Context: an optimization exercise on an open-source flow, tuned for small area, a short achievable clock period and few clock cycles per item. The choices shown serve that exercise and are no tape-out recipe.
In this exercise RTL edits were held to simulation tests only and were not proved equivalent to the original.
Not every run is shown, and edits may drop behaviour that the tests do not exercise.

`run.sh`:
```
#!/bin/bash
# synth_recipe.tcl (not shown) runs the flow's synth.tcl, then flattens the netlist and writes it again
# the make line also repeats each setting of config.mk as NAME=value (left out here)
make -C /OpenROAD-flow-scripts/flow DESIGN_CONFIG=/design/flow/config.mk WORK_HOME=/design/flow/orfs CLKGATE_MAP_FILE= SYNTH_SCRIPT=/design/flow/synth_recipe.tcl finish
```
`config.mk`:
```
export PLATFORM = sky130hd
export DESIGN_NAME = hanoivm_fsm
export DESIGN_NICKNAME = hanoivm_fsm
export VERILOG_FILES = /design/flow/design.v
export SDC_FILE = /design/flow/constraint.sdc
export NUM_CORES = 4
export LEC_CHECK = 0
export CAP_MARGIN = 20
export CORE_MARGIN = 2
export CORE_UTILIZATION = 30
export PLACE_DENSITY = 0.5
export SLEW_MARGIN = 20
```
`constraint.sdc`:
```
create_clock -name core_clock -period 9.0 [get_ports {clk}]
set_input_delay 1.8000 -clock core_clock [delete_from_list [all_inputs] [get_ports {clk}]]
set_output_delay 1.8000 -clock core_clock [all_outputs]
set_load 0.01 [all_outputs]
```
`design.v`:
```
module hanoivm_fsm(
    input clk,
    input rst,
    input [7:0] opcode_in,
    input [80:0] operand_in,
    input valid,
    output ready,
    output [80:0] result_out,
    output reg done
);
    localparam D = 15;
    reg [80:0] s [0:D-1];
    reg [80:0] last_top;
    reg [3:0]  sp;
    reg        sel_top;    
    reg        sel_last;   
    assign ready = 1'b1;
    wire is_push = valid && opcode_in == 8'h01;
    wire is_pop  = valid && opcode_in == 8'h02 && sp != 4'd0;
    wire is_add  = valid && opcode_in == 8'h03 && sp[3:1] != 3'd0;
    wire down    = is_pop || is_add;
    wire [80:0] sum = s[0] + s[1];
    always @(posedge clk or posedge rst) begin
        if (rst) begin
            sp <= 4'd0;
            done <= 1'b0;
        end else begin
            done <= valid;
            if (is_push)
                sp <= sp + 4'd1;
            else if (down)
                sp <= sp - 4'd1;
        end
    end
    always @(posedge clk) begin
        sel_top  <= is_push || is_add;
        sel_last <= is_pop;
        last_top <= s[0];
    end
    always @(posedge clk) begin
        if (is_push)
            s[0] <= operand_in;
        else if (is_add)
            s[0] <= sum;
        else if (is_pop)
            s[0] <= s[1];
    end
    genvar i;
    generate
        for (i = 1; i < D; i = i + 1) begin : g_shift
            always @(posedge clk) begin
                if (is_push)
                    s[i] <= s[i-1];
                else if (down && i < D-1)
                    s[i] <= s[(i < D-1) ? i+1 : i];
            end
        end
    endgenerate
    assign result_out = ({81{sel_top}} & s[0]) | ({81{sel_last}} & last_top);
endmodule
```
==> run_1/wires.png <==
Scale: 1 px per um.
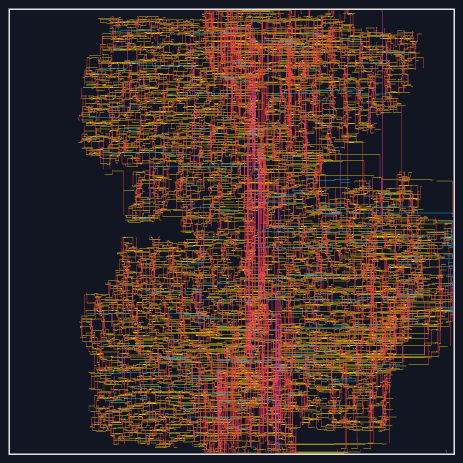
| colour | layer | wire length |
|---|---|---|
| yellow | metal 1 | 64.8 mm |
| cyan | metal 3 | 4,760 um |
| blue | metal 5 | 12.9 um |
| red | metal 2 | 62.6 mm |
| magenta | metal 4 | 4,440 um |

==> run_1/clk_routes.png <==
Scale: 1 px per um.
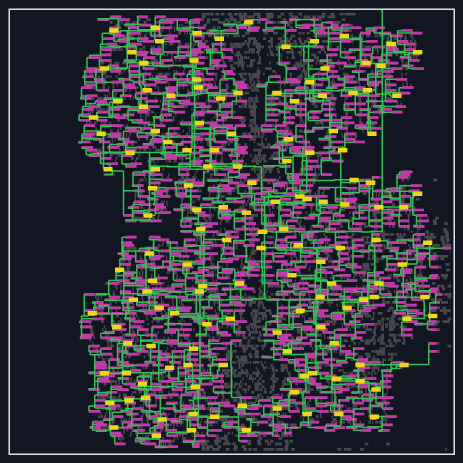
[green] clock wires | length: 18,100 um
[yellow] clock drivers | count: 143
[magenta] flip-flops | count: 1,303
routed clock nets: 144
worst clock skew: 0.0312 ns
Clock Latency Late Sink: 0.79 ns

==> run_1/power_grid.png <==
Scale: 1 px per um. Pins as bars on the die edge.
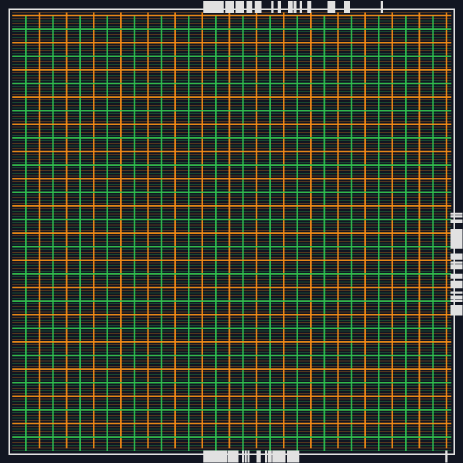
| colour | net |
|---|---|
| green | VSS |
| orange | VDD |
rows: 161
signal pins: 175
met5 straps: 32
Chip Height: 443 um
Die W: 443 um
Core Region: 0.192 mm2

==> run_1/placement_by_type.png <==
Scale: 1 px per um.
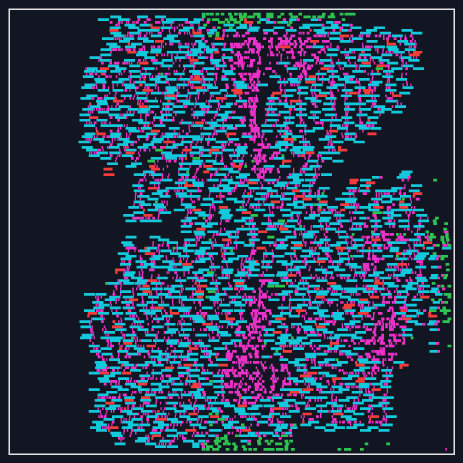
| colour | class | cells | share of their area |
|---|---|---|---|
| magenta | combinational and other logic | 4,127 | 29% |
| green | remaining buffers and delay cells | 220 | 3.5% |
| red | clock drivers and dummy loads | 258 | 7.1% |
| cyan | sequential cells | 1,303 | 60% |

==> impl_metrics.tcl, run 1 <==
set metrics [dict create \
    largestRegisters "s: 1215 flops, last_top: 81 flops, sp: 4 flops" \
    top_layer "met5" \
    rr_worst_depth 12 \
    yosys_most_used_dff "edfxtp_1" \
    post-route-cell-area_mm2 0.0667 \
    seq-cell-share_pct 57.4 \
    status "finished clean" \
    post-synth-top-count-cell "nand2_1" \
    path_depth 11 \
    pre_cts_slack_ns 1.75 \
    ys_seq_elements 1303 \
    n_all_buffers 220 \
    synthesis.instances 5742 \
    synthTopCellsByCount "nand2_1, edfxtp_1, clkbuf_1" \
    clockRootBuffer "clkbuf_16" \
    gp_congestion 0.878 \
    stdcell_count 8435 \
    path_class "primary input to flop" \
    largest_register_ff_count 1215 \
    crit_path_top_delay_cell "inv_2" \
    regMostFlops "s" \
    hold_path.class "flop to flop" \
    syn-num-nets 5918 \
    cpMostUsedCell "nor2_4" \
    num_vias 39500 \
    synth_top_area_cell "edfxtp_1" \
]
Testbench counts for the RTL of run 1, summed over its fixed seeds: cycles 2,400, items 2,400.
==> run 1 -> run 2 <==
==> design.v (replaced) <==
module hanoivm_fsm(
    input clk,
    input rst,
    input [7:0] opcode_in,
    input [80:0] operand_in,
    input valid,
    output ready,
    output reg [80:0] result_out,
    output reg done
);
    localparam D = 15;
    reg [80:0] s [0:D-1];
    reg [3:0]  sp;
    reg        sp_nz;      
    reg        sp_ge2;     
    reg        v1;
    reg        op_push, op_pop, op_add;
    reg [80:0] operand_r;
    assign ready = 1'b1;
    always @(posedge clk or posedge rst) begin
        if (rst)
            v1 <= 1'b0;
        else
            v1 <= valid;
    end
    always @(posedge clk) begin
        op_push   <= opcode_in == 8'h01;
        op_pop    <= opcode_in == 8'h02;
        op_add    <= opcode_in == 8'h03;
        operand_r <= operand_in;
    end
    wire is_push = v1 && op_push;
    wire is_pop  = v1 && op_pop && sp_nz;
    wire is_add  = v1 && op_add && sp_ge2;
    wire down    = is_pop || is_add;
    wire hold    = !(is_push || down);
    wire [80:0] sum = s[0] + s[1];
    wire [3:0] sp_next = is_push ? sp + 4'd1 : down ? sp - 4'd1 : sp;
    always @(posedge clk or posedge rst) begin
        if (rst) begin
            sp <= 4'd0;
            sp_nz <= 1'b0;
            sp_ge2 <= 1'b0;
            done <= 1'b0;
        end else begin
            sp <= sp_next;
            sp_nz <= sp_next != 4'd0;
            sp_ge2 <= sp_next[3:1] != 3'd0;
            done <= v1;
        end
    end
    always @(posedge clk) begin
        result_out <= ({81{is_push}} & operand_r) | ({81{is_add}} & sum) |
                      ({81{is_pop}} & s[0]);
    end
    always @(posedge clk) begin
        s[0] <= ({81{is_push}} & operand_r) | ({81{is_add}} & sum) |
                ({81{is_pop}} & s[1]) | ({81{hold}} & s[0]);
    end
    genvar i;
    generate
        for (i = 1; i < D; i = i + 1) begin : g_shift
            always @(posedge clk) begin
                if (i < D-1)
                    s[i] <= ({81{is_push}} & s[i-1]) | ({81{down}} & s[(i < D-1) ? i+1 : i]) | ({81{hold}} & s[i]);
                else
                    s[i] <= ({81{is_push}} & s[i-1]) | ({81{!is_push}} & s[i]);
            end
        end
    endgenerate
endmodule
--- a/config.mk
+++ b/config.mk
@@ -7,6 +7,7 @@
 export LEC_CHECK = 0
 export CAP_MARGIN = 20
 export CORE_MARGIN = 2
-export CORE_UTILIZATION = 30
-export PLACE_DENSITY = 0.5
+export CORE_UTILIZATION = 50
+export PLACE_DENSITY = 0.6
+export SETUP_SLACK_MARGIN = 5
 export SLEW_MARGIN = 20
==> run_2/power_grid.png <==
Scale: 1.5 px per um. Pins as bars on the die edge.
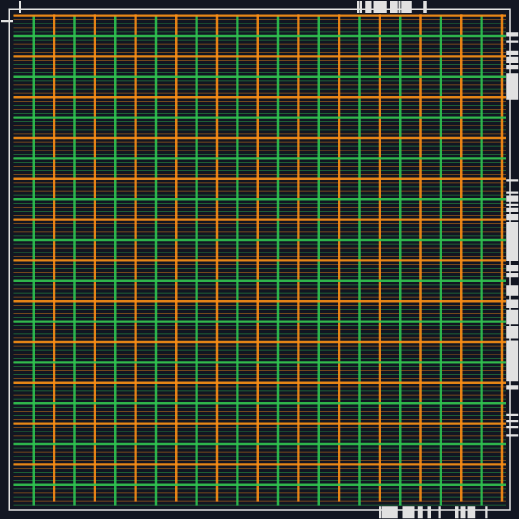
Core Region: 0.107 mm2
Chip Height: 333 um
Die W: 333 um

==> run_2/clk_routes.png <==
Scale: 1.5 px per um.
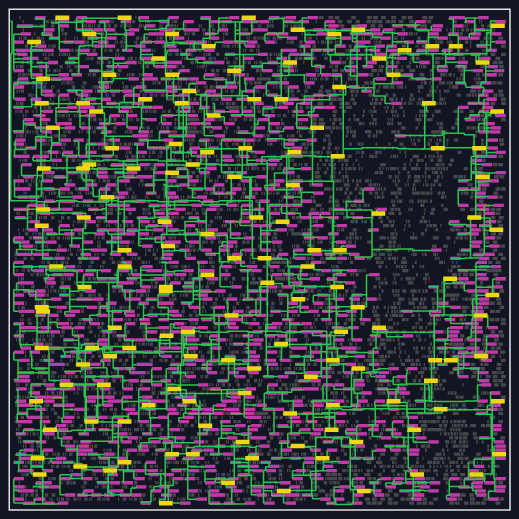
[yellow] clock drivers | count: 146
[magenta] flip-flops | count: 1,388
[green] clock wires | length: 16,600 um
flops lie: spread over the die
routed clock nets: 147

==> run 2 against run 1 <==
Highest routed layer unchanged. Sequential share of layout area down 10 points. Clock skew fell by 0.0052 ns. Maximum frequency grew 68%. Utilization is 22 points higher. Critical path type is now flop to flop. First-iteration DRC count grew 53%.
==> impl_metrics.tcl, run 2 <==
set metrics [dict create \
    num_vias 43300 \
    yosys_most_used_dff "dfxtp_1" \
    gp_congestion 0.939 \
    synthTopCellsByCount "nand2_1, dfxtp_1, a22oi_1" \
    largestRegisters "s: 1134 flops, operand_r: 81 flops, result_out: 81 flops" \
    n_all_buffers 205 \
    crit_path_top_delay_cell "a2111oi_4" \
    post-synth-top-count-cell "nand2_1" \
    regMostFlops "s" \
    yosys.area_share.simple_pct 18.1 \
    hold_buffers 0 \
    hold_path.class "flop to flop" \
    synthesis.instances 6199 \
    pre_cts_slack_ns 4.53 \
    stdcell_count 7622 \
    inv_count 54 \
    path_class "flop to flop" \
    skew_ns 0.0259 \
    clockRootBuffer "clkbuf_16" \
    buffer_area_share_pct 3.62 \
    nMultiInputCombCells 4309 \
    largest_register_ff_count 1134 \
    antennaDiodeCount 0 \
    rr_worst_depth 12 \
    muxShareOfSynthArea_pct 0.113 \
    top_layer "met5" \
    syn-num-nets 6374 \
    fin_crit_ns 3.86 \
    status "finished clean" \
    grtUsageTotal_pct 23.9 \
    ys_seq_elements 1388 \
    synth_top_area_cell "dfxtp_1" \
    final-setup-viol-count 0 \
]
Testbench counts for the RTL of run 2, summed over its fixed seeds: cycles 2,406, items 2,400.
==> run_2/placement_by_type.png <==
Scale: 1 px per um.
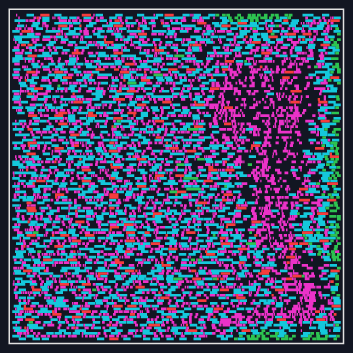
| colour | class | cells | share of their area |
|---|---|---|---|
| red | clock drivers and dummy loads | 263 | 7.9% |
| green | remaining buffers and delay cells | 205 | 3.7% |
| magenta | combinational and other logic | 4,363 | 40% |
| cyan | sequential cells | 1,388 | 48% |
Core Util, Final: 57.0%
final instance area: 0.0611 mm2
Seq area share: 46.9%
Rows: 120

==> run_2/wires.png <==
Scale: 1 px per um.
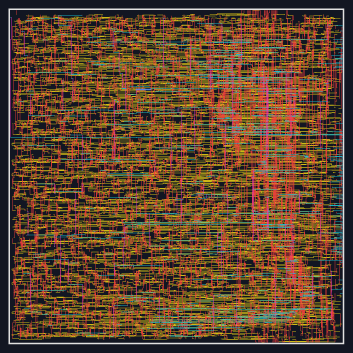
| colour | layer | wire length |
|---|---|---|
| blue | metal 5 | 13.8 um |
| yellow | metal 1 | 75.1 mm |
| cyan | metal 3 | 8,720 um |
| red | metal 2 | 52.8 mm |
| magenta | metal 4 | 2,570 um |

==> run 2 -> run 3 <==
--- a/config.mk
+++ b/config.mk
@@ -7,7 +7,7 @@
 export LEC_CHECK = 0
 export CAP_MARGIN = 20
 export CORE_MARGIN = 2
-export CORE_UTILIZATION = 50
-export PLACE_DENSITY = 0.6
+export CORE_UTILIZATION = 30
+export PLACE_DENSITY = 0.5
 export SETUP_SLACK_MARGIN = 5
 export SLEW_MARGIN = 20
==> run_3/clk_routes.png <==
Scale: 1.5 px per um.
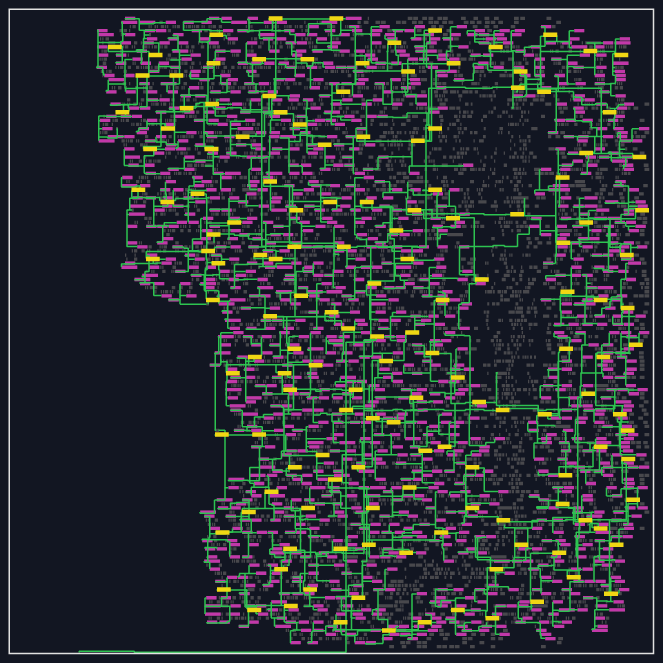
[yellow] clock drivers | count: 150
[magenta] flip-flops | count: 1,388
[green] clock wires | length: 18,700 um
flops lie: spread over the die
routed clock nets: 151
worst clock skew: 0.0323 ns

==> run_3/power_grid.png <==
Scale: 1 px per um. Pins as bars on the die edge.
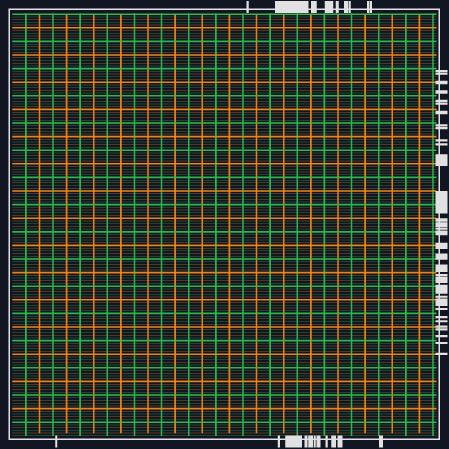
| colour | net |
|---|---|
| orange | VDD |
| green | VSS |
met4 straps: 31
met1 rails: 156

==> run 3 against run 2 <==
Via count up 0.44%. Global-route usage fell by 9.2 points. Critical path depth did not move. Worst setup slack barely moved. Worst hold slack lost 0.0045 ns. Wire length rose by 2.1%. Non-clock buffer count is 2 lower. Maximum frequency hardly changed. Count of clock-buffer cells in the layout decreased by 8. Clock skew up 0.0063 ns. Utilization is 22 points lower.
==> impl_metrics.tcl, run 3 <==
set metrics [dict create \
    status "finished clean" \
    final-setup-viol-count 0 \
    crit_path_top_delay_cell "a2111oi_4" \
    yosys.area_share.simple_pct 18.1 \
    yosys_most_used_dff "dfxtp_1" \
    rows 155 \
    path_class "flop to flop" \
    rr_startpoint "s[0][0]" \
    synth_top_area_cell "dfxtp_1" \
    post-synth-top-count-cell "nand2_1" \
    post-route-cell-area_mm2 0.0625 \
    largest_register_ff_count 1134 \
    fp.dieW_um 429 \
    ys_seq_elements 1388 \
    buffer_area_share_pct 3.47 \
    crit_chain "ha_1, inv_1, fa_1, and2b_1, o31ai_2, a2111o_1, a2111oi_4, o21ai_2, o21bai_1, a21boi_0, mux2i_1, nand2_1" \
    cts_num_sinks 1388 \
    fin_crit_ns 3.86 \
    pre_cts_slack_ns 4.79 \
    gp_congestion 0.870 \
    largestRegisters "s: 1134 flops, operand_r: 81 flops, result_out: 81 flops" \
    stdcell_count 8587 \
    grt_pass1_wl_um 224000 \
    n_all_buffers 203 \
    synthTopCellsByCount "nand2_1, dfxtp_1, a22oi_1" \
    relSlewSlack_pct 26.5 \
    regMostFlops "s" \
    nMultiInputCombCells 4309 \
    hpwl_um 89500 \
    seq-cell-share_pct 45.8 \
    nFlopsAndLatches 1388 \
    core_mm2 0.179 \
    cts_tree "done" \
    syn-num-nets 6374 \
    fp.dieH_um 429 \
    muxShareOfSynthArea_pct 0.113 \
    synthesis.instances 6199 \
    hold_path_end "s[13][13]" \
    antennaDiodeCount 2 \
    hold_buffers 0 \
    grtUsageMet3_pct 2.38 \
    top_layer "met4" \
    hold_path.class "flop to flop" \
    final_util_pct 35.0 \
    rr_worst_depth 12 \
    inv_count 54 \
    synth_fa_ha_area_share_pct 1.93 \
]
==> run_3/placement_by_type.png <==
Scale: 1 px per um.
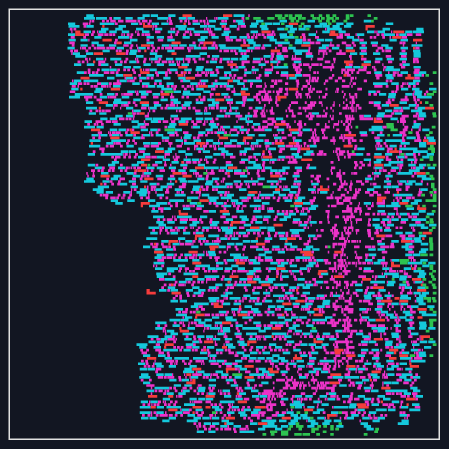
| colour | class | cells | share of their area |
|---|---|---|---|
| magenta | combinational and other logic | 4,363 | 40% |
| cyan | sequential cells | 1,388 | 48% |
| red | clock drivers and dummy loads | 276 | 8.4% |
| green | remaining buffers and delay cells | 203 | 3.6% |

==> run_3/wires.png <==
Scale: 1 px per um.
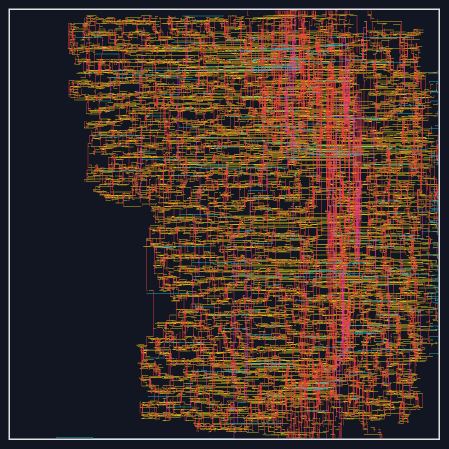
| colour | layer | wire length |
|---|---|---|
| cyan | metal 3 | 5,730 um |
| yellow | metal 1 | 73.3 mm |
| magenta | metal 4 | 3,740 um |
| red | metal 2 | 59.2 mm |
Post-Route WL: 142,000 um
DR vias: 43,500
wire per inst: 16.5 um
Overall Global Routing Usage: 14.7%

==> run 3 -> run 4 <==
==> design.v (replaced) <==
module hanoivm_fsm(
    input clk,
    input rst,
    input [7:0] opcode_in,
    input [80:0] operand_in,
    input valid,
    output ready,
    output reg [80:0] result_out,
    output reg done
);
    localparam D  = 15;
    localparam LO = 41;         
    localparam HI = 81 - LO;    
    reg [LO-1:0] sl [0:D-1];
    reg [HI-1:0] sh [0:D-1];
    reg [3:0]    sp;            
    reg          v2;
    reg          a_push, a_pop, a_add, a_down, a_hold;
    reg [80:0]   operand_r;
    reg          v3;
    reg          b_push, b_pop, b_add, b_down, b_hold;
    reg [HI-1:0] operand_h;
    reg          carry;
    reg [LO-1:0] result_l;
    assign ready = 1'b1;
    wire [3:0] sp_now = a_push ? sp + 4'd1 : a_down ? sp - 4'd1 : sp;
    wire       nz     = sp_now != 4'd0;
    wire       ge2    = sp_now[3:1] != 3'd0;
    wire c_push = valid && opcode_in == 8'h01;
    wire c_pop  = valid && opcode_in == 8'h02 && nz;
    wire c_add  = valid && opcode_in == 8'h03 && ge2;
    always @(posedge clk or posedge rst) begin
        if (rst) begin
            v2     <= 1'b0;
            a_push <= 1'b0;
            a_pop  <= 1'b0;
            a_add  <= 1'b0;
            a_down <= 1'b0;
            a_hold <= 1'b1;
            v3     <= 1'b0;
            b_push <= 1'b0;
            b_pop  <= 1'b0;
            b_add  <= 1'b0;
            b_down <= 1'b0;
            b_hold <= 1'b1;
            sp     <= 4'd0;
            done   <= 1'b0;
        end else begin
            v2     <= valid;
            a_push <= c_push;
            a_pop  <= c_pop;
            a_add  <= c_add;
            a_down <= c_pop || c_add;
            a_hold <= !(c_push || c_pop || c_add);
            v3     <= v2;
            b_push <= a_push;
            b_pop  <= a_pop;
            b_add  <= a_add;
            b_down <= a_down;
            b_hold <= a_hold;
            sp     <= sp_now;
            done   <= v3;
        end
    end
    always @(posedge clk) begin
        operand_r <= operand_in;
        operand_h <= operand_r[80:LO];
    end
    wire [LO:0] sum_l = {1'b0, sl[0]} + {1'b0, sl[1]};
    always @(posedge clk) begin
        carry    <= sum_l[LO];
        result_l <= ({LO{a_push}} & operand_r[LO-1:0]) | ({LO{a_add}} & sum_l[LO-1:0]) |
                    ({LO{a_pop}} & sl[0]);
        sl[0]    <= ({LO{a_push}} & operand_r[LO-1:0]) | ({LO{a_add}} & sum_l[LO-1:0]) |
                    ({LO{a_pop}} & sl[1]) | ({LO{a_hold}} & sl[0]);
    end
    wire [HI:0]   sum_hc = {sh[0], 1'b1} + {sh[1], carry};
    wire [HI-1:0] sum_h  = sum_hc[HI:1];
    always @(posedge clk) begin
        result_out <= {({HI{b_push}} & operand_h) | ({HI{b_add}} & sum_h) |
                       ({HI{b_pop}} & sh[0]),
                       result_l};
        sh[0]      <= ({HI{b_push}} & operand_h) | ({HI{b_add}} & sum_h) |
                      ({HI{b_pop}} & sh[1]) | ({HI{b_hold}} & sh[0]);
    end
    genvar i;
    generate
        for (i = 1; i < D; i = i + 1) begin : g_shift
            always @(posedge clk) begin
                if (i < D-1) begin
                    sl[i] <= ({LO{a_push}} & sl[i-1]) | ({LO{a_down}} & sl[(i < D-1) ? i+1 : i]) |
                             ({LO{a_hold}} & sl[i]);
                    sh[i] <= ({HI{b_push}} & sh[i-1]) | ({HI{b_down}} & sh[(i < D-1) ? i+1 : i]) |
                             ({HI{b_hold}} & sh[i]);
                end else begin
                    sl[i] <= ({LO{a_push}} & sl[i-1]) | ({LO{!a_push}} & sl[i]);
                    sh[i] <= ({HI{b_push}} & sh[i-1]) | ({HI{!b_push}} & sh[i]);
                end
            end
        end
    endgenerate
endmodule
==> flow/run.sh (new file) <==
#!/bin/bash
set -euo pipefail
bash standard.sh SETUP_SLACK_MARGIN=6 TNS_END_PERCENT=30 \
  "BUFFER_PORTS_ARGS=-buffer_cell sky130_fd_sc_hd__buf_2" \
  "CTS_ARGS=-sink_clustering_enable -repair_clock_nets -dont_use_dummy_load -sink_clustering_size 25 -sink_clustering_max_diameter 120" \
  finish > standard.log 2>&1
==> standard.sh (new file) <==
#!/bin/bash
# synth_recipe.tcl (not shown) runs the flow's synth.tcl, then flattens the netlist and writes it again
# the make line also repeats each setting of config.mk as NAME=value (left out here)
make -C /OpenROAD-flow-scripts/flow DESIGN_CONFIG=/design/flow/config.mk WORK_HOME=/design/flow/orfs CLKGATE_MAP_FILE= SYNTH_SCRIPT=/design/flow/synth_recipe.tcl "${@:-finish}"
--- a/config.mk
+++ b/config.mk
@@ -7,7 +7,7 @@
 export LEC_CHECK = 0
 export CAP_MARGIN = 20
 export CORE_MARGIN = 2
-export CORE_UTILIZATION = 30
-export PLACE_DENSITY = 0.5
+export CORE_UTILIZATION = 40
+export PLACE_DENSITY = 0.55
 export SETUP_SLACK_MARGIN = 5
 export SLEW_MARGIN = 20
removed: run.sh
==> run_4/clk_routes.png <==
Scale: 1.5 px per um.
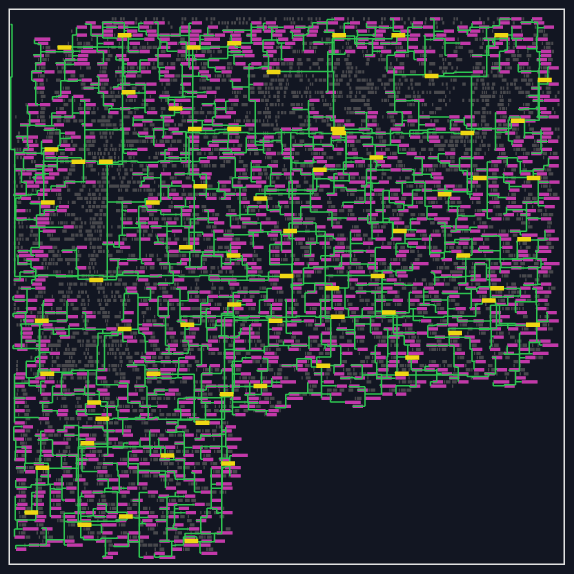
[green] clock wires | length: 15,600 um
[yellow] clock drivers | count: 69
[magenta] flip-flops | count: 1,476
routed clock nets: 70

==> run_4/placement_by_type.png <==
Scale: 1 px per um.
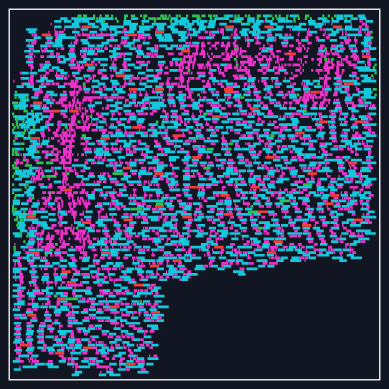
Core Region: 0.132 mm2
Seq area share: 53.0%
final instance area: 0.0575 mm2

==> run 4 against run 3 <==
Die area shrank 26%. Clock skew grew 0.037 ns. Synthesized area shrank 1.4%. Global-route usage grew 1.9 points. Cell area shrank 8.0%. Wire length shrank 15%. Critical path type unchanged. Highest routed layer is now met5.
==> impl_metrics.tcl, run 4 <==
set metrics [dict create \
    hold_buffers 0 \
    rr_worst_depth 11 \
    crit_chain "fa_2, a21oi_2, nor2b_1, a311o_2, a211o_4, a21o_4, nand4_1, o211ai_1, a31oi_1, xnor2_1, a221o_1" \
    cts_tree "done" \
    synth_fa_ha_area_share_pct 2.00 \
    yosys_most_used_dff "dfxtp_1" \
    syn-num-nets 5198 \
    largestRegisters "sl: 574 flops, sh: 560 flops" \
    nFlopsAndLatches 1476 \
    rr_startpoint "carry" \
    post-synth-top-count-cell "dfxtp_1" \
    relSlewSlack_pct 8.47 \
    fp.dieW_um 369 \
    hold_path.class "flop to flop" \
    muxShareOfSynthArea_pct 0.0188 \
    status "finished clean" \
    synth_top_area_cell "dfxtp_1" \
    regMostFlops "sl" \
    gp_congestion 0.872 \
    inv_count 1106 \
    n_all_buffers 225 \
    hpwl_um 72400 \
    clock_latency_ns 0.68 \
    crit_path_top_delay_cell "dfxtp_4" \
    synthesis.instances 5022 \
    fp.dieH_um 369 \
    ys_seq_elements 1476 \
    grt_pass1_wl_um 189000 \
    grtUsageMet3_pct 2.43 \
    final-setup-viol-count 0 \
    final_util_pct 43.6 \
    antennaDiodeCount 0 \
    pre_cts_slack_ns 5.45 \
    buffer_area_share_pct 2.62 \
    fin_crit_ns 3.14 \
    rows 133 \
    wl_um 121000 \
    largest_register_ff_count 574 \
    path_class "flop to flop" \
    skew_ns 0.0690 \
    cts_num_sinks 1476 \
]
Testbench counts for the RTL of run 4, summed over its fixed seeds: cycles 2,412, items 2,400.
==> run_4/ir_drop.png <==
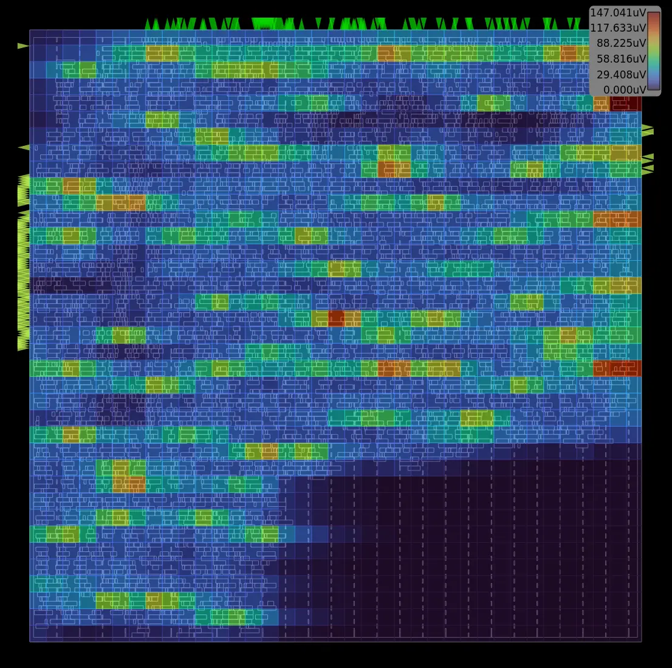

==> run_4/wires.png <==
Scale: 1 px per um.
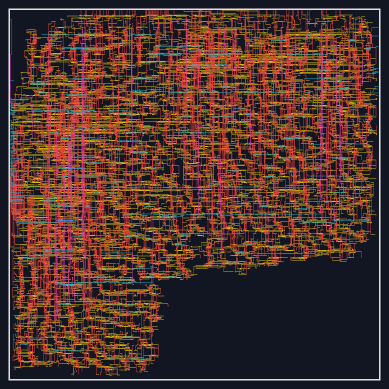
wire per inst: 18.2 um
DR vias: 38,800

==> run 4 -> run 5 <==
==> design.v (replaced) <==
module hanoivm_fsm(
    input clk,
    input rst,
    input [7:0] opcode_in,
    input [80:0] operand_in,
    input valid,
    output ready,
    output reg [80:0] result_out,
    output reg done
);
    localparam D  = 15;
    localparam LO = 41;         
    localparam HI = 81 - LO;    
    reg [LO-1:0] sl [0:D-1];
    reg [HI-1:0] sh [0:D-1];
    reg [3:0]    sp;
    reg          nz;            
    reg          ge2;           
    reg          v2;
    reg          b_push, b_pop, b_add, b_down, b_hold;
    reg [HI-1:0] operand_h;
    reg          carry;
    reg [LO-1:0] result_l;
    assign ready = 1'b1;
    wire a_push = valid && opcode_in == 8'h01;
    wire a_pop  = valid && opcode_in == 8'h02 && nz;
    wire a_add  = valid && opcode_in == 8'h03 && ge2;
    wire a_down = a_pop || a_add;
    wire a_hold = !(a_push || a_down);
    wire [3:0] sp_next = a_push ? sp + 4'd1 : a_down ? sp - 4'd1 : sp;
    always @(posedge clk or posedge rst) begin
        if (rst) begin
            sp     <= 4'd0;
            nz     <= 1'b0;
            ge2    <= 1'b0;
            v2     <= 1'b0;
            b_push <= 1'b0;
            b_pop  <= 1'b0;
            b_add  <= 1'b0;
            b_down <= 1'b0;
            b_hold <= 1'b1;
            done   <= 1'b0;
        end else begin
            sp     <= sp_next;
            nz     <= sp_next != 4'd0;
            ge2    <= sp_next[3:1] != 3'd0;
            v2     <= valid;
            b_push <= a_push;
            b_pop  <= a_pop;
            b_add  <= a_add;
            b_down <= a_down;
            b_hold <= a_hold;
            done   <= v2;
        end
    end
    wire [LO:0] sum_l = {1'b0, sl[0]} + {1'b0, sl[1]};
    always @(posedge clk) begin
        operand_h <= operand_in[80:LO];
        carry     <= sum_l[LO];
        result_l  <= ({LO{a_push}} & operand_in[LO-1:0]) | ({LO{a_add}} & sum_l[LO-1:0]) |
                     ({LO{a_pop}} & sl[0]);
        sl[0]     <= ({LO{a_push}} & operand_in[LO-1:0]) | ({LO{a_add}} & sum_l[LO-1:0]) |
                     ({LO{a_pop}} & sl[1]) | ({LO{a_hold}} & sl[0]);
    end
    wire [HI:0]   sum_hc = {sh[0], 1'b1} + {sh[1], carry};
    wire [HI-1:0] sum_h  = sum_hc[HI:1];
    always @(posedge clk) begin
        result_out <= {({HI{b_push}} & operand_h) | ({HI{b_add}} & sum_h) |
                       ({HI{b_pop}} & sh[0]),
                       result_l};
        sh[0]      <= ({HI{b_push}} & operand_h) | ({HI{b_add}} & sum_h) |
                      ({HI{b_pop}} & sh[1]) | ({HI{b_hold}} & sh[0]);
    end
    genvar i;
    generate
        for (i = 1; i < D; i = i + 1) begin : g_shift
            always @(posedge clk) begin
                if (i < D-1) begin
                    sl[i] <= ({LO{a_push}} & sl[i-1]) | ({LO{a_down}} & sl[(i < D-1) ? i+1 : i]) |
                             ({LO{a_hold}} & sl[i]);
                    sh[i] <= ({HI{b_push}} & sh[i-1]) | ({HI{b_down}} & sh[(i < D-1) ? i+1 : i]) |
                             ({HI{b_hold}} & sh[i]);
                end else begin
                    sl[i] <= ({LO{a_push}} & sl[i-1]) | ({LO{!a_push}} & sl[i]);
                    sh[i] <= ({HI{b_push}} & sh[i-1]) | ({HI{!b_push}} & sh[i]);
                end
            end
        end
    endgenerate
endmodule
--- a/config.mk
+++ b/config.mk
@@ -6,8 +6,10 @@
 export NUM_CORES = 4
 export LEC_CHECK = 0
 export CAP_MARGIN = 20
+export CELL_PAD_IN_SITES_DETAIL_PLACEMENT = 1
+export CELL_PAD_IN_SITES_GLOBAL_PLACEMENT = 1
 export CORE_MARGIN = 2
-export CORE_UTILIZATION = 40
-export PLACE_DENSITY = 0.55
+export CORE_UTILIZATION = 35
+export PLACE_DENSITY = 0.5
 export SETUP_SLACK_MARGIN = 5
 export SLEW_MARGIN = 20
==> run_5/power_grid.png <==
Scale: 1 px per um. Pins as bars on the die edge.
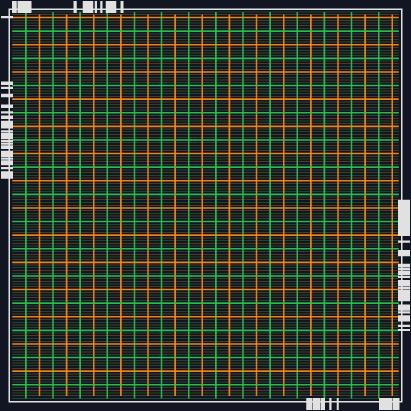
| colour | net |
|---|---|
| orange | VDD |
| green | VSS |
met5 straps: 28
rows: 142

==> run_5/clk_routes.png <==
Scale: 1.5 px per um.
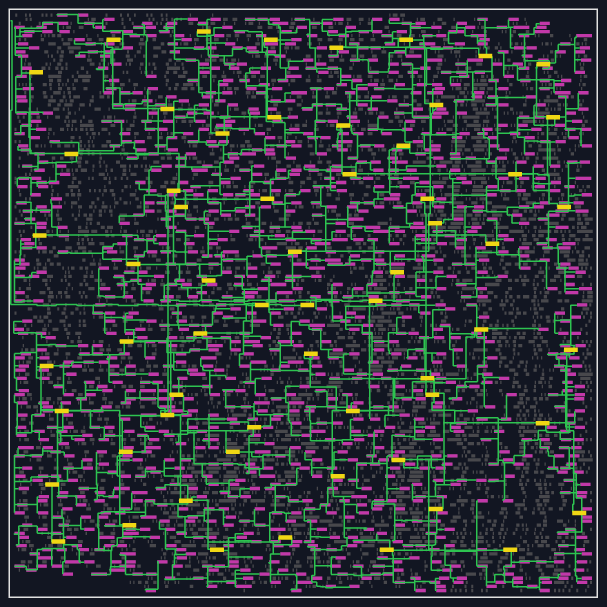
[yellow] clock drivers | count: 61
[magenta] flip-flops | count: 1,391
[green] clock wires | length: 17,500 um
flops lie: spread over the die
routed clock nets: 62

==> run 5 against run 4 <==
Highest routed layer is now met4. Critical path depth up 4. Register-to-register slack about the same. Cell count up 14%. Die area up 12%.
==> impl_metrics.tcl, run 5 <==
set metrics [dict create \
    status "finished clean" \
    wl_um 171000 \
    synth_fa_ha_area_share_pct 2.03 \
    yosys_most_used_dff "dfxtp_1" \
    nFlopsAndLatches 1391 \
    fp.dieW_um 391 \
    n_all_buffers 478 \
    rows 142 \
    ys_seq_elements 1391 \
    grt_pass1_wl_um 243000 \
    core_mm2 0.149 \
    largest_register_ff_count 574 \
    inv_count 568 \
    hold_path.class "flop to flop" \
    synth_top_area_cell "dfxtp_1" \
    syn-num-nets 5677 \
    grtUsageMet3_pct 1.96 \
    wire_per_inst_um 22.6 \
    buffer_area_share_pct 11.0 \
    rr_startpoint "sl[1][0]" \
    skew_ns 0.0216 \
    num_vias 42700 \
    synthesis.instances 5501 \
    post-synth-top-count-cell "dfxtp_1" \
    final-setup-viol-count 0 \
    pre_cts_slack_ns 3.29 \
    antennaDiodeCount 0 \
    crit_path_top_delay_cell "or4b_4" \
]
Testbench counts for the RTL of run 5, summed over its fixed seeds: cycles 2,406, items 2,400.
==> run_5/placement_by_type.png <==
Scale: 1 px per um.
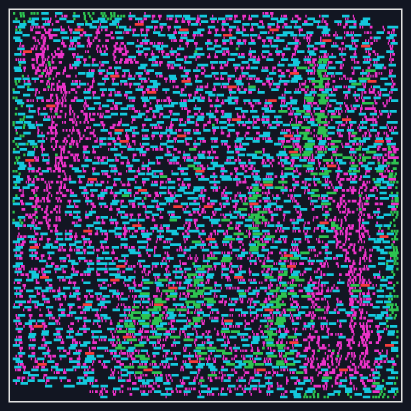
| colour | class | cells | share of their area |
|---|---|---|---|
| red | clock drivers | 61 | 2.5% |
| cyan | sequential cells | 1,391 | 47% |
| magenta | combinational and other logic | 3,689 | 39% |
| green | remaining buffers and delay cells | 478 | 11% |

==> run_5/ir_drop.png <==
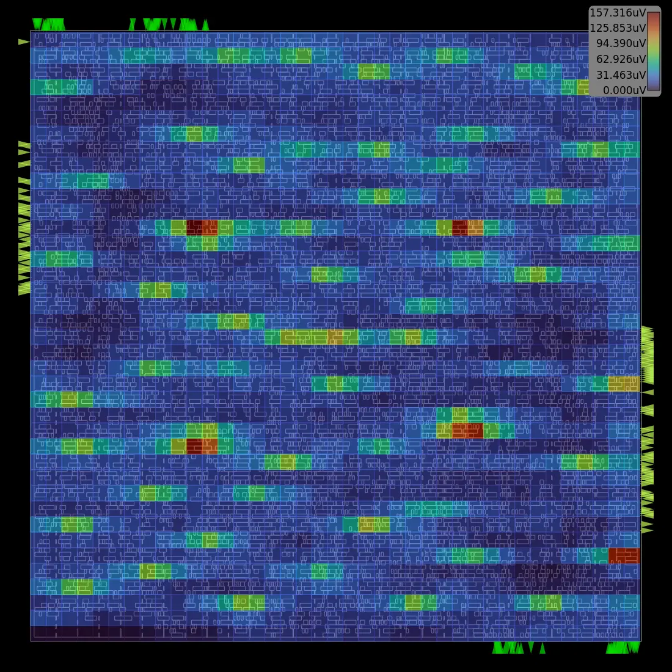

==> run 5 -> run 6 <==
==> design.v (replaced) <==
module hanoivm_fsm(
    input clk,
    input rst,
    input [7:0] opcode_in,
    input [80:0] operand_in,
    input valid,
    output ready,
    output reg [80:0] result_out,
    output reg done
);
    localparam D  = 15;
    localparam LO = 41;         
    localparam HI = 81 - LO;    
    reg [LO-1:0] sl [0:D-1];
    reg [HI-1:0] sh [0:D-1];
    reg [3:0]    sp;            
    reg          ph;            
    reg          v2;
    reg          a_push, a_pop, a_add, a_down, a_hold;
    reg [80:0]   operand_r;
    reg          v3;
    reg          b_push, b_pop, b_add, b_down, b_hold;
    reg [HI-1:0] operand_h;
    reg          carry;
    reg [LO-1:0] result_l;
    assign ready = 1'b1;
    wire [3:0] sp_now = a_push ? sp + 4'd1 : a_down ? sp - 4'd1 : sp;
    wire       nz     = sp_now != 4'd0;
    wire       ge2    = sp_now[3:1] != 3'd0;
    wire c_push = valid && opcode_in == 8'h01;
    wire c_pop  = valid && opcode_in == 8'h02 && nz;
    wire c_add  = valid && opcode_in == 8'h03 && ge2;
    always @(posedge clk or posedge rst) begin
        if (rst) begin
            ph     <= 1'b0;
            v2     <= 1'b0;
            a_push <= 1'b0;
            a_pop  <= 1'b0;
            a_add  <= 1'b0;
            a_down <= 1'b0;
            a_hold <= 1'b1;
            v3     <= 1'b0;
            b_push <= 1'b0;
            b_pop  <= 1'b0;
            b_add  <= 1'b0;
            b_down <= 1'b0;
            b_hold <= 1'b1;
            sp     <= 4'd0;
            done   <= 1'b0;
        end else begin
            ph     <= !ph;
            v2     <= valid;
            a_push <= c_push;
            a_pop  <= c_pop;
            a_add  <= c_add;
            a_down <= c_pop || c_add;
            a_hold <= !(c_push || c_pop || c_add);
            v3     <= v2;
            b_push <= a_push;
            b_pop  <= a_pop;
            b_add  <= a_add;
            b_down <= a_down;
            b_hold <= a_hold;
            sp     <= sp_now;
            done   <= v3;
        end
    end
    always @(posedge clk) begin
        operand_r <= operand_in;
        operand_h <= operand_r[80:LO];
    end
    wire [LO:0]   sum_l = {1'b0, sl[0]} + {1'b0, sl[1]} + {{LO{1'b0}}, ph};
    wire [LO-1:0] op_l  = operand_r[LO-1:0] ^ {LO{ph}};
    always @(posedge clk) begin
        carry    <= sum_l[LO];
        result_l <= ({LO{a_push}} & operand_r[LO-1:0]) |
                    ((({LO{a_add}} & sum_l[LO-1:0]) | ({LO{a_pop}} & sl[0])) ^ {LO{ph & a_down}});
        sl[0]    <= ~(({LO{a_push}} & op_l) | ({LO{a_add}} & sum_l[LO-1:0]) |
                      ({LO{a_pop}} & sl[1]) | ({LO{a_hold}} & sl[0]));
    end
    wire [HI:0]   sum_hc = {sh[0], 1'b1} + {sh[1], !carry};
    wire [HI-1:0] sum_h  = sum_hc[HI:1];
    wire [HI-1:0] op_h   = operand_h ^ {HI{ph}};
    always @(posedge clk) begin
        result_out <= {({HI{b_push}} & operand_h) |
                       ((({HI{b_add}} & sum_h) | ({HI{b_pop}} & sh[0])) ^ {HI{ph & b_down}}),
                       result_l};
        sh[0]      <= ~(({HI{b_push}} & op_h) | ({HI{b_add}} & sum_h) |
                        ({HI{b_pop}} & sh[1]) | ({HI{b_hold}} & sh[0]));
    end
    genvar i;
    generate
        for (i = 1; i < D; i = i + 1) begin : g_shift
            always @(posedge clk) begin
                if (i < D-1) begin
                    sl[i] <= ~(({LO{a_push}} & sl[i-1]) | ({LO{a_down}} & sl[(i < D-1) ? i+1 : i]) |
                               ({LO{a_hold}} & sl[i]));
                    sh[i] <= ~(({HI{b_push}} & sh[i-1]) | ({HI{b_down}} & sh[(i < D-1) ? i+1 : i]) |
                               ({HI{b_hold}} & sh[i]));
                end else begin
                    sl[i] <= ~(({LO{a_push}} & sl[i-1]) | ({LO{!a_push}} & sl[i]));
                    sh[i] <= ~(({HI{b_push}} & sh[i-1]) | ({HI{!b_push}} & sh[i]));
                end
            end
        end
    endgenerate
endmodule
==> config.mk (replaced) <==
export PLATFORM = sky130hd
export DESIGN_NAME = hanoivm_fsm
export DESIGN_NICKNAME = hanoivm_fsm
export VERILOG_FILES = /design/flow/design.v
export SDC_FILE = /design/flow/constraint.sdc
export NUM_CORES = 4
export LEC_CHECK = 0
export CAP_MARGIN = 20
export CORE_MARGIN = 2
export CORE_UTILIZATION = 40
export PLACE_DENSITY = 0.55
export SETUP_SLACK_MARGIN = 5
export SLEW_MARGIN = 20
==> run_6/ir_drop.png <==
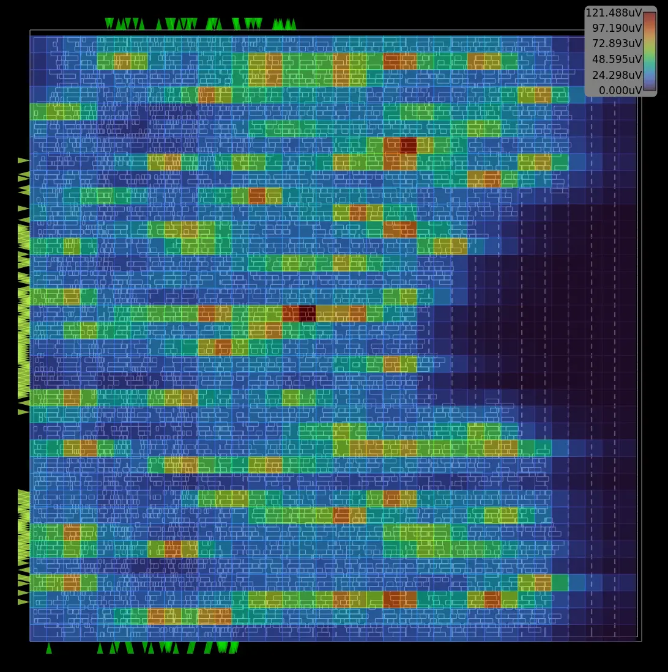

==> run_6/clk_routes.png <==
Scale: 1.5 px per um.
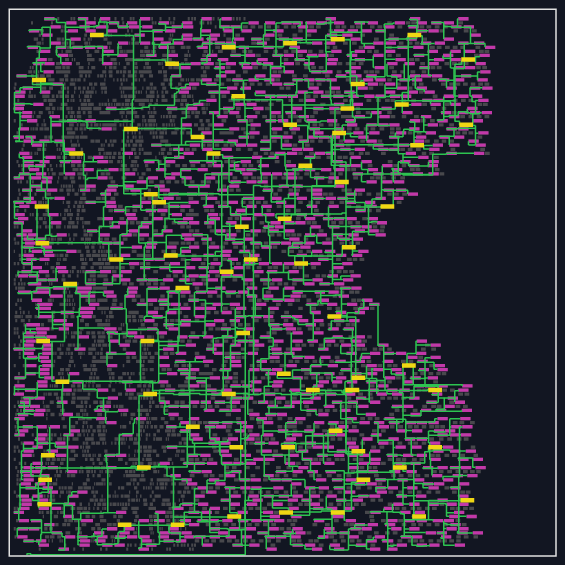
worst clock skew: 0.0641 ns

==> run 6 against run 5 <==
Sequential cell count grew 86. First-iteration DRC count rose by 100%. Worst hold slack lost 0.017 ns. Non-clock buffer count shrank 230. Die area down 14%. Cell area fell by 11%. Utilization is 1.6 points higher. Cell count shrank 22%. Global-route usage decreased by 2.7 points. Critical path type is now flop to flop. Largest cell class unchanged. Highest routed layer unchanged.
==> impl_metrics.tcl, run 6 <==
set metrics [dict create \
    fp.dieW_um 364 \
    yosys_most_used_dff "dfxtp_1" \
    core_mm2 0.128 \
    wl_um 122000 \
    synth_fa_ha_area_share_pct 2.08 \
    status "finished clean" \
    crit_chain "fa_2, buf_6, a211oi_4, o21ai_2, a211o_1, a32oi_2, nand3_1, and3_1, or2_1, mux2i_1, o21ai_1, xnor2_1, nand2_1" \
    synthTopCellsByArea "dfxtp_1, a222oi_1, clkbuf_1, ha_1, xor2_1" \
    n_all_buffers 248 \
    dieArea_mm2 0.132 \
    grt_pass1_wl_um 188000 \
    n_clock_buffer 69 \
    crit_path_top_delay_cell "dfrtp_4" \
    final-setup-viol-count 0 \
    antennaDiodeCount 0 \
    buffer_area_share_pct 3.08 \
    hold_path.class "flop to flop" \
    async_flop_share_pct 1.22 \
    pre_cts_slack_ns 4.89 \
    largest_register_ff_count 615 \
    grt_antenna_before_repair 2 \
    synth_cell_types 74 \
    fin_crit_ns 3.24 \
    yosys.area_share.simple_pct 4.25 \
    rr_worst_depth 13 \
    grtUsageMet3_pct 2.17 \
    rr_startpoint "ph" \
    largestRegisters "sl: 615 flops, sh: 600 flops" \
    finalCritPeriodShare_pct 36.0 \
    synthesis.instances 4400 \
    num_vias 38200 \
    synth_top_area_cell "dfxtp_1" \
    crit_fanout 3 \
    ys_seq_elements 1477 \
    inv_count 30 \
    nFlopsAndLatches 1477 \
    synth_top_area_share_pct 56.5 \
    syn-num-nets 4576 \
    critPathArrivalTime_ns 3.77 \
    rows 131 \
    post-synth-top-count-cell "dfxtp_1" \
]
Testbench counts for the RTL of run 6, summed over its fixed seeds: cycles 2,412, items 2,400.
==> run_6/power_grid.png <==
Scale: 1 px per um. Pins as bars on the die edge.
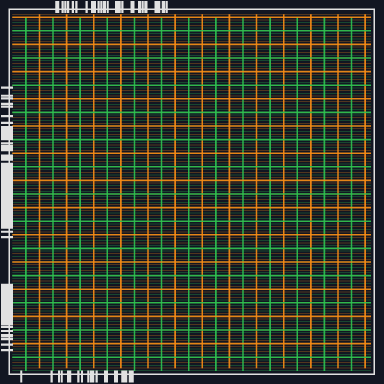
Chip Height: 364 um

==> run_6/wires.png <==
Scale: 1 px per um.
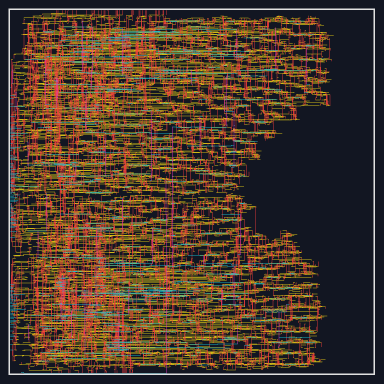
| colour | layer | wire length |
|---|---|---|
| yellow | metal 1 | 65.9 mm |
| red | metal 2 | 46.2 mm |
| magenta | metal 4 | 1,670 um |
| cyan | metal 3 | 8,510 um |
wire per inst: 20.7 um
Overall Global Routing Usage: 17.1%

==> run 6 -> run 7 <==
--- a/design.v
+++ b/design.v
@@ -22,7 +22,7 @@
     reg          b_push, b_pop, b_add, b_down, b_hold;
     reg [HI-1:0] operand_h;
     reg          carry;
-    reg [LO-1:0] result_l;
+    reg [LO-1:0] result_l;      
     assign ready = 1'b1;
     wire [3:0] sp_now = a_push ? sp + 4'd1 : a_down ? sp - 4'd1 : sp;
     wire       nz     = sp_now != 4'd0;
@@ -69,12 +69,13 @@
         operand_r <= operand_in;
         operand_h <= operand_r[80:LO];
     end
-    wire [LO:0]   sum_l = {1'b0, sl[0]} + {1'b0, sl[1]} + {{LO{1'b0}}, ph};
-    wire [LO-1:0] op_l  = operand_r[LO-1:0] ^ {LO{ph}};
+    wire [LO+1:0] sum_lc = {1'b0, sl[0], 1'b1} + {1'b0, sl[1], ph};
+    wire [LO:0]   sum_l  = sum_lc[LO+1:1];
+    wire [LO-1:0] op_l   = operand_r[LO-1:0] ^ {LO{ph}};
     always @(posedge clk) begin
         carry    <= sum_l[LO];
-        result_l <= ({LO{a_push}} & operand_r[LO-1:0]) |
-                    ((({LO{a_add}} & sum_l[LO-1:0]) | ({LO{a_pop}} & sl[0])) ^ {LO{ph & a_down}});
+        result_l <= ({LO{a_push}} & op_l) | ({LO{a_add}} & sum_l[LO-1:0]) |
+                    ({LO{a_pop}} & sl[0]) | {LO{a_hold & ph}};
         sl[0]    <= ~(({LO{a_push}} & op_l) | ({LO{a_add}} & sum_l[LO-1:0]) |
                       ({LO{a_pop}} & sl[1]) | ({LO{a_hold}} & sl[0]));
     end
@@ -84,7 +85,7 @@
     always @(posedge clk) begin
         result_out <= {({HI{b_push}} & operand_h) |
                        ((({HI{b_add}} & sum_h) | ({HI{b_pop}} & sh[0])) ^ {HI{ph & b_down}}),
-                       result_l};
+                       result_l ^ {LO{!ph}}};
         sh[0]      <= ~(({HI{b_push}} & op_h) | ({HI{b_add}} & sum_h) |
                         ({HI{b_pop}} & sh[1]) | ({HI{b_hold}} & sh[0]));
     end
==> run_7/wires.png <==
Scale: 1 px per um.
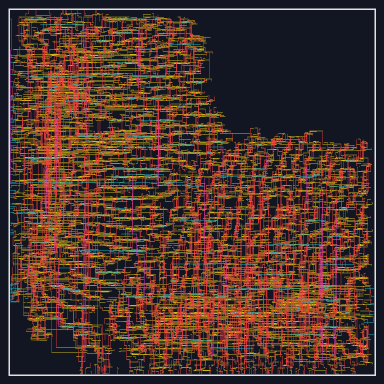
Overall Global Routing Usage: 16.2%
Post-Route WL: 115,000 um
wire per inst: 19.5 um
DR vias: 37,500

==> run_7/ir_drop.png <==
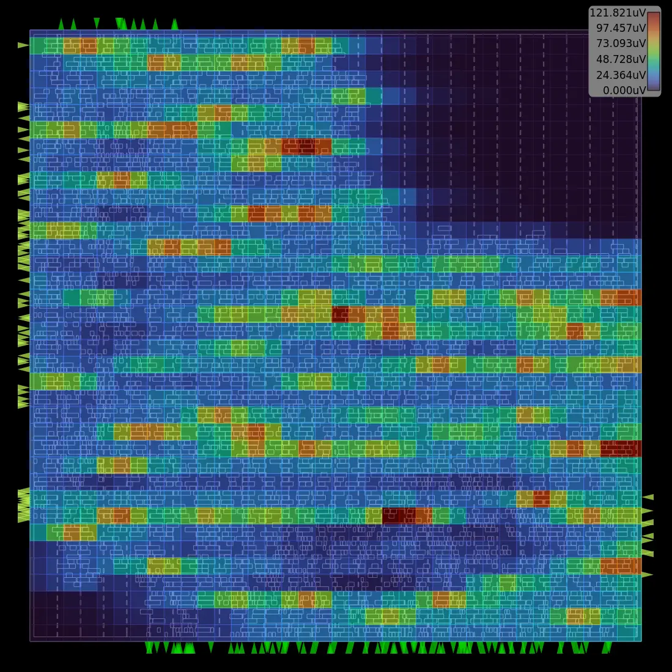

==> run 7 against run 6 <==
Sequential share of layout area barely moved. Register-to-register slack improved by 0.19 ns. Wire length fell by 5.5%. Critical endpoint unchanged. Highest routed layer unchanged. Still clean. First-iteration DRC count fell by 16%. Cell area rose by 0.22%.
==> impl_metrics.tcl, run 7 <==
set metrics [dict create \
    status "finished clean" \
    synth_top_area_share_pct 56.2 \
    inv_count 24 \
    skew_ns 0.0647 \
    syn-num-nets 4523 \
    n_all_buffers 233 \
    crit_path_top_delay_cell "dfrtp_4" \
    grtUsageMet3_pct 2.13 \
    largest_register_ff_count 615 \
    rr_worst_depth 11 \
    nFlopsAndLatches 1477 \
    grt_pass1_wl_um 181000 \
    finalCritPeriodShare_pct 33.9 \
    crit_chain "fa_2, a21o_1, a21oi_2, o211ai_1, a31oi_2, o21ai_4, a31oi_4, o21ai_1, a221o_1, xor2_1, a221o_1" \
    rows 132 \
    pre_cts_slack_ns 5.37 \
    dieArea_mm2 0.133 \
    ys_seq_elements 1477 \
    n_clock_buffer 69 \
    yosys_most_used_dff "dfxtp_1" \
    yosys.area_share.simple_pct 3.80 \
    critPathArrivalTime_ns 3.63 \
    synth_cell_types 87 \
    post-synth-top-count-cell "dfxtp_1" \
    crit_fanout 3 \
    synthesis.instances 4347 \
    antennaDiodeCount 0 \
    final-setup-viol-count 0 \
    crit_family "compound AO/OA/AOI/OAI gates" \
    hold_path.class "flop to flop" \
    rr_startpoint "ph" \
    synth_fa_ha_area_share_pct 2.05 \
    fin_crit_ns 3.05 \
    synthTopCellsByArea "dfxtp_1, a222oi_1, clkbuf_1, ha_1, xnor2_1" \
]
Testbench counts for the RTL of run 7, summed over its fixed seeds: cycles 2,412, items 2,400.
==> run_7/power_grid.png <==
Scale: 1 px per um. Pins as bars on the die edge.
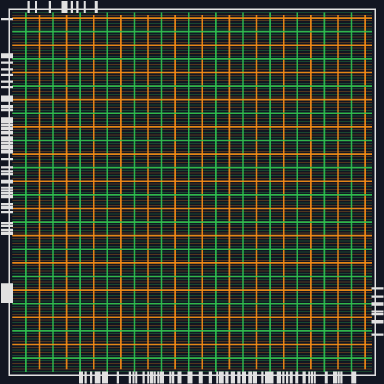
| colour | net |
|---|---|
| green | VSS |
| orange | VDD |
met5 straps: 26
signal pins: 175
rows: 132
Chip Height: 364 um
Core Region: 0.129 mm2
Die W: 364 um

==> run_7/placement_by_type.png <==
Scale: 1 px per um.
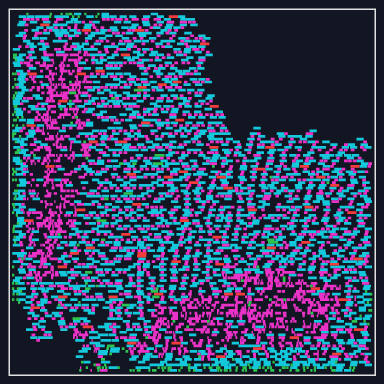
| colour | class | cells | share of their area |
|---|---|---|---|
| red | clock drivers | 69 | 3.2% |
| cyan | sequential cells | 1,477 | 55% |
| green | remaining buffers and delay cells | 233 | 2.9% |
| magenta | combinational and other logic | 2,391 | 39% |

==> run 7 -> run 8 <==
--- a/design.v
+++ b/design.v
@@ -15,6 +15,7 @@
     reg [HI-1:0] sh [0:D-1];
     reg [3:0]    sp;            
     reg          ph;            
+    reg          ph_c;          
     reg          v2;
     reg          a_push, a_pop, a_add, a_down, a_hold;
     reg [80:0]   operand_r;
@@ -66,10 +67,11 @@
         end
     end
     always @(posedge clk) begin
+        ph_c      <= !ph;
         operand_r <= operand_in;
         operand_h <= operand_r[80:LO];
     end
-    wire [LO+1:0] sum_lc = {1'b0, sl[0], 1'b1} + {1'b0, sl[1], ph};
+    wire [LO+1:0] sum_lc = {1'b0, sl[0], 1'b1} + {1'b0, sl[1], ph_c};
     wire [LO:0]   sum_l  = sum_lc[LO+1:1];
     wire [LO-1:0] op_l   = operand_r[LO-1:0] ^ {LO{ph}};
     always @(posedge clk) begin
==> run_8/wires.png <==
Scale: 1 px per um.
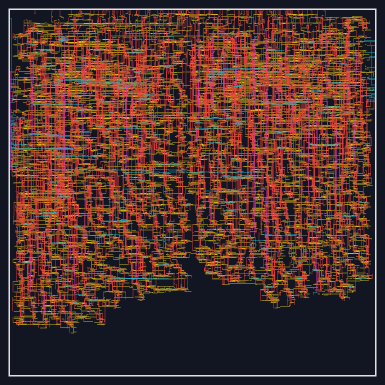
Overall Global Routing Usage: 17.4%
Post-Route WL: 125,000 um
DR vias: 38,500
wire per inst: 20.9 um

==> run_8/power_grid.png <==
Scale: 1 px per um. Pins as bars on the die edge.
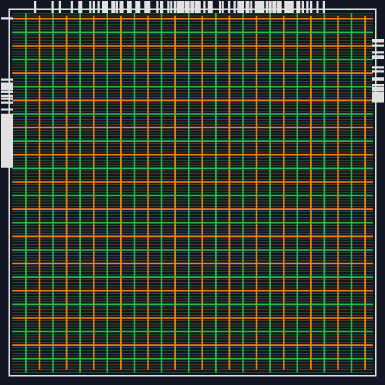
| colour | net |
|---|---|
| green | VSS |
| orange | VDD |
signal pins: 175
rows: 132
met4 straps: 26
Core Region: 0.129 mm2

==> run 8 against run 7 <==
Via count increased by 2.6%. Maximum frequency increased by 0.29%. Worst setup slack improved by 0.0088 ns. Critical endpoint is now result_out[79]. Global-route usage increased by 1.3 points. Largest cell class unchanged.
==> impl_metrics.tcl, run 8 <==
set metrics [dict create \
    grt_pass1_wl_um 193000 \
    synth_cell_types 88 \
    crit_chain "ha_1, nor2b_1, o31ai_4, a21oi_2, o2111ai_2, a211oi_2, or3_4, a311o_1, o211ai_2, mux2_1" \
    maxCapViolations 0 \
    hold_start "operand_r[62]" \
    n_all_buffers 216 \
    crit_path_top_delay_cell "or3_4" \
    worst_slew_pin_slew_ns 1.16 \
    largest_register_ff_count 615 \
    status "finished clean" \
    io_pins 175 \
    syn-num-nets 4591 \
    drive_gt1_share_pct 8.73 \
    nFlopsAndLatches 1478 \
    ys_seq_elements 1478 \
    fin_crit_ns 3.04 \
    post-synth-top-count-cell "dfxtp_1" \
    grtUsageMet3_pct 1.92 \
    synth-edff-count 0 \
    pre_cts_slack_ns 5.60 \
    rr_startpoint "sh[0][0]" \
    crit_family "compound AO/OA/AOI/OAI gates" \
    dieArea_mm2 0.133 \
    synth_top_area_share_pct 56.1 \
    fp.dieW_um 365 \
    synthTopCellsByArea "dfxtp_1, a222oi_1, clkbuf_1, mux2i_1, ha_1" \
    grt_max_degree 263 \
    crit_fanout 5 \
    portBuffers 173 \
    synthesis.instances 4415 \
    final_common_cell "dfxtp_1" \
    rows 132 \
    finalCritPeriodShare_pct 33.8 \
    fp.dieH_um 365 \
    yosys_most_used_dff "dfxtp_1" \
    skew_ns 0.0439 \
    yosys.area_share.simple_pct 4.16 \
    placedInstanceArea_mm2 0.0538 \
    inv_count 28 \
    hold_viol_final 0 \
    critPathArrivalTime_ns 3.59 \
    n_clock_buffer 69 \
]
Testbench counts for the RTL of run 8, summed over its fixed seeds: cycles 2,412, items 2,400.
==> run_8/clk_routes.png <==
Scale: 1.5 px per um.
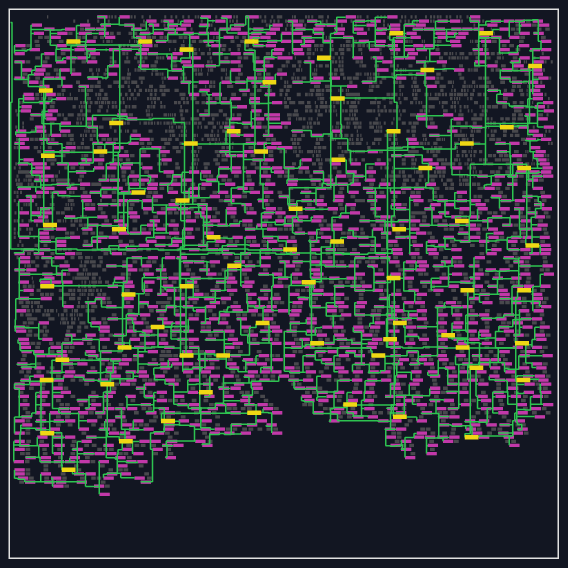
[magenta] flip-flops | count: 1,478
[green] clock wires | length: 15,600 um
[yellow] clock drivers | count: 69
flops lie: spread over the die

==> run_8/placement_by_type.png <==
Scale: 1 px per um.
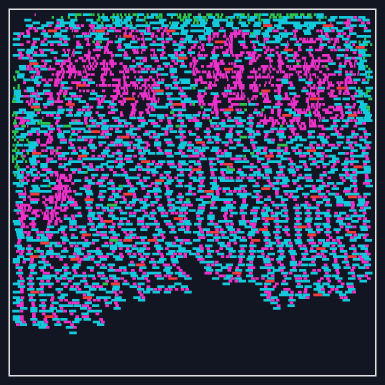
| colour | class | cells | share of their area |
|---|---|---|---|
| magenta | combinational and other logic | 2,466 | 39% |
| cyan | sequential cells | 1,478 | 55% |
| red | clock drivers | 69 | 3.2% |
| green | remaining buffers and delay cells | 216 | 2.6% |

==> run 8 -> run 9 <==
==> flow/run.sh (replaced) <==
#!/bin/bash
set -euo pipefail
bash standard.sh SETUP_SLACK_MARGIN=6.3 TNS_END_PERCENT=50 \
  "BUFFER_PORTS_ARGS=-buffer_cell sky130_fd_sc_hd__buf_2" \
  "CTS_ARGS=-sink_clustering_enable -repair_clock_nets -dont_use_dummy_load -sink_clustering_size 25 -sink_clustering_max_diameter 120" \
  finish > standard.log 2>&1
==> run_9/clk_routes.png <==
Scale: 1.5 px per um.
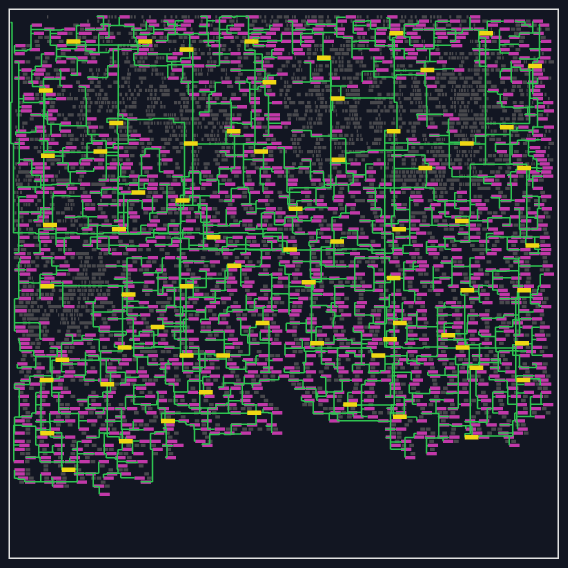
[yellow] clock drivers | count: 69
[green] clock wires | length: 15,600 um
[magenta] flip-flops | count: 1,478
flops lie: spread over the die

==> run_9/wires.png <==
Scale: 1 px per um.
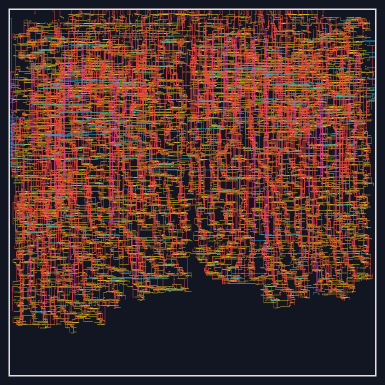
| colour | layer | wire length |
|---|---|---|
| cyan | metal 3 | 4,910 um |
| magenta | metal 4 | 4,150 um |
| blue | metal 5 | 13.8 um |
| yellow | metal 1 | 53.3 mm |
| red | metal 2 | 65.7 mm |

==> run 9 against run 8 <==
Sequential cell count is the same. Die area is the same. Cell area grew 3.7%. Utilization grew 1.6 points. Highest routed layer unchanged.
==> impl_metrics.tcl, run 9 <==
set metrics [dict create \
    status "finished clean" \
    grtUsageTotal_pct 17.8 \
    portBuffers 173 \
    worst_slew_pin_slew_ns 1.28 \
    synthesis.instances 4415 \
    n_clock_buffer 69 \
    hold_viol_final 0 \
    io_pins 175 \
    tns_ns 0 \
    synthTopCellsByArea "dfxtp_1, a222oi_1, clkbuf_1, mux2i_1, ha_1" \
    crit_path_top_delay_cell "dfrtp_1" \
    cp-start-kind "flop" \
    critPathArrivalTime_ns 1.19 \
    crit_family "flip-flops" \
    skew_ns 0.0478 \
    muxShareOfSynthArea_pct 2.02 \
    final_common_cell "dfxtp_1" \
    num_vias 39200 \
    post-synth-top-count-cell "dfxtp_1" \
    maxCapViolations 0 \
    synth_cell_types 88 \
    synth_top_area_share_pct 56.1 \
    yosys.area_share.simple_pct 4.16 \
    fp.dieH_um 365 \
    grt_pass1_wl_um 197000 \
    placedInstanceArea_mm2 0.0538 \
    fin_crit_ns 2.99 \
    n_all_buffers 280 \
    fp.dieW_um 365 \
    wl_um 128000 \
    pre_cts_slack_ns 5.60 \
    crit_chain "buf_2" \
    synth-edff-count 0 \
    ys_seq_elements 1478 \
    hold_start "operand_r[62]" \
    rr_startpoint "sh[0][0]" \
    finalCritPeriodShare_pct 33.2 \
    wire_per_inst_um 21.2 \
]
==> run_9/placement_by_type.png <==
Scale: 1 px per um.
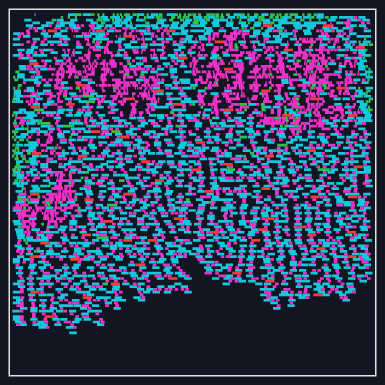
| colour | class | cells | share of their area |
|---|---|---|---|
| red | clock drivers | 69 | 3.1% |
| magenta | combinational and other logic | 2,466 | 39% |
| cyan | sequential cells | 1,478 | 54% |
| green | remaining buffers and delay cells | 280 | 4.1% |

==> run_9/ir_drop.png <==
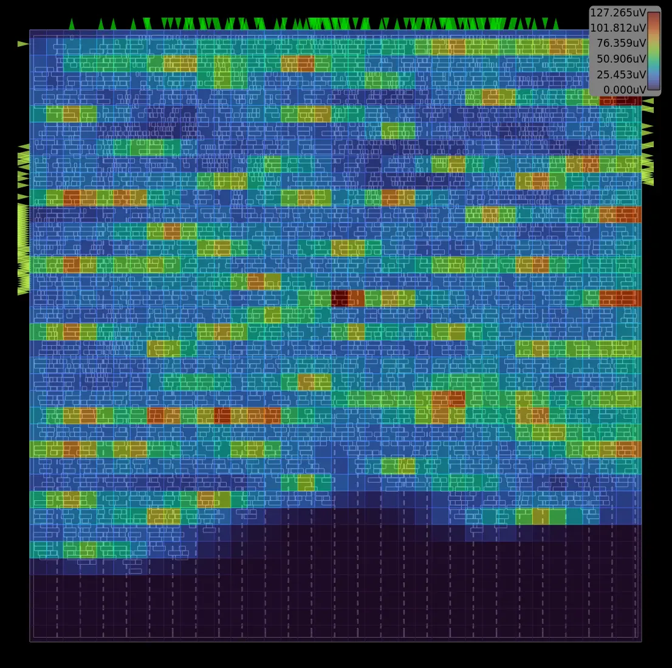


==> notes/layouts.md <==
Pictures saved along the way, in no particular order.

Static IR drop.
picture 1
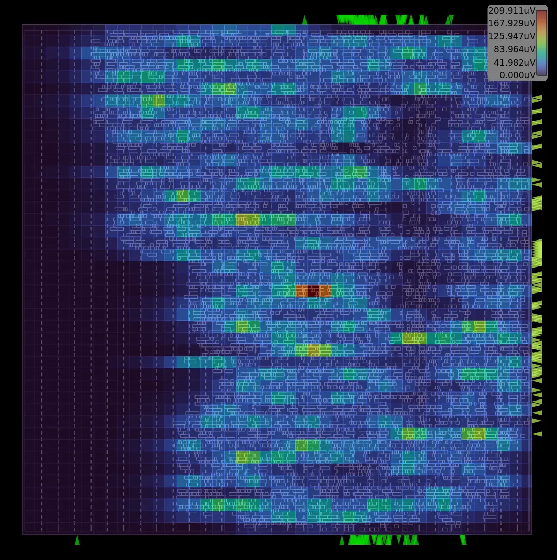
picture 2
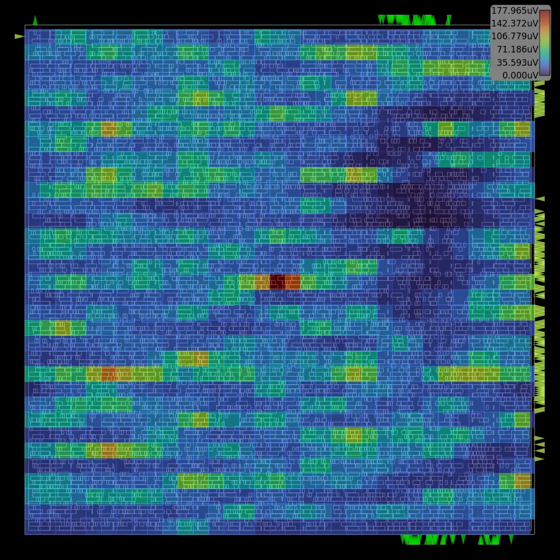
picture 3
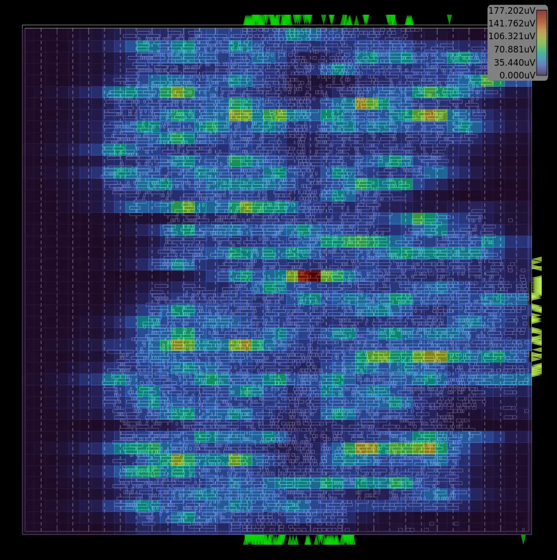
picture 4
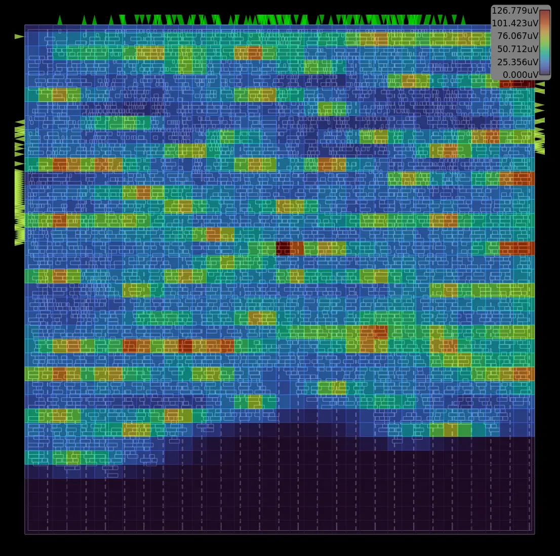
| picture | from |
|---|---|
| picture 4 | run 8 |
| picture 3 | run 1 |
| picture 1 | run 3 |
| picture 2 | run 2 |

[afterwards: timing with drivers on the ports]
How much do the figures lean on ideal ports? The routed layouts below were timed once more, with nothing changed but the port constraints. Step 1 (the two cells are an assumption about what drives the block):
set clk [get_ports {clk}]
set_driving_cell -lib_cell sky130_fd_sc_hd__clkbuf_16 $clk
set_driving_cell -lib_cell sky130_fd_sc_hd__buf_2 [delete_from_list [all_inputs] $clk]
Step 2 moves the port delays by t, midway between the first and last clock arrival at a register: inputs arrive t later, outputs are due t later. That takes back most of the time a late clock gives input paths. Slacks: ideal ports / drivers / drivers and shift; pairs: ideal ports / drivers.
| run | shift t [ns] | setup WS [ns] | hold slack, ns | latest minus earliest clock arrival (ns) | pins driven straight from the clock port |
|---|---|---|---|---|---|
| run 1 | 0.851 | 2.524 / 2.568 / 1.716 | 0.443 / 0.443 / 0.443 | 0.036 / 0.035 | 1 |
| run 2 | 0.812 | 5.143 / 5.143 / 5.143 | 0.447 / 0.447 / 0.447 | 0.027 / 0.027 | 1 |
| run 3 | 0.852 | 5.143 / 5.143 / 5.143 | 0.442 / 0.442 / 0.442 | 0.034 / 0.034 | 1 |
| run 4 | 0.740 | 5.858 / 5.843 / 5.858 | 0.298 / 0.298 / 0.298 | 0.099 / 0.099 | 1 |
| run 5 | 0.797 | 5.488 / 5.527 / 4.730 | 0.328 / 0.328 / 0.328 | 0.030 / 0.030 | 1 |
| run 6 | 0.715 | 5.761 / 5.761 / 5.702 | 0.311 / 0.311 / 0.311 | 0.088 / 0.088 | 1 |
| run 7 | 0.727 | 5.948 / 5.948 / 5.745 | 0.315 / 0.315 / 0.315 | 0.086 / 0.086 | 1 |
| run 8 | 0.726 | 5.957 / 5.938 / 5.717 | 0.321 / 0.321 / 0.321 | 0.046 / 0.045 | 1 |
| run 9 | 0.729 | 6.008 / 5.933 / 5.716 | 0.320 / 0.320 / 0.320 | 0.049 / 0.050 | 1 |
After both steps setup and hold are still met in every run listed. For run 1, which loses most, drivers alone change the setup slack by +0.044 ns; drivers and shift together by -0.808 ns.
